From an optimization exercise on the open Yosys and OpenROAD flow, aimed at small area; shortcuts taken in it are not production practice. Where RTL was checked, it was by simulation tests only, not by an equivalence proof against the original. The series may have gaps, and a smaller design here may also do less where the tests do not look. No functional check of the RTL was part of runs 4 and 5. Power is estimated from default activity; no workload was simulated.

<file path="design/flow/config.mk">
export PLATFORM = sky130hd
export DESIGN_NAME = contr_play_game
export DESIGN_NICKNAME = contr_play_game
export VERILOG_FILES = /design/flow/design.v
export SDC_FILE = /design/flow/constraint.sdc
export NUM_CORES = 4
export LEC_CHECK = 0
export CAP_MARGIN = 20
export CORE_MARGIN = 2
export CORE_UTILIZATION = 40
export PLACE_DENSITY = 0.6
export SLEW_MARGIN = 20
</file>
<file path="design/flow/constraint.sdc">
create_clock -name core_clock -period 8.0 [get_ports {vga_clk}]
set_input_delay 1.6000 -clock core_clock [delete_from_list [all_inputs] [get_ports {vga_clk}]]
set_output_delay 1.6000 -clock core_clock [all_outputs]
set_load 0.01 [all_outputs]
</file>
<file path="design/flow/design.v">
module contr_play_game(vga_clk,resetn,key_move,addr_x,addr_y,vga_r1,vga_g1,vga_b1);
parameter RESOLUTION = "160x120";
input vga_clk;
input resetn;
input key_move;
input [((RESOLUTION == "320x240") ? (8) : (7)):0] addr_x; 
input [((RESOLUTION == "320x240") ? (7) : (6)):0] addr_y;	
output [9:0] vga_r1;
output [9:0] vga_g1;
output [9:0] vga_b1;
reg [23:0] key_move_v;
reg move_sig;
reg[6:0] row_data_h0;
reg[6:0] row_data_l0;
reg[6:0] row_data_h1;
reg[6:0] row_data_l1;
reg[6:0] row_data_h2;
reg[6:0] row_data_l2;
reg[6:0] row_data_h3;
reg[6:0] row_data_l3;
reg [4:0] data_con;
reg up_sig0;
reg up_sig1;
reg up_sig2;
reg up_sig3;
reg en_sig;
reg [9:0] vga_r1r;
reg [9:0] vga_g1r;
reg [9:0] vga_b1r;
reg [9:0] vga_r1rr;
reg [9:0] vga_g1rr;
reg [9:0] vga_b1rr;
reg [7:0] targ_addr;
reg hit_sig0;
reg hit_sig1;
reg hit_sig2;
reg hit_sig3;
reg hit_sig;
always@(posedge vga_clk)
begin
  if(addr_x =='d1 && addr_y =='d0)
    data_con <= data_con +1'b1;
  else
    data_con <= data_con ;
  if(!resetn) begin
    data_con <= 5'd0;
  end
end
always@(posedge vga_clk)
begin
  if(addr_x =='d1 && addr_y =='d0 && data_con ==5'd30) 
     en_sig <= 1'b1;
  else
     en_sig <= 1'b0; 
  if(!resetn) begin
    en_sig <= 1'b0;
  end
end
always@(posedge vga_clk)
begin
   if(en_sig ==1'b1) begin
	  if(row_data_h0 ==7'd118 && up_sig0 ==1'b1)
	    up_sig0 <= 1'b0;
	  else if(row_data_h0 ==7'd10 & up_sig0 ==1'b0)
	    up_sig0 <= 1'b1;
	  else
	    up_sig0 <= up_sig0;
	end
	else
	  up_sig0 <= up_sig0;
  if(!resetn) begin
    up_sig0 <= 1'b0;
  end
end
always@(posedge vga_clk)
begin
   if(en_sig ==1'b1 && up_sig0 ==1'b1) begin
	  row_data_h0 <= row_data_h0 +1'b1;
	  row_data_l0 <= row_data_l0 +1'b1;
	end
	else if(en_sig ==1'b1 && up_sig0 ==1'b0) begin
	  row_data_h0 <= row_data_h0 -1'b1;
	  row_data_l0 <= row_data_l0 -1'b1;
	end
  if(!resetn) begin
    row_data_h0 <= 7'd9;
    row_data_l0 <= 7'd0;
  end
end
always@(posedge vga_clk)
begin
   if(en_sig ==1'b1) begin
	  if(row_data_h1 ==7'd118 && up_sig1 ==1'b1)
	    up_sig1 <= 1'b0;
	  else if(row_data_h1 ==7'd10 & up_sig1 ==1'b0)
	    up_sig1 <= 1'b1;
	  else
	    up_sig1 <= up_sig1;
	end
	else
	  up_sig1 <= up_sig1;
  if(!resetn) begin
    up_sig1 <= 1'b0;
  end
end
always@(posedge vga_clk)
begin
   if(en_sig ==1'b1 && up_sig1 ==1'b1) begin
	  row_data_h1 <= row_data_h1 +1'b1;
	  row_data_l1 <= row_data_l1 +1'b1;
	end
	else if(en_sig ==1'b1 && up_sig1 ==1'b0) begin
	  row_data_h1 <= row_data_h1 -1'b1;
	  row_data_l1 <= row_data_l1 -1'b1;
	end
  if(!resetn) begin
    row_data_h1 <= 7'd69;
    row_data_l1 <= 7'd60;
  end
end
always@(posedge vga_clk)
begin
   if(en_sig ==1'b1) begin
	  if(row_data_h2 ==7'd118 && up_sig2 ==1'b1)
	    up_sig2 <= 1'b0;
	  else if(row_data_h2 ==7'd10 & up_sig2 ==1'b0)
	    up_sig2 <= 1'b1;
	  else
	    up_sig2 <= up_sig2;
	end
	else
	  up_sig2 <= up_sig2;
  if(!resetn) begin
    up_sig2 <= 1'b0;
  end
end
always@(posedge vga_clk)
begin
   if(en_sig ==1'b1 && up_sig2 ==1'b1) begin
	  row_data_h2 <= row_data_h2 +1'b1;
	  row_data_l2 <= row_data_l2 +1'b1;
	end
	else if(en_sig ==1'b1 && up_sig2 ==1'b0) begin
	  row_data_h2 <= row_data_h2 -1'b1;
	  row_data_l2 <= row_data_l2 -1'b1;
	end
  if(!resetn) begin
    row_data_h2 <= 7'd49;
    row_data_l2 <= 7'd40;
  end
end
always@(posedge vga_clk)
begin
   if(en_sig ==1'b1) begin
	  if(row_data_h3 ==7'd118 && up_sig3 ==1'b1)
	    up_sig3 <= 1'b0;
	  else if(row_data_h3 ==7'd10 & up_sig3 ==1'b0)
	    up_sig3 <= 1'b1;
	  else
	    up_sig3 <= up_sig3;
	end
	else
	  up_sig3 <= up_sig3;
  if(!resetn) begin
    up_sig3 <= 1'b0;
  end
end
always@(posedge vga_clk)
begin
   if(en_sig ==1'b1 && up_sig3 ==1'b1) begin
	  row_data_h3 <= row_data_h3 +1'b1;
	  row_data_l3 <= row_data_l3 +1'b1;
	end
	else if(en_sig ==1'b1 && up_sig3 ==1'b0) begin
	  row_data_h3 <= row_data_h3 -1'b1;
	  row_data_l3 <= row_data_l3 -1'b1;
	end
  if(!resetn) begin
    row_data_h3 <= 7'd109;
    row_data_l3 <= 7'd100;
  end
end
reg col_sig;
always@(posedge vga_clk)
begin
  if(((addr_x >='d34 && addr_x <='d36) || (addr_x >='d69 && addr_x <='d71)) || 
    ((addr_x >='d99 && addr_x <='d101) || (addr_x >='d129 && addr_x <='d131)))
	   col_sig <= 1'b1;
  else 
      col_sig <= 1'b0;
  if(!resetn) begin
    col_sig <= 1'b0;
  end
end
always@(posedge vga_clk)
begin
  if(targ_addr >=8'd31 && targ_addr <=8'd36) begin
     if((row_data_h0 >=7'd58 && row_data_l0 <= 7'd58) ||(row_data_h0 >=7'd61 && row_data_l0 <=7'd61))
	    hit_sig0 <= 1'b1;
	  else
	    hit_sig0 <= 1'b0;
  end
  else
    hit_sig0 <= 1'b0;
  if(!resetn) begin
    hit_sig0 <= 1'b0;
  end
end
always@(posedge vga_clk)
begin
  if(targ_addr >=8'd66 && targ_addr <=8'd71) begin
     if((row_data_h1 >=7'd58 && row_data_l1 <= 7'd58) ||(row_data_h1 >=7'd61 && row_data_l1 <=7'd61))
	    hit_sig1 <= 1'b1;
	  else
	    hit_sig1 <= 1'b0;
  end
  else
    hit_sig1 <= 1'b0;
  if(!resetn) begin
    hit_sig1 <= 1'b0;
  end
end
always@(posedge vga_clk)
begin
  if(targ_addr >=8'd96 && targ_addr <=8'd101) begin
     if((row_data_h2 >=7'd58 && row_data_l2 <= 7'd58) ||(row_data_h2 >=7'd61 && row_data_l2 <=7'd61))
	    hit_sig2 <= 1'b1;
	  else
	    hit_sig2 <= 1'b0;
  end
  else
    hit_sig2 <= 1'b0;
  if(!resetn) begin
    hit_sig2 <= 1'b0;
  end
end
always@(posedge vga_clk)
begin
  if(targ_addr >=8'd126 && targ_addr <=8'd131) begin
     if((row_data_h3 >=7'd58 && row_data_l3 <= 7'd58) ||(row_data_h3 >=7'd61 && row_data_l3 <=7'd61))
	    hit_sig3 <= 1'b1;
	  else
	    hit_sig3 <= 1'b0;
  end
  else
    hit_sig3 <= 1'b0;
  if(!resetn) begin
    hit_sig3 <= 1'b0;
  end
end
always@(posedge vga_clk)
begin
  hit_sig <= (hit_sig0 | hit_sig1) | (hit_sig2 | hit_sig3);
  if(!resetn) begin
    hit_sig <= 1'b0;
  end
end
always@(posedge vga_clk)
begin
  if(col_sig) begin
    if((addr_y <=row_data_h0 && addr_y >=row_data_l0) || (addr_y <=row_data_h1 && addr_y >=row_data_l1) || 
	    (addr_y <=row_data_h2 && addr_y >=row_data_l2) || (addr_y <=row_data_h3 && addr_y >=row_data_l3) ) begin
	   vga_r1r <= 10'd1000;
		vga_g1r <= 10'd3;
		vga_b1r <= 10'd10;
	 end
    else begin
	   vga_r1r <= 10'd0;
		vga_g1r <= 10'd0;
		vga_b1r <= 10'd0;
	 end
  end
  if(!resetn) begin
    vga_r1r <= 10'd0;
    vga_g1r <= 10'd0;
    vga_b1r <= 10'd0;
  end
end
always@(posedge vga_clk)
begin
  key_move_v <={key_move_v[22:0],key_move};
  if(key_move_v ==24'h800000)
    move_sig <= 1'b1;
  else
    move_sig <= 1'b0;
  if(!resetn) begin
    key_move_v <= 24'hffffff;
    move_sig <= 1'b0;
  end
end
always@(posedge vga_clk)
begin
   if(!resetn)
	  targ_addr <= 8'd1;
	else if(hit_sig)
	  targ_addr <= 8'd1;
	else if(move_sig) begin
	  if(targ_addr >=8'd150)
	    targ_addr <= 8'd1;
	  else
	    targ_addr <= targ_addr +8'd4;
	end
end
always@(posedge vga_clk)
begin
  if(addr_y >='d58 && addr_y <='d61) begin
     if(addr_x >=targ_addr && addr_x <= targ_addr +8'd3) begin
	     vga_r1rr <= 10'd10;
		  vga_g1rr <= 10'd400;
		  vga_b1rr <= 10'd400;
     end	
	  else begin
	     vga_r1rr <= 10'd0;
		  vga_g1rr <= 10'd0;
		  vga_b1rr <= 10'd0;
     end	
  end
  if(!resetn) begin
    vga_r1rr <= 10'd0;
    vga_g1rr <= 10'd0;
    vga_b1rr <= 10'd0;
  end
end
assign vga_r1 = vga_r1r | vga_r1rr;
assign vga_g1 = vga_g1r | vga_g1rr;
assign vga_b1 = vga_b1r | vga_b1rr;
endmodule
</file>
<file path="design/flow/run.sh">
#!/bin/bash
# synth_recipe.tcl (not shown) runs the flow's synth.tcl, then flattens the netlist and writes it again
# the make line also repeats each setting of config.mk as NAME=value (left out here)
make -C /OpenROAD-flow-scripts/flow DESIGN_CONFIG=/design/flow/config.mk WORK_HOME=/design/flow/orfs CLKGATE_MAP_FILE= SYNTH_SCRIPT=/design/flow/synth_recipe.tcl finish
</file>
run_1/power_grid.png
Pins as bars on the die edge. Tap cells in gray.
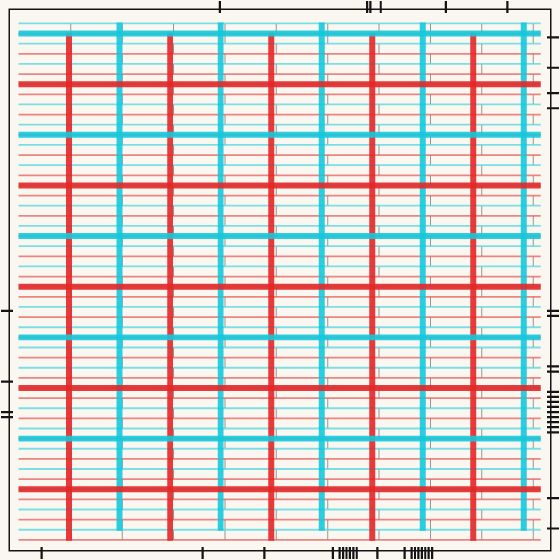
Cyan is VDD. Red is VSS.
265 tap cells. 48 signal pins sit on the boundary.

run_1/placement_by_type.png
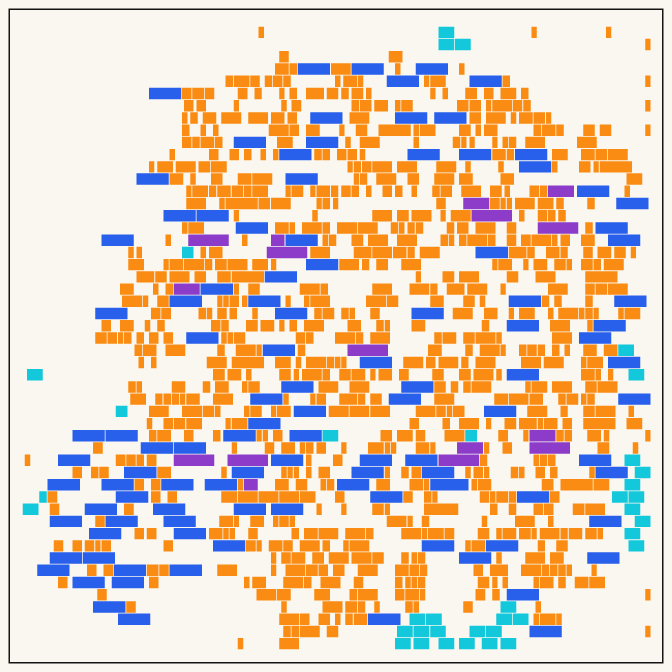
Orange is combinational and other logic, cells 786, share of their area 66%. Cyan is remaining buffers and delay cells, cells 37, share of their area 4.3%. Blue is sequential cells, cells 106, share of their area 25%. Purple is clock drivers and dummy loads, cells 16, share of their area 3.9%.

run_1/clk_routes.png
Scale bar: 50 µm.
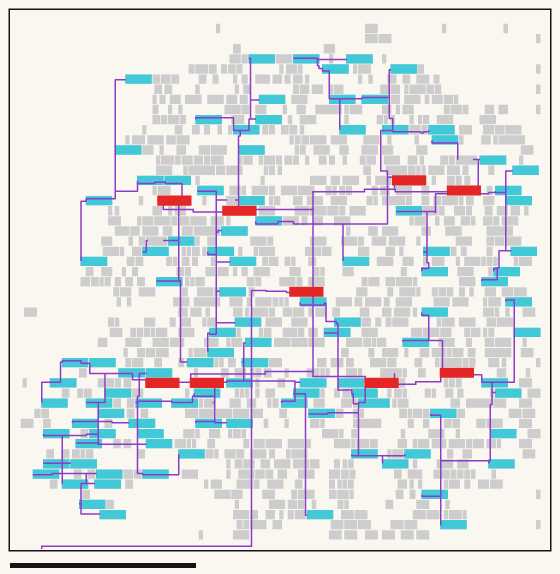
Red is clock drivers, count 9. Cyan is flip-flops, count 106. Purple is clock wires, length 1,530 µm.
There are 10 routed clock nets.

run_1/wires.png
Scale bar: 50 µm. Only two layers are drawn.
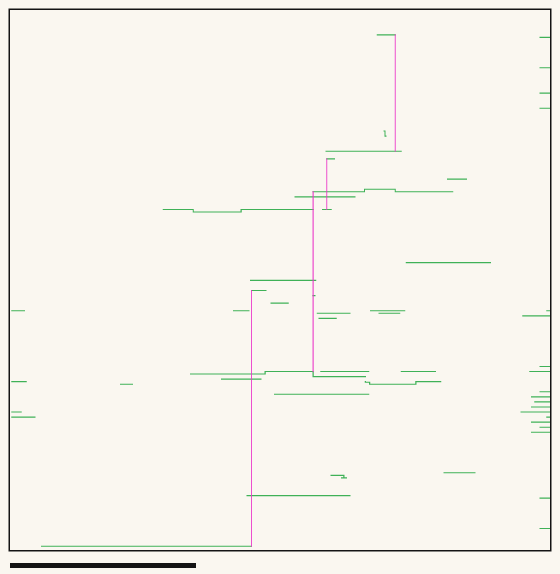
Magenta is metal 4, wire length 162 µm. Green is metal 3, wire length 526 µm.

==> impl_metrics.ini, run 1 <==
[logic_synthesis]
async_flop_share = 0
synth_top_area_share = 0.267
synth-edff-count = 0
yosysMostFrequentCell = ha_1
yosys-top-cells-count = ha_1, dfxtp_1, inv_1
syn_avg_cell_area_um2 = 8.51
synth_top_family_by_area = adder cells
synth_area_leaders = dfxtp_1, ha_1, xnor2_1

[sta]
finalSetupTns_ns = 0
finalHoldViolations = 0
finalSetupViolCount = 0
rsz0062_at_grt = no

[critical_path]
cp_slowest_stage_delay_ns = 0.68
worst_setup_path_start_kind = primary input
cp_slowest_cell = clkdlybuf4s50_1
critPathArrivalTime_ns = 3.68
path_max_fanout = 10
crit_type = primary input to register
reg2reg_depth = 8
cp_cell_sequence = clkdlybuf4s50_1 > or4_1 > nor3_2 > and3_1 > a31o_2 > a21oi_1

[global_routing]
grt-ovfl-total = 0
antenna_found_initial = 0
grt_use_total = 0.172
grt_pass1_wl_mm = 30.1

[clock_tree]
htree_levels = 3
cts_sinks = 106
cts_buffers = 9
clock_path_buffers = 2
post_cts_buffers = 0

[power]
power.density_nw_per_um2 = 125
max-vdd-ir-drop_mv = 0.126
total_power_mw = 1.09

[finish]
fin_util = 0.446
drive_gt1_frac = 0.0317

[status]
status = finished clean

[floorplan]
fp.coreArea_um2 = 19500

[worst_hold_path]
min_path_type = register to register

[drt]
drt_iter0_drc = 300
ant_nets = 0
run 1: metal layers:
layer  share of wire  up-vias  routed length (µm)  global-route usage
met5               0        -                   0                   0
met1            0.50     2969                8970               0.236
met3           0.030       10                 526              0.0321
met4          0.0091        0                 161              0.0294
li1                -     3356                   -                   -
met2            0.46       82                8120               0.284
run 1: through the flow:
stage	std cells	instance area (µm²)	setup WS [ns]	hold WS (ns)
after floorplan	947	8000	5.12	0.401
after global routing	1210	8680	4.28	0.453
after detailed placement	1194	8360	4.13	0.418
final	1210	8680	4.55	0.432
after CTS	1210	8680	4.51	0.434
after global placement	1194	8360	4.14	0.412
run 1: layout make-up:
cell class	instances	area, µm²
clock buffer	9	225
clock inverter	7	98.8
fill	1958	10800
inverter	84	315
multi-input combinational	702	5230
sequential	106	2130
tap	265	332
timing repair buffer	37	358
run 1: power by group:
group	total (mW)	internal [mW]	switching [mW]	leakage, nW
clock network	0.471	0.227	0.244	0.154
logic	0.0849	0.0360	0.0490	2.40
registers	0.533	0.529	0.00343	0.857
run 1: cells by family (layout without fill, tap and decap cells):
family                     count (synthesis)  after routing
muxes                                     28             28
DFF                                      106            106
xor gates and xnor gates                  45             45
and+or+nand+nor                          290            290
other                                      1             13
AOI/OAI and AO/OA                        200            200
buffers and inverters                    139            137
adders and majority gates                126            126
run 1: state kept, by name, indices dropped and copies added, names as in the netlist, 5 cells and up:
name         flops
row_data_l2      7
key_move_v      24
row_data_l3      7
row_data_l0      7
row_data_l1      7
row_data_h1      7
targ_addr        7
row_data_h3      7
data_con         5
row_data_h0      7
row_data_h2      7
run 1: final timing paths:
kind / startpoint / to / slack [ns]
worst max-delay path: addr_y[4] / data_con[3] / 4.55
worst min-delay path: key_move_v[10] / key_move_v[11] / 0.43
worst max register to register: en_sig / row_data_l3[6] / 4.56
worst min register to register: key_move_v[10] / key_move_v[11] / 0.43
run 1: layout by cell type, fill, tap and decap left out, types with 13 or more instances in the layout:
cell type        Yosys  final
o211ai_1            14     14
nand2_1             59     59
inv_1               84     84
clkdlybuf4s50_1      0     33
mux2i_1             26     26
o21ai_0             30     30
ha_1               118    118
nor2_1              55     55
nor3_1              23     23
a31oi_1             14     14
dfxtp_1            106    105
a21oi_1             53     53
conb_1               1     13
nand2b_1            34     34
a21o_1              24     24
nor4_1              14     14
or3_1               13     13
nand3_1             31     31
xnor2_1             39     39
nand4_1             26     26
==> run 2, diff against run 1 <==
==> design/flow/design.v (replaced) <==
module contr_play_game(vga_clk,resetn,key_move,addr_x,addr_y,vga_r1,vga_g1,vga_b1);
parameter RESOLUTION = "160x120";
input vga_clk;
input resetn;
input key_move;
input [((RESOLUTION == "320x240") ? (8) : (7)):0] addr_x;
input [((RESOLUTION == "320x240") ? (7) : (6)):0] addr_y;
output [9:0] vga_r1;
output [9:0] vga_g1;
output [9:0] vga_b1;
reg [4:0] data_con;
reg en_sig;
wire frame_addr = (addr_x == 8'd1) && (addr_y == 7'd0);
always @(posedge vga_clk) begin
  if (!resetn) begin
    data_con <= 5'd0;
    en_sig <= 1'b0;
  end else begin
    if (frame_addr) data_con <= data_con + 1'b1;
    en_sig <= frame_addr && (data_con == 5'd30);
  end
end
reg [6:0] l0, l1, l2, l3;
reg up0, up1, up2, up3;
always @(posedge vga_clk) begin
  if (!resetn) begin
    l0 <= 7'd0;   up0 <= 1'b0;
    l1 <= 7'd60;  up1 <= 1'b0;
    l2 <= 7'd40;  up2 <= 1'b0;
    l3 <= 7'd100; up3 <= 1'b0;
  end else if (en_sig) begin
    l0 <= up0 ? l0 + 1'b1 : l0 - 1'b1;
    l1 <= up1 ? l1 + 1'b1 : l1 - 1'b1;
    l2 <= up2 ? l2 + 1'b1 : l2 - 1'b1;
    l3 <= up3 ? l3 + 1'b1 : l3 - 1'b1;
    if (up0 ? (l0 == 7'd109) : (l0 == 7'd1)) up0 <= ~up0;
    if (up1 ? (l1 == 7'd109) : (l1 == 7'd1)) up1 <= ~up1;
    if (up2 ? (l2 == 7'd109) : (l2 == 7'd1)) up2 <= ~up2;
    if (up3 ? (l3 == 7'd109) : (l3 == 7'd1)) up3 <= ~up3;
  end
end
reg col_sig;
always @(posedge vga_clk) begin
  if (!resetn) col_sig <= 1'b0;
  else col_sig <= (addr_x >= 8'd34 && addr_x <= 8'd36) || (addr_x >= 8'd69 && addr_x <= 8'd71) ||
                  (addr_x >= 8'd99 && addr_x <= 8'd101) || (addr_x >= 8'd129 && addr_x <= 8'd131);
end
wire [7:0] d0 = {1'b0, addr_y} - {1'b0, l0};
wire [7:0] d1 = {1'b0, addr_y} - {1'b0, l1};
wire [7:0] d2 = {1'b0, addr_y} - {1'b0, l2};
wire [7:0] d3 = {1'b0, addr_y} - {1'b0, l3};
wire in0 = (d0 <= 8'd9) && (l0 <= 7'd118);
wire in1 = (d1 <= 8'd9);
wire in2 = (d2 <= 8'd9);
wire in3 = (d3 <= 8'd9);
reg bar_on;
always @(posedge vga_clk) begin
  if (!resetn) bar_on <= 1'b0;
  else if (col_sig) bar_on <= in0 | in1 | in2 | in3;
end
reg [4:0] zc;
reg move_sig;
always @(posedge vga_clk) begin
  if (!resetn || key_move) zc <= 5'd0;
  else if (zc != 5'd24) zc <= zc + 1'b1;
  if (!resetn) move_sig <= 1'b0;
  else move_sig <= (zc == 5'd23);
end
reg [5:0] k;
reg hit_any, hit_sig;
always @(posedge vga_clk) begin
  if (!resetn || hit_sig) k <= 6'd0;
  else if (move_sig) k <= (k == 6'd38) ? 6'd0 : k + 1'b1;
end
wire cov0 = (l0 >= 7'd49) && (l0 <= 7'd61);
wire cov1 = (l1 >= 7'd49) && (l1 <= 7'd61);
wire cov2 = (l2 >= 7'd49) && (l2 <= 7'd61);
wire cov3 = (l3 >= 7'd49) && (l3 <= 7'd61);
always @(posedge vga_clk) begin
  if (!resetn) begin
    hit_any <= 1'b0;
    hit_sig <= 1'b0;
  end else begin
    hit_any <= ((k == 6'd8) && cov0) || ((k == 6'd17) && cov1) ||
               ((k == 6'd24 || k == 6'd25) && cov2) || ((k == 6'd32) && cov3);
    hit_sig <= hit_any;
  end
end
wire [7:0] xm1 = addr_x - 8'd1;
reg targ_on;
always @(posedge vga_clk) begin
  if (!resetn) targ_on <= 1'b0;
  else if (addr_y >= 7'd58 && addr_y <= 7'd61) targ_on <= (xm1[7:2] == k);
end
wire A = bar_on, B = targ_on;
assign vga_r1 = {A, A, A, A, A, 1'b0, A | B, 1'b0, B, 1'b0};
assign vga_g1 = {1'b0, B, B, 1'b0, 1'b0, B, 1'b0, 1'b0, A, A};
assign vga_b1 = {1'b0, B, B, 1'b0, 1'b0, B, A, 1'b0, A, 1'b0};
endmodule
run_2/wires.png
Scale bar: 20 µm. Only two layers are drawn.
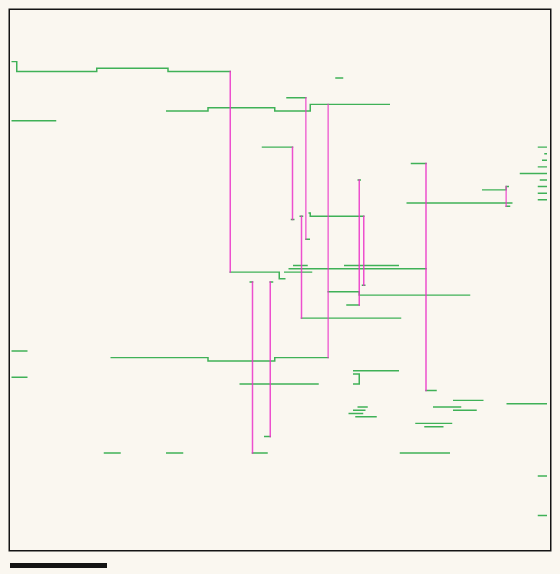
Magenta is metal 4, wire length 318 µm. Green is metal 3, wire length 445 µm.

run_2/power_grid.png
Pins as bars on the die edge. Tap cells in gray.
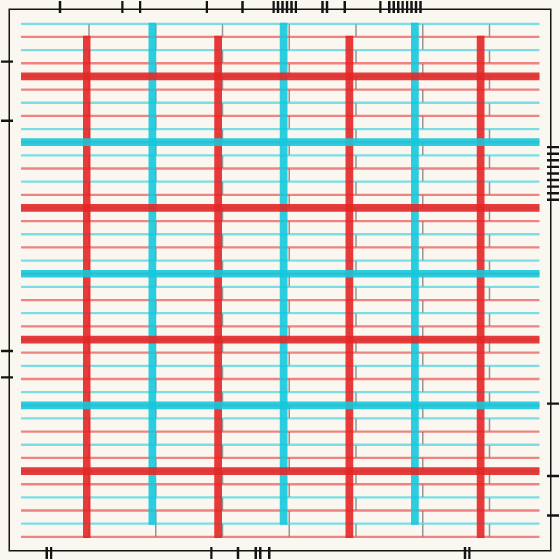
Cyan is VDD. Red is VSS.
40 met1 rails follow the rows. 7 straps on met5.

==> run 2 against run 1 <==
Worst setup slack worse by 0.56 ns. Critical path depth is 3 higher. Sequential share of layout area is 2.8 points lower. Register-to-register slack better by 0.95 ns. Global-route usage is 0.085 points higher. Power is 46% lower. Die area is 41% lower. Hold slack better by 0.0074 ns. Wire length is 41% lower. Via count is 38% lower. First-iteration DRC count is 11% lower. Fmax is 14% lower. Critical path type unchanged. Critical endpoint is now bar_on. Largest cell class unchanged.
==> impl_metrics.ini, run 2 <==
[critical_path]
crit_type = primary input to register
timing.rr.start = l1[0]
path_max_fanout = 10
r2r-end = bar_on
r2r_slack_ns = 5.51
worst_setup_path_start_kind = primary input
cp_slowest_cell = clkdlybuf4s50_1
cp_cell_sequence = clkdlybuf4s50_1 > inv_1 > fa_1 > nor2b_4 > o21a_1 > o21ai_0 > a221o_1 > o311a_1 > a31oi_1

[drt]
drt_iter0_drc = 268
ant_nets = 0

[clock_tree]
cts_sinks = 55
post_cts_buffers = 0
cts_buffers = 5
htree_levels = 2

[finish]
final_area_um2 = 5070
fin_cells = 744
final_cell_mix = dfxtp_1, ha_1, o21ai_0
num-fill-cells = 1126
fin_util = 0.446

[logic_synthesis]
yosys-top-cells-count = dfxtp_1, ha_1, o21ai_0
yosysMostFrequentCell = dfxtp_1
synth_area_leaders = dfxtp_1, ha_1, xnor2_1

[sta]
rsz0062_at_grt = no
holdWs_ns = 0.440
finalSetupViolCount = 0
finalSetupTns_ns = 0
setup_ws_ns = 3.98

[power]
clkPwrFrac = 0.406
power.switching_mw = 0.159
power.density_nw_per_um2 = 116
sw_frac_of_total = 0.271
pwr-share-comb = 0.125
seqPwrFrac = 0.469
power_report.internal_total_mw = 0.427
max-vdd-ir-drop_mv = 0.187

[worst_hold_path]
min_path_type = register to register
hold_end = hit_sig

[floorplan]
fp.coreArea_um2 = 11400

[status]
status = finished clean

[global_routing]
grt_pass1_wl_mm = 17.8
grt-ovfl-total = 0
antenna_found_initial = 0

[place]
dp.cells = 736
place_area_um2 = 4910
==> run 2: cell types whose count changed after synthesis, moves of 21 or more <==
| cell | previous run | this run |
|---|---|---|
| a21oi_1 | 53 | 32 |
| and2_1 | 3 | 28 |
| nand2b_1 | 34 | 5 |
| inv_1 | 84 | 45 |
| a21o_1 | 24 | 3 |
| dfxtp_1 | 106 | 55 |
| ha_1 | 118 | 49 |
| mux2i_1 | 26 | 3 |
==> run 2: layout make-up <==
class | count | area, µm² | area share
flip-flops and latches | 55 | 1100 | 0.217
clock buffers | 5 | 125 | 0.0247
multi-input cells | 457 | 3110 | 0.613
inverters | 45 | 169 | 0.0333
well taps | 143 | 179 | 0.0353
clock inverters | 3 | 33.8 | 0.00666
repair buffers | 36 | 355 | 0.0701
==> run 2: power groups by stage <==
stage | clock (mW) | sequential, mW | combinational, mW
floorplan | 0 | 0.281 | 0.0528
global route | 0.257 | 0.275 | 0.0819
finish | 0.238 | 0.275 | 0.0734
detailed placement | 0 | 0.282 | 0.0728
CTS | 0.248 | 0.275 | 0.0729
global placement | 0 | 0.282 | 0.0705
==> run 2: cells by family (layout without fill, tap and decap cells) <==
kind of cell    count (synthesis)  count (layout)  synth area share
simple gates                  213             213             0.242
compound gates                120             120             0.156
buf+inv                        94              89             0.101
flops                          55              55             0.238
fa+ha+maj                      53              53             0.150
xor+xnor                       51              51            0.0964
mux                             7               7            0.0162
other cells                     1              13          0.000809
==> run 2: worst max-delay path by stage <==
stage               cells past startpoint      to  startpoint  slack [ns]
finish                                  9  bar_on   addr_y[1]        3.98
global route                            9  bar_on   addr_y[1]        3.78
CTS                                     9  bar_on   addr_y[1]        3.98
detailed placement                      9  bar_on   addr_y[1]        3.65
global placement                        9  bar_on   addr_y[1]        3.76
floorplan                              11  bar_on   addr_y[0]        4.46
==> run 2: per-layer routing <==
metal / vias to the layer above / share of wire / track usage
li1: 2027 / - / -
met1: 1849 / 0.47 / 0.212
met2: 88 / 0.46 / 0.284
met3: 24 / 0.042 / 0.0463
met4: 0 / 0.030 / 0.0741
met5: - / 0 / 0
==> run 2: worst register-to-register path, stage by stage, from the launching register on <==
cell and delay [ns]:
dfxtp_1 0.49, ha_1 0.23, inv_1 0.06, fa_1 0.41, a21oi_1 0.16, nor2b_1 0.06, or4_1 0.46, a22oi_1 0.15
nand4_1 0.12, o311a_1 0.14, a31oi_1 0.15
==> run 3, diff against run 2 <==
==> design/flow/flow/run.sh (new file) <==
#!/bin/bash
# Own layout flow: the standard synthesis, then an area-oriented re-mapping of the
# combinational logic between the (untouched) registers, then the standard ORFS layout.
set -euo pipefail
W=$(pwd)
R=$W/orfs/results/${FLOW_PLATFORM}/contr_play_game/base
LIB=$FLOW_HOME/platforms/sky130hd/lib/sky130_fd_sc_hd__tt_025C_1v80.lib

# 1. standard synthesis (unchanged)
bash standard.sh synth > $W/log_synth.txt 2>&1

# 2. re-map the logic for area; registers (dfxtp cells) are kept as black boxes
cp $R/1_2_yosys.v $W/std_synth.v
sed -e "s#@LIB@#$LIB#g" -e "s#@IN@#$W/std_synth.v#g" -e "s#@OUT@#$W/remapped.v#g" \
    -e "s#@ABC@#$W/flow/area.abc#g" $W/flow/remap.ys > $W/remap_run.ys
yosys -s $W/remap_run.ys > $W/log_remap.txt 2>&1
cp $W/remapped.v $R/1_2_yosys.v
rm -f $R/1_synth.odb $R/1_synth.sdc

# 3. standard layout on the re-mapped netlist
bash standard.sh \
  "BUFFER_PORTS_ARGS=-buffer_cell sky130_fd_sc_hd__buf_1" \
  finish > $W/log_layout.txt 2>&1
==> design/flow/flow/area.abc (new file) <==
strash
&get -n
&deepsyn -T 30
&put
dch -f
amap
topo
dnsize
==> design/flow/flow/remap.ys (new file) <==
read_liberty -ignore_miss_func @LIB@
read_verilog @IN@
hierarchy -top contr_play_game
setattr -mod -set blackbox 1 sky130_fd_sc_hd__dfxtp_1
flatten
hierarchy -top contr_play_game
read_liberty -lib -overwrite @LIB@
opt_clean
stat
abc -liberty @LIB@ -dont_use sky130_fd_sc_hd__probe_p_8 -dont_use sky130_fd_sc_hd__probec_p_8 -dont_use sky130_fd_sc_hd__lpflow_bleeder_1 -dont_use sky130_fd_sc_hd__lpflow_clkbufkapwr_1 -dont_use sky130_fd_sc_hd__lpflow_clkbufkapwr_16 -dont_use sky130_fd_sc_hd__lpflow_clkbufkapwr_2 -dont_use sky130_fd_sc_hd__lpflow_clkbufkapwr_4 -dont_use sky130_fd_sc_hd__lpflow_clkbufkapwr_8 -dont_use sky130_fd_sc_hd__lpflow_clkinvkapwr_1 -dont_use sky130_fd_sc_hd__lpflow_clkinvkapwr_16 -dont_use sky130_fd_sc_hd__lpflow_clkinvkapwr_2 -dont_use sky130_fd_sc_hd__lpflow_clkinvkapwr_4 -dont_use sky130_fd_sc_hd__lpflow_clkinvkapwr_8 -dont_use sky130_fd_sc_hd__lpflow_decapkapwr_12 -dont_use sky130_fd_sc_hd__lpflow_decapkapwr_3 -dont_use sky130_fd_sc_hd__lpflow_decapkapwr_4 -dont_use sky130_fd_sc_hd__lpflow_decapkapwr_6 -dont_use sky130_fd_sc_hd__lpflow_decapkapwr_8 -dont_use sky130_fd_sc_hd__lpflow_inputiso0n_1 -dont_use sky130_fd_sc_hd__lpflow_inputiso0p_1 -dont_use sky130_fd_sc_hd__lpflow_inputiso1n_1 -dont_use sky130_fd_sc_hd__lpflow_inputiso1p_1 -dont_use sky130_fd_sc_hd__lpflow_inputisolatch_1 -dont_use sky130_fd_sc_hd__lpflow_isobufsrc_1 -dont_use sky130_fd_sc_hd__lpflow_isobufsrc_16 -dont_use sky130_fd_sc_hd__lpflow_isobufsrc_2 -dont_use sky130_fd_sc_hd__lpflow_isobufsrc_4 -dont_use sky130_fd_sc_hd__lpflow_isobufsrc_8 -dont_use sky130_fd_sc_hd__lpflow_isobufsrckapwr_16 -dont_use sky130_fd_sc_hd__lpflow_lsbuf_lh_hl_isowell_tap_1 -dont_use sky130_fd_sc_hd__lpflow_lsbuf_lh_hl_isowell_tap_2 -dont_use sky130_fd_sc_hd__lpflow_lsbuf_lh_hl_isowell_tap_4 -dont_use sky130_fd_sc_hd__lpflow_lsbuf_lh_isowell_4 -dont_use sky130_fd_sc_hd__lpflow_lsbuf_lh_isowell_tap_1 -dont_use sky130_fd_sc_hd__lpflow_lsbuf_lh_isowell_tap_2 -dont_use sky130_fd_sc_hd__lpflow_lsbuf_lh_isowell_tap_4 -dont_use sky130_fd_sc_hd__fill_1 -dont_use sky130_fd_sc_hd__fill_2 -dont_use sky130_fd_sc_hd__fill_4 -dont_use sky130_fd_sc_hd__fill_8  -script @ABC@
opt_clean -purge
hilomap -singleton -hicell sky130_fd_sc_hd__conb_1 HI -locell sky130_fd_sc_hd__conb_1 LO
setundef -zero
splitnets
opt_clean -purge
insbuf -buf sky130_fd_sc_hd__buf_4 A X
check -assert
stat -liberty @LIB@
write_verilog -noattr -nohex -nodec @OUT@
==> design/flow/standard.sh (new file) <==
#!/bin/bash
# synth_recipe.tcl (not shown) runs the flow's synth.tcl, then flattens the netlist and writes it again
# the make line also repeats each setting of config.mk as NAME=value (left out here)
make -C /OpenROAD-flow-scripts/flow DESIGN_CONFIG=/design/flow/config.mk WORK_HOME=/design/flow/orfs CLKGATE_MAP_FILE= SYNTH_SCRIPT=/design/flow/synth_recipe.tcl "${@:-finish}"
removed: design/flow/run.sh
run_3/placement_by_type.png
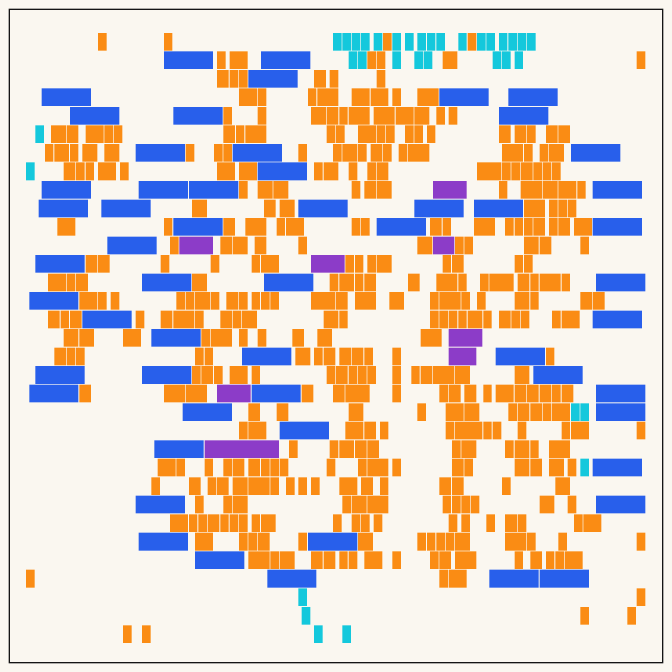
Cyan is remaining buffers and delay cells, cells 34, share of their area 3.7%. Blue is sequential cells, cells 55, share of their area 32%. Purple is clock drivers and dummy loads, cells 8, share of their area 3.5%. Orange is combinational and other logic, cells 419, share of their area 61%.

run_3/power_grid.png
Pins as bars on the die edge. Tap cells in gray.
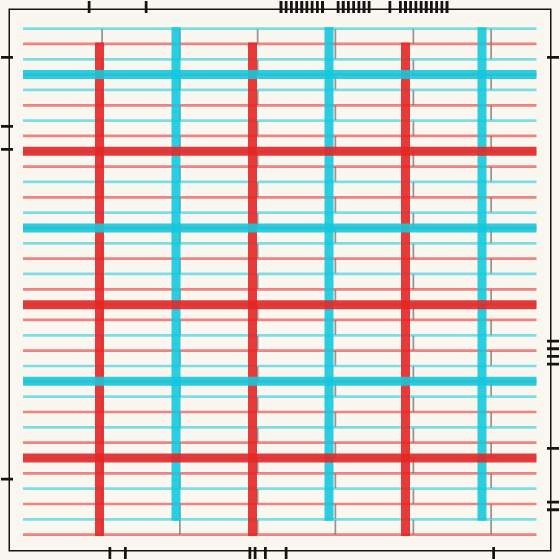
Red is VSS. Cyan is VDD.
105 tap cells. 6 straps on met4.

==> run 3 against run 2 <==
Still clean. Worst setup slack better by 0.54 ns. Critical path depth is 2 higher. Fmax is 16% higher. Non-clock buffer count is 2 lower. Synthesized area is 27% lower. Critical path type unchanged. Largest power group unchanged. Highest routed layer unchanged.
==> impl_metrics.ini, run 3 <==
[sta]
finalSetupViolCount = 0
holdWs_ns = 0.444
rsz0062_at_grt = no
finalSetupTns_ns = 0
finalHoldViolations = 0

[critical_path]
r2r-end = l3[6]
critPathArrivalTime_ns = 3.73
worst_setup_path_start_kind = primary input
crit_type = primary input to register
r2r_slack_ns = 5.21
cp_slowest_cell = buf_1
cp_cell_sequence = buf_1 > clkinv_1 > nor2_1 > clkinv_1 > o21ai_0 > nor2_1 > o32ai_1 > o311ai_0 > a222oi_1 > nor3_1 > a31oi_1
reg2reg_depth = 9
cp_slowest_stage_delay_ns = 0.31
timing.rr.start = en_sig
path_max_fanout = 7

[floorplan]
fp.coreArea_um2 = 8180

[finish]
nets = 533
fin_cells = 621
final_common_cell = nor2_1
drive_gt1_frac = 0.0174
final_cell_mix = nor2_1, clkinv_1, dfxtp_1

[drt]
drt_iter0_drc = 227
ant_nets = 0

[clock_tree]
clock_path_buffers = 2
cts_sinks = 55
post_cts_buffers = 0
htree_levels = 2
cts_buffers = 5

[worst_hold_path]
hold-path-cell-count = 1
hold_end = move_sig
min_path_type = register to register
min-delay-start = zc[3]

[power]
power.density_nw_per_um2 = 144
max-vdd-ir-drop_mv = 0.0862

[global_routing]
grt_use_total = 0.191
grt_pass1_wl_mm = 14.0
grt-ovfl-total = 0

[status]
status = finished clean

[logic_synthesis]
syn_avg_cell_area_um2 = 6.86

[place]
dp.cells = 613
==> run 3: report_power, final <==
part           leakage [nW]  internal [mW]  switching [mW]  total [mW]
Sequential            0.444          0.275         0.00104       0.276
Clock                0.0607         0.0967           0.100       0.197
Combinational         0.593         0.0124          0.0304      0.0428
Total                  1.10          0.384           0.132       0.515
==> run 3: final cells by class <==
type                            count  area (µm²)
Tap cell                          105         131
Clock buffer                        5        68.8
Clock inverter                      3        50.0
Multi-Input combinational cell    348        1830
Inverter                           71         267
Sequential cell                    55        1100
Timing Repair Buffer               34         128
Fill cell                         852        4600
==> run 3: worst max path at each step <==
stage	start	to	cells after the start
finish	addr_y[3]	bar_on	11
global route	addr_y[3]	bar_on	11
CTS	resetn	zc[0]	4
detailed placement	resetn	zc[2]	4
global placement	resetn	zc[2]	4
floorplan	addr_x[6]	data_con[2]	6
==> run 3: per-stage QoR <==
stage / total power [mW] / worst slack, ns / utilization / instance area [µm²]
2_1_floorplan: 0.314 / 4.83 / - / 3410
3_3_place_gp: 0.323 / 4.08 / 0.423 / 3460
3_5_place_dp: 0.324 / 3.98 / 0.423 / 3460
4_1_cts: 0.521 / 4.34 / 0.437 / 3570
5_1_grt: 0.537 / 4.25 / 0.437 / 3570
6_report: 0.515 / 4.53 / 0.437 / 3570
==> run 3: per-layer routing <==
metal  track usage  vias up  wire, µm
met3        0.0321       15       335
met4        0.0488        0       153
met5             0        -         0
li1              -     1780         -
met1         0.253     1560      4070
met2         0.323       85      3980
==> run 4, diff against run 3 <==
--- a/design/flow/design.v
+++ b/design/flow/design.v
@@ -11,28 +11,36 @@
 reg [4:0] data_con;
 reg en_sig;
 wire frame_addr = (addr_x == 8'd1) && (addr_y == 7'd0);
+wire dc_fb = data_con[4] ^ data_con[2] ^ (data_con[3:0] == 4'd0);
 always @(posedge vga_clk) begin
   if (!resetn) begin
     data_con <= 5'd0;
     en_sig <= 1'b0;
   end else begin
-    if (frame_addr) data_con <= data_con + 1'b1;
-    en_sig <= frame_addr && (data_con == 5'd30);
+    if (frame_addr) data_con <= {data_con[3:0], dc_fb};
+    en_sig <= frame_addr && (data_con == 5'b01000);
   end
 end
-reg [6:0] l0, l1, l2, l3;
+reg b0;
+reg [5:0] u0, u1, u2, u3;
 reg up0, up1, up2, up3;
+wire [6:0] l0 = {u0, b0};
+wire [6:0] l1 = {u1, b0};
+wire [6:0] l2 = {u2, b0};
+wire [6:0] l3 = {u3, b0};
 always @(posedge vga_clk) begin
   if (!resetn) begin
-    l0 <= 7'd0;   up0 <= 1'b0;
-    l1 <= 7'd60;  up1 <= 1'b0;
-    l2 <= 7'd40;  up2 <= 1'b0;
-    l3 <= 7'd100; up3 <= 1'b0;
+    b0 <= 1'b0;
+    u0 <= 6'd0;  up0 <= 1'b0;
+    u1 <= 6'd30; up1 <= 1'b0;
+    u2 <= 6'd20; up2 <= 1'b0;
+    u3 <= 6'd50; up3 <= 1'b0;
   end else if (en_sig) begin
-    l0 <= up0 ? l0 + 1'b1 : l0 - 1'b1;
-    l1 <= up1 ? l1 + 1'b1 : l1 - 1'b1;
-    l2 <= up2 ? l2 + 1'b1 : l2 - 1'b1;
-    l3 <= up3 ? l3 + 1'b1 : l3 - 1'b1;
+    b0 <= ~b0;
+    u0 <= up0 ? u0 + b0 : u0 - !b0;
+    u1 <= up1 ? u1 + b0 : u1 - !b0;
+    u2 <= up2 ? u2 + b0 : u2 - !b0;
+    u3 <= up3 ? u3 + b0 : u3 - !b0;
     if (up0 ? (l0 == 7'd109) : (l0 == 7'd1)) up0 <= ~up0;
     if (up1 ? (l1 == 7'd109) : (l1 == 7'd1)) up1 <= ~up1;
     if (up2 ? (l2 == 7'd109) : (l2 == 7'd1)) up2 <= ~up2;
@@ -60,11 +68,13 @@
 end
 reg [4:0] zc;
 reg move_sig;
+wire [15:0] zc_tt = 16'b1000011011111001;
+wire zc_fb = zc_tt[{zc[4], zc[3], zc[1], zc[0]}];
 always @(posedge vga_clk) begin
   if (!resetn || key_move) zc <= 5'd0;
-  else if (zc != 5'd24) zc <= zc + 1'b1;
+  else zc <= {zc[3:0], zc_fb};
   if (!resetn) move_sig <= 1'b0;
-  else move_sig <= (zc == 5'd23);
+  else move_sig <= (zc == 5'b01111);
 end
 reg [5:0] k;
 reg hit_any, hit_sig;
--- a/design/flow/flow/run.sh
+++ b/design/flow/flow/run.sh
@@ -20,4 +20,6 @@
 # 3. standard layout on the re-mapped netlist
 bash standard.sh \
   "BUFFER_PORTS_ARGS=-buffer_cell sky130_fd_sc_hd__buf_1" \
+  "SKIP_REPAIR_TIE_FANOUT=1" \
+  "CTS_ARGS=-sink_clustering_enable -repair_clock_nets -dont_use_dummy_load" \
   finish > $W/log_layout.txt 2>&1
==> design/flow/flow/area.abc (replaced) <==
strash
&get -n
&deepsyn -T 60
&put
dch -f
amap
topo
dnsize
--- a/design/flow/flow/remap.ys
+++ b/design/flow/flow/remap.ys
@@ -3,6 +3,7 @@
 hierarchy -top contr_play_game
 setattr -mod -set blackbox 1 sky130_fd_sc_hd__dfxtp_1
 flatten
+rename -hide w:*.*
 hierarchy -top contr_play_game
 read_liberty -lib -overwrite @LIB@
 opt_clean
run_4/clk_routes.png
Scale bar: 20 µm.
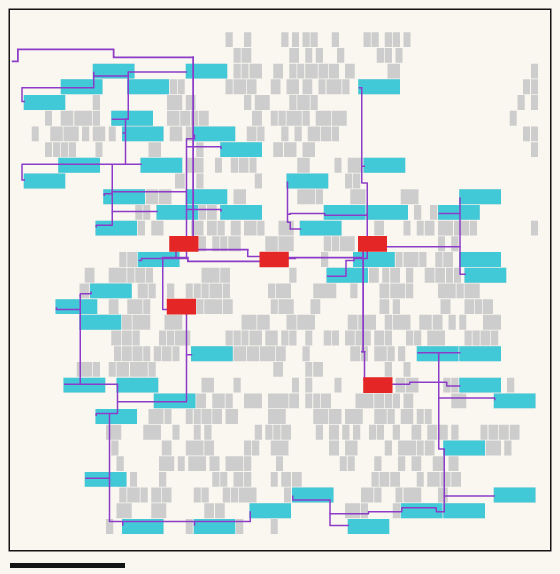
Purple is clock wires, length 640 µm. Cyan is flip-flops, count 52. Red is clock drivers, count 5.
Position of the flops: all over the die. There are 6 routed clock nets.

run_4/power_grid.png
Pins as bars on the die edge. Tap cells in gray.
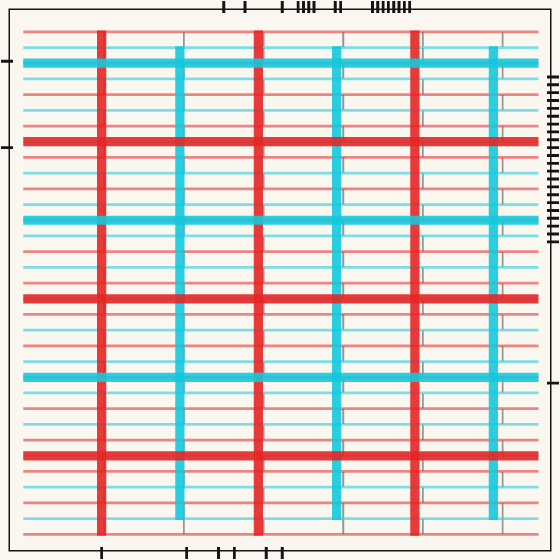
Cyan is VDD. Red is VSS.
6 straps on met4. 33 met1 rails follow the rows. The core has 32 rows. 6 straps on met5. 48 signal pins sit on the boundary.

==> run 4 against run 3 <==
Still clean. Combinational power about the same. Worst setup slack got worse by 0.052 ns. Cell count is 6.4% lower. Die area shrank 4.6%. Sequential cell count is 3 lower. Count of clock-buffer cells in the layout stayed put. Clock power is 31% lower. Wire length shrank 3.4%. Largest power group unchanged. Highest routed layer unchanged.
==> impl_metrics.ini, run 4 <==
[status]
status = finished clean

[sta]
period_minus_slack_ns = 3.53
finalSetupViolCount = 0
finalHoldViolations = 0
rsz0062_at_grt = no
finalSetupTns_ns = 0
holdWs_ns = 0.439
timing.final.crit_share = 0.441

[place]
dp_hpwl_mm = 6.29
place_area_um2 = 3260
portBuffers = 34

[clock_tree]
post_cts_resized = 0
clk_pin_slew_ns = 0.11
clock_path_buffers = 2
post_cts_buffers = 0
cts_buffers = 5
htree_levels = 2
cts_sinks = 52
root_buffer = clkbuf_8

[finish]
drive_gt1_frac = 0.0125
seqCellArea_um2 = 1040
antenna_cells = 0
final_cell_mix = nor2_1, clkinv_1, dfxtp_1
multi_input_area_um2 = 1710
syn_to_final_growth_pct = 3.78
final_area_um2 = 3330
num-fill-cells = 822
final_common_cell = nor2_1
nets = 499

[logic_synthesis]
syn_avg_cell_area_um2 = 6.87
netlist_instances = 467

[global_routing]
grt_max_degree = 20
grt_pass1_wl_mm = 13.6
grt-ovfl-total = 0
grt_use_total = 0.195
antenna_found_initial = 0

[drt]
vias = 3251
drt_iter0_drc = 193
ant_nets = 0
first_pass_iters = 5

[critical_path]
path_max_fanout = 10
worst_setup_path_start_kind = register
crit_type = register to register
critPathArrivalTime_ns = 3.75

[floorplan]
io-pin-count = 48
fp.coreArea_um2 = 7770
dieArea_um2 = 8750
die_y_um = 93.5
num_rows = 32

[power]
power_leakage_nw = 1.01
power.density_nw_per_um2 = 132
max-vdd-ir-drop_mv = 0.0580

[worst_hold_path]
min_path_type = register to register
-- run 4: routing by layer --
layer | part of all wire | wire, µm | vias to the layer above | track usage
li1 | - | - | 1683 | -
met1 | 0.49 | 4020 | 1481 | 0.271
met2 | 0.46 | 3800 | 78 | 0.319
met3 | 0.042 | 346 | 9 | 0.0274
met4 | 0.010 | 83 | 0 | 0.0447
met5 | 0 | 0 | - | 0
-- run 4: final timing paths --
| path | from | endpoint | slack, ns | cells past startpoint |
|---|---|---|---|---|
| worst min register to register | zc[2] | zc[3] | 0.44 | 2 |
| worst min-delay path | zc[2] | zc[3] | 0.44 | 2 |
| worst max-delay path | b0 | up3 | 4.47 | 12 |
| worst max register to register | b0 | up3 | 4.47 | 12 |
-- run 4: area by class of cell --
class,count,share of cell area
multi-input cells,322,0.514
flip-flops and latches,52,0.313
inverters,65,0.0733
repair buffers,35,0.0406
well taps,102,0.0383
clock buffers,5,0.0207
-- run 4: power by group --
part | total (mW) | internal, mW | switching (mW)
clock network | 0.135 | 0.0567 | 0.0781
registers | 0.261 | 0.260 | 0.000896
logic | 0.0427 | 0.0129 | 0.0298
-- run 4: stage by stage --
stage | power [mW] | setup WS [ns] | instances | util
final | 0.438 | 4.47 | 581 | 0.428
after global routing | 0.461 | 4.06 | 581 | 0.428
after CTS | 0.447 | 4.46 | 581 | 0.428
after detailed placement | 0.309 | 4.29 | 576 | 0.420
after global placement | 0.308 | 4.37 | 576 | 0.420
after floorplan | 0.298 | 4.68 | 467 | -
-- run 4: worst max-delay path: stages, from the launching register on --
cell	delay, ns
dfxtp_1	0.35
clkinv_1	0.28
nor2_1	0.73
clkinv_1	0.55
nor2_1	0.21
o21ai_0	0.15
nor2_1	0.19
clkinv_1	0.11
a211oi_1	0.28
o21ai_0	0.19
a21oi_1	0.16
o21ai_0	0.13
a21oi_1	0.13
==> run 5, diff against run 4 <==
--- a/design/flow/flow/run.sh
+++ b/design/flow/flow/run.sh
@@ -21,5 +21,5 @@
 bash standard.sh \
   "BUFFER_PORTS_ARGS=-buffer_cell sky130_fd_sc_hd__buf_1" \
   "SKIP_REPAIR_TIE_FANOUT=1" \
-  "CTS_ARGS=-sink_clustering_enable -repair_clock_nets -dont_use_dummy_load" \
+  "CTS_ARGS=-sink_clustering_enable -repair_clock_nets -dont_use_dummy_load -sink_clustering_size 30 -buf_list {sky130_fd_sc_hd__clkbuf_4 sky130_fd_sc_hd__clkbuf_8} -root_buf sky130_fd_sc_hd__clkbuf_8" \
   finish > $W/log_layout.txt 2>&1
run_5/worst_path.png
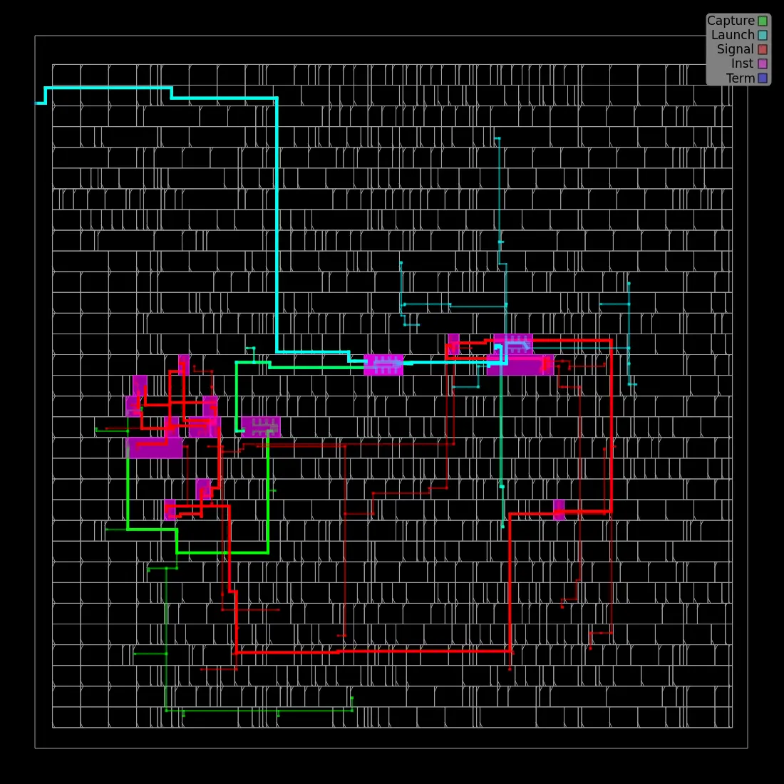
Final Critical Period: 3.53 ns
Final Util: 0.428

run_5/placement_by_type.png
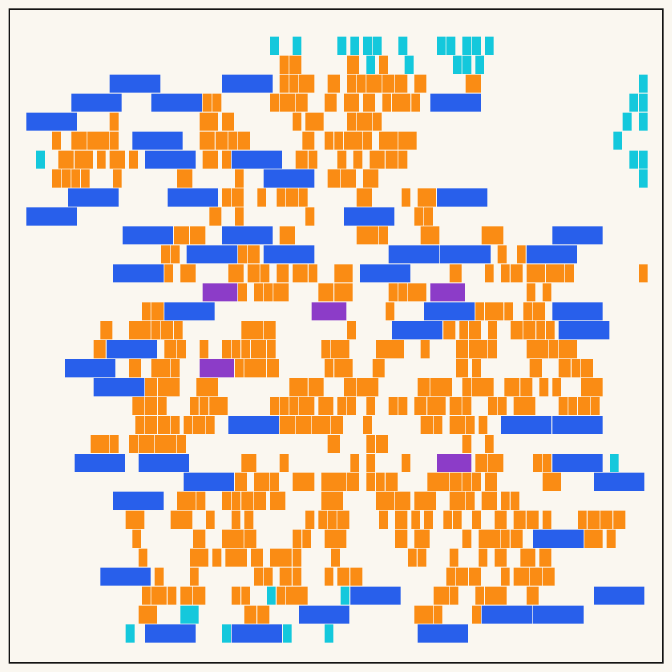
Orange is combinational and other logic, cells 387, share of their area 61%. Purple is clock drivers, cells 5, share of their area 2.2%. Blue is sequential cells, cells 52, share of their area 33%. Cyan is remaining buffers and delay cells, cells 35, share of their area 4.2%.

==> run 5 against run 4 <==
Synthesized area unchanged. Highest routed layer unchanged. Global-route usage unchanged. Clock skew is the same. Wire length stayed put. Die area unchanged. Largest power group unchanged. Still clean on timing, DRC and antenna. Design area stayed put. Cell count unchanged.
==> impl_metrics.ini, run 5 <==
[sta]
setup_ws_ns = 4.47
rsz0062_at_grt = no
finalHoldViolations = 0
finalSetupViolCount = 0
timing.final.crit_share = 0.441
finalSetupTns_ns = 0
holdWs_ns = 0.439

[critical_path]
crit_type = register to register
reg2reg_depth = 12
critical_path_buf_inv_count = 3
path_max_fanout = 10
worst_setup_path_start_kind = register
cp_cell_sequence = clkinv_1 > nor2_1 > clkinv_1 > nor2_1 > o21ai_0 > nor2_1 > clkinv_1 > a211oi_1 > o21ai_0 > a21oi_1 > o21ai_0 > a21oi_1
cp_slowest_stage_delay_ns = 0.73

[status]
status = finished clean

[clock_tree]
root_buffer = clkbuf_8
clk_pin_slew_ns = 0.11
cts_buffers = 5
clock_path_buffers = 2
htree_levels = 2
cts_sinks = 52
post_cts_buffers = 0

[place]
place_area_um2 = 3260
dp_hpwl_mm = 6.29

[finish]
syn_to_final_growth_pct = 3.78
final_area_um2 = 3330
antenna_cells = 0
num-fill-cells = 822

[global_routing]
grt-ovfl-total = 0
grt_use_total = 0.195
grt_pass1_wl_mm = 13.6
antenna_found_initial = 0

[floorplan]
fp.coreArea_um2 = 7770
die_y_um = 93.5

[power]
total_power_mw = 0.438
power_leakage_nw = 1.01

[worst_hold_path]
min_path_type = register to register
hold-path-cell-count = 2

[drt]
first_pass_iters = 5
-- run 5: stage by stage --
stage                util  std cells
floorplan               -        467
CTS                 0.428        581
global placement    0.420        576
global route        0.428        581
detailed placement  0.420        576
finish              0.428        581
-- run 5: layout make-up --
class	instances	area [µm²]	share of cell area
Timing Repair Buffer	35	135	0.0406
Sequential cell	52	1040	0.313
Inverter	65	244	0.0733
Clock buffer	5	68.8	0.0207
Multi-Input combinational cell	322	1710	0.514
Tap cell	102	128	0.0383
-- run 5: per-layer routing --
layer / wire length [µm] / up-vias / track usage
met5: 0 / - / 0
met2: 3800 / 78 / 0.319
met3: 346 / 9 / 0.0274
li1: - / 1683 / -
met1: 4020 / 1481 / 0.271
met4: 83 / 0 / 0.0447
-- run 5: path summary, 6_finish.rpt --
| kind | from | to | slack [ns] |
|---|---|---|---|
| worst max register to register | b0 | up3 | 4.47 |
| worst max-delay path | b0 | up3 | 4.47 |
| worst min-delay path | zc[2] | zc[3] | 0.44 |
| worst min register to register | zc[2] | zc[3] | 0.44 |
-- run 5: tightest hold or removal path: cells and delay by family (launching register included) --
kind | cells | cell delay (ns)
buffers and inverters | 1 | 0.05
flip-flops | 1 | 0.32
AND/OR/NAND/NOR | 1 | 0.04
-- run 5: power by group --
group          leakage [nW]  internal [mW]  switching, mW
clock network        0.0359         0.0567         0.0781
logic                 0.551         0.0129         0.0298
registers             0.420          0.260       0.000896
==> run 6, diff against run 5 <==
--- a/design/flow/design.v
+++ b/design/flow/design.v
@@ -41,10 +41,10 @@
     u1 <= up1 ? u1 + b0 : u1 - !b0;
     u2 <= up2 ? u2 + b0 : u2 - !b0;
     u3 <= up3 ? u3 + b0 : u3 - !b0;
-    if (up0 ? (l0 == 7'd109) : (l0 == 7'd1)) up0 <= ~up0;
-    if (up1 ? (l1 == 7'd109) : (l1 == 7'd1)) up1 <= ~up1;
-    if (up2 ? (l2 == 7'd109) : (l2 == 7'd1)) up2 <= ~up2;
-    if (up3 ? (l3 == 7'd109) : (l3 == 7'd1)) up3 <= ~up3;
+    if (b0 && (up0 ? (u0[5] & u0[4] & u0[2] & u0[1]) : (u0 == 6'd0))) up0 <= ~up0;
+    if (b0 && (up1 ? (u1[5] & u1[4] & u1[2] & u1[1]) : (u1 == 6'd0))) up1 <= ~up1;
+    if (b0 && (up2 ? (u2[5] & u2[4] & u2[2] & u2[1]) : (u2 == 6'd0))) up2 <= ~up2;
+    if (b0 && (up3 ? (u3[5] & u3[4] & u3[2] & u3[1]) : (u3 == 6'd0))) up3 <= ~up3;
   end
 end
 reg col_sig;
@@ -80,7 +80,7 @@
 reg hit_any, hit_sig;
 always @(posedge vga_clk) begin
   if (!resetn || hit_sig) k <= 6'd0;
-  else if (move_sig) k <= (k == 6'd38) ? 6'd0 : k + 1'b1;
+  else if (move_sig) k <= (k[5] & k[2] & k[1]) ? 6'd0 : k + 1'b1;   
 end
 wire cov0 = (l0 >= 7'd49) && (l0 <= 7'd61);
 wire cov1 = (l1 >= 7'd49) && (l1 <= 7'd61);
@@ -91,8 +91,10 @@
     hit_any <= 1'b0;
     hit_sig <= 1'b0;
   end else begin
-    hit_any <= ((k == 6'd8) && cov0) || ((k == 6'd17) && cov1) ||
-               ((k == 6'd24 || k == 6'd25) && cov2) || ((k == 6'd32) && cov3);
+    hit_any <= (k[3] & ~k[4] & (k[2:0] == 3'd0) & cov0) |
+               (k[4] & (k[3:1] == 3'd0) & k[0] & cov1) |
+               (k[4] & k[3] & (k[2:1] == 2'd0) & cov2) |
+               (k[5] & (k[2:0] == 3'd0) & cov3);
     hit_sig <= hit_any;
   end
 end
--- a/design/flow/flow/run.sh
+++ b/design/flow/flow/run.sh
@@ -21,5 +21,5 @@
 bash standard.sh \
   "BUFFER_PORTS_ARGS=-buffer_cell sky130_fd_sc_hd__buf_1" \
   "SKIP_REPAIR_TIE_FANOUT=1" \
-  "CTS_ARGS=-sink_clustering_enable -repair_clock_nets -dont_use_dummy_load -sink_clustering_size 30 -buf_list {sky130_fd_sc_hd__clkbuf_4 sky130_fd_sc_hd__clkbuf_8} -root_buf sky130_fd_sc_hd__clkbuf_8" \
+  "CTS_ARGS=-sink_clustering_enable -repair_clock_nets -dont_use_dummy_load" \
   finish > $W/log_layout.txt 2>&1
==> design/flow/flow/area.abc (replaced) <==
strash
&get -n
&deepsyn -T 120 -t
&put
dch -f
amap
topo
dnsize
run_6/placement_by_type.png
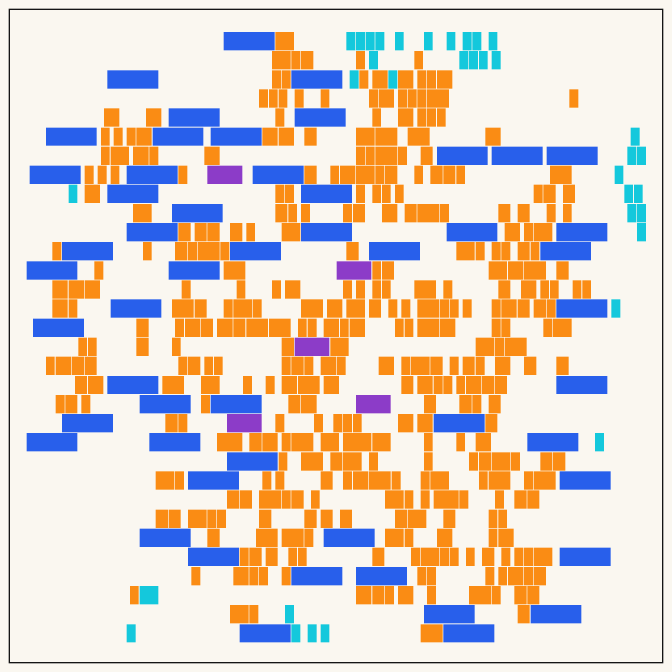
Purple is clock drivers, cells 5, share of their area 2.2%. Cyan is remaining buffers and delay cells, cells 35, share of their area 4.3%. Blue is sequential cells, cells 52, share of their area 33%. Orange is combinational and other logic, cells 372, share of their area 60%.

run_6/clk_routes.png
Scale bar: 20 µm.
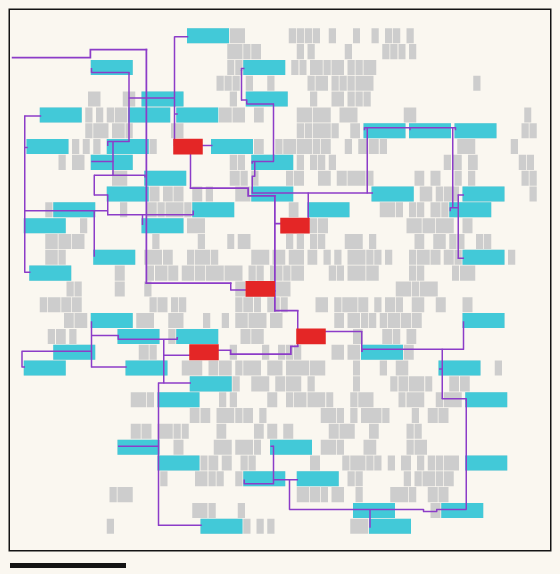
Cyan is flip-flops, count 52. Red is clock drivers, count 5. Purple is clock wires, length 661 µm.
Position of the flops: all over the die.

==> run 6 against run 5 <==
Still clean on timing, DRC and antenna. Via count fell by 1.6%. Count of clock-buffer cells in the layout did not move. First-iteration DRC count fell by 19%. Critical path type is now primary input to register.
==> impl_metrics.ini, run 6 <==
[status]
status = finished clean

[critical_path]
cp_slowest_stage_delay_ns = 0.43
crit_type = primary input to register

[sta]
holdWs_ns = 0.444
timing.final.crit_share = 0.422
finalSetupTns_ns = 0
finalHoldViolations = 0
period_minus_slack_ns = 3.38

[drt]
ant_nets = 0
vias = 3200

[finish]
final_cell_mix = nor2_1, clkinv_1, dfxtp_1
drive_gt1_frac = 0.0129
antenna_cells = 0
multi_input_area_um2 = 1650
num-fill-cells = 815
final_common_cell = nor2_1
nets = 484

[logic_synthesis]
syn_avg_cell_area_um2 = 6.98
netlist_instances = 452

[clock_tree]
cts_buffers = 5
cts_sinks = 52

[global_routing]
grt_use_total = 0.196
grt_max_degree = 30

[floorplan]
num_rows = 32
die_y_um = 92.8
dieArea_um2 = 8620

[power]
power.density_nw_per_um2 = 133
power_leakage_nw = 0.986
seqPwrFrac = 0.595
pwr-share-comb = 0.095
[run 6: per-layer routing]
layer  share of wire  vias up  global-route usage
met1            0.45     1435               0.255
met3           0.050       16              0.0325
met2            0.47      114               0.321
li1                -     1635                   -
met5               0        -                   0
met4           0.024        0              0.0821
[run 6: worst paths after layout]
kind / depth (start not counted) / slack, ns / start / endpoint
worst min-delay path: 2 / 0.44 / zc[2] / zc[3]
worst max-delay path: 8 / 4.62 / addr_y[2] / bar_on
worst max register to register: 8 / 5.65 / b0 / u0[5]
worst min register to register: 2 / 0.44 / zc[2] / zc[3]
[run 6: power by group through the flow]
stage,Combinational (mW),Sequential (mW),Clock [mW]
after global routing,0.0456,0.260,0.154
after floorplan,0.0310,0.266,0
after global placement,0.0398,0.266,0
after detailed placement,0.0404,0.266,0
after CTS,0.0406,0.260,0.143
final,0.0413,0.260,0.135
[run 6: critical path, delay by kind of cell]
kind	cells	cell delay (ns)
AOI/OAI and AO/OA	5	1.05
buffers and inverters	2	0.61
and+or+nand+nor	1	0.35
[run 6: final cells by class]
type / count / share of cell area
sequential: 52 / 0.318
inverter: 67 / 0.0767
timing repair buffer: 35 / 0.0412
multi-input combinational: 305 / 0.505
clock buffer: 5 / 0.0210
tap: 102 / 0.0389
[run 6: through the flow]
step / cells / power, mW / cell area [µm²] / util / setup WS (ns)
final: 566 / 0.437 / 3280 / 0.426 / 4.62
after global routing: 566 / 0.459 / 3280 / 0.426 / 4.41
after CTS: 566 / 0.443 / 3280 / 0.426 / 4.67
after detailed placement: 561 / 0.306 / 3210 / 0.417 / 4.37
after global placement: 561 / 0.306 / 3210 / 0.417 / 4.49
after floorplan: 452 / 0.297 / 3160 / - / 4.95
==> run 7, diff against run 6 <==
--- a/design/flow/design.v
+++ b/design/flow/design.v
@@ -53,14 +53,14 @@
   else col_sig <= (addr_x >= 8'd34 && addr_x <= 8'd36) || (addr_x >= 8'd69 && addr_x <= 8'd71) ||
                   (addr_x >= 8'd99 && addr_x <= 8'd101) || (addr_x >= 8'd129 && addr_x <= 8'd131);
 end
-wire [7:0] d0 = {1'b0, addr_y} - {1'b0, l0};
-wire [7:0] d1 = {1'b0, addr_y} - {1'b0, l1};
-wire [7:0] d2 = {1'b0, addr_y} - {1'b0, l2};
-wire [7:0] d3 = {1'b0, addr_y} - {1'b0, l3};
-wire in0 = (d0 <= 8'd9) && (l0 <= 7'd118);
-wire in1 = (d1 <= 8'd9);
-wire in2 = (d2 <= 8'd9);
-wire in3 = (d3 <= 8'd9);
+wire [6:0] yb = addr_y - b0;
+wire [3:0] zb = yb[6:3];
+wire [1:0] zo = yb[2:1];
+wire [3:0] zbm1 = zb - 1'b1;
+wire in0 = ((zb == u0[5:2] && zo >= u0[1:0]) || (zbm1 == u0[5:2] && zo <= u0[1:0])) && (l0 <= 7'd118);
+wire in1 = (zb == u1[5:2] && zo >= u1[1:0]) || (zbm1 == u1[5:2] && zo <= u1[1:0]);
+wire in2 = (zb == u2[5:2] && zo >= u2[1:0]) || (zbm1 == u2[5:2] && zo <= u2[1:0]);
+wire in3 = (zb == u3[5:2] && zo >= u3[1:0]) || (zbm1 == u3[5:2] && zo <= u3[1:0]);
 reg bar_on;
 always @(posedge vga_clk) begin
   if (!resetn) bar_on <= 1'b0;
run_7/clk_routes.png
Scale bar: 20 µm.
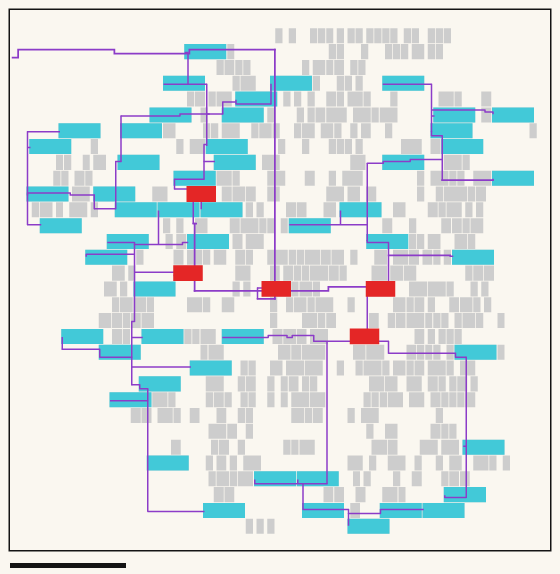
Red is clock drivers, count 5. Purple is clock wires, length 691 µm. Cyan is flip-flops, count 52.
There are 6 routed clock nets.

run_7/worst_path.png
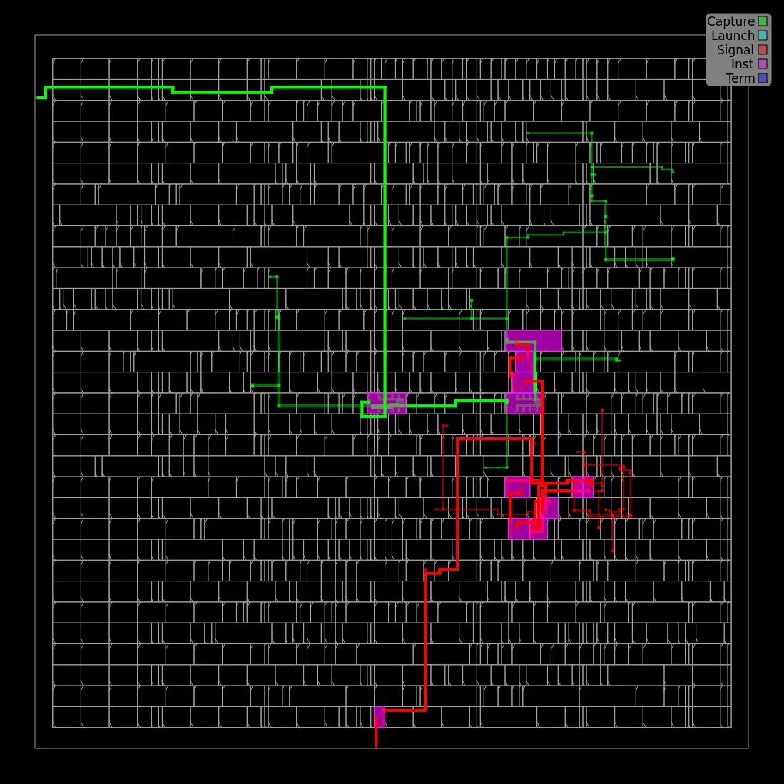
final worst-path setup slack: 4.79 ns
Final Critical Period: 3.21 ns
setup TNS: 0 ns

==> run 7 against run 6 <==
Critical path type unchanged. Largest power group unchanged. Wire length down 0.23%. Critical path depth up 1. Design area is 0.23% higher. Still clean on timing, DRC and antenna. Combinational power increased by 1%. Synthesized area unchanged.
==> impl_metrics.ini, run 7 <==
[clock_tree]
root_buffer = clkbuf_8
htree_levels = 2
post_cts_resized = 0
cts_sinks = 52
clock_path_buffers = 2

[finish]
final_cell_mix = nor2_1, clkinv_1, dfxtp_1
antenna_cells = 0
drive_gt1_frac = 0.0150
fin_util = 0.427
syn_to_final_growth_pct = 4.08
nets = 486
final_common_cell = nor2_1

[floorplan]
dieArea_um2 = 8620
fp.coreArea_um2 = 7690
io-pin-count = 48
num_rows = 32
die_y_um = 92.8

[global_routing]
antenna_found_initial = 0
grt_max_degree = 30
grt-ovfl-total = 0

[place]
dp_hpwl_mm = 6.27
portBuffers = 34

[drt]
first_pass_iters = 5

[critical_path]
reg2reg_depth = 11
timing.rr.start = b0
critPathArrivalTime_ns = 3.42
crit_start = addr_y[2]
critPathCapture = bar_on
crit_type = primary input to register

[power]
power.density_nw_per_um2 = 134
max-vdd-ir-drop_mv = 0.0838

[sta]
rsz0062_at_grt = no
timing.final.crit_share = 0.401

[status]
status = finished clean

[worst_hold_path]
min_path_type = register to register

[logic_synthesis]
syn_avg_cell_area_um2 = 6.97
==> run 7: final cells by class <==
type                    instances  area [µm²]  area share
clock buffers                   5        68.8      0.0209
multi-input cells             301        1640       0.498
inverters                      72         270      0.0823
repair buffers                 36         143      0.0434
well taps                     102         128      0.0388
flip-flops and latches         52        1040       0.317
==> run 7: power breakdown <==
group          leakage, nW  switching (mW)  internal, mW
Clock               0.0359          0.0802        0.0567
Sequential           0.419        0.000813         0.259
Combinational        0.549          0.0289        0.0128
Total                 1.00           0.110         0.329
==> run 7: how the worst min path moves through the flow <==
stage / depth (start not counted) / startpoint / to / slack (ns)
2_1_floorplan: 2 / zc[2] / zc[3] / 0.40
4_1_cts: 2 / zc[2] / zc[3] / 0.44
6_report: 2 / zc[2] / zc[3] / 0.43
3_5_place_dp: 2 / zc[2] / zc[3] / 0.42
5_1_grt: 1 / data_con[2] / en_sig / 0.46
3_3_place_gp: 1 / hit_any / hit_sig / 0.42
==> run 7: metal layers <==
layer / GRT usage / up-vias / wire (µm) / part of all wire
met5: 0 / - / 0 / 0
met4: 0.0588 / 0 / 182 / 0.022
met3: 0.0317 / 15 / 618 / 0.075
met2: 0.316 / 104 / 3780 / 0.46
met1: 0.255 / 1461 / 3620 / 0.44
li1: - / 1628 / - / -
==> run 7: through the flow <==
stage	hold slack, ns	worst slack (ns)	cell area [µm²]	power, mW	instances
global placement	0.419	4.60	3220	0.307	563
CTS	0.439	4.85	3290	0.443	568
floorplan	0.404	5.13	3160	0.298	453
detailed placement	0.423	4.56	3220	0.307	563
global route	0.457	4.71	3290	0.458	568
finish	0.434	4.79	3290	0.439	568
==> run 7: critical path, cell delays in order <==
cell	delay [ns]
buf_1	0.30
clkinv_1	0.25
nand2_1	0.23
o22ai_1	0.14
o21a_1	0.12
o31a_1	0.24
nor4_1	0.27
nor3b_1	0.10
a31oi_1	0.16

-- what the ideal ports hide --
The results above use ideal ports. As a check the final layouts listed here were re-extracted and re-timed, cells and wires unchanged. Step 1 sets driving cells, clkbuf_16 on the clock port and buf_2 on the other inputs (assumed; they add their load-dependent delay and slew). Step 2, shift: input delay + t, output delay - t, t = (earliest + latest rising clock arrival at the registers) / 2. This alone moves slack from input paths to output paths. a / b / c = ideal / step 1 / step 2; a / b = the first two.
run | shift t [ns] | slack for setup (ns) | worst setup path at the end | clock arrival spread, ns | worst data-port slew with drivers (ns)
run 1 | 0.401 | 4.548 / 4.561 / 4.168 | input to register | 0.010 / 0.011 | 0.06
run 2 | 0.348 | 3.984 / 3.984 / 3.636 | input to register | 0.013 / 0.012 | 0.04
run 3 | 0.349 | 4.526 / 4.535 / 4.186 | input to register | 0.015 / 0.016 | 0.03
run 4 | 0.327 | 4.474 / 4.474 / 4.241 | input to register | 0.027 / 0.026 | 0.03
run 5 | 0.327 | 4.474 / 4.474 / 4.241 | input to register | 0.027 / 0.026 | 0.03
run 6 | 0.329 | 4.622 / 4.631 / 4.302 | input to register | 0.028 / 0.028 | 0.03
run 7 | 0.330 | 4.795 / 4.807 / 4.478 | input to register | 0.021 / 0.021 | 0.04
After both steps every run listed still meets setup and hold. For run 1, which loses most, drivers alone change the setup slack by +0.013 ns; drivers and shift together by -0.380 ns.
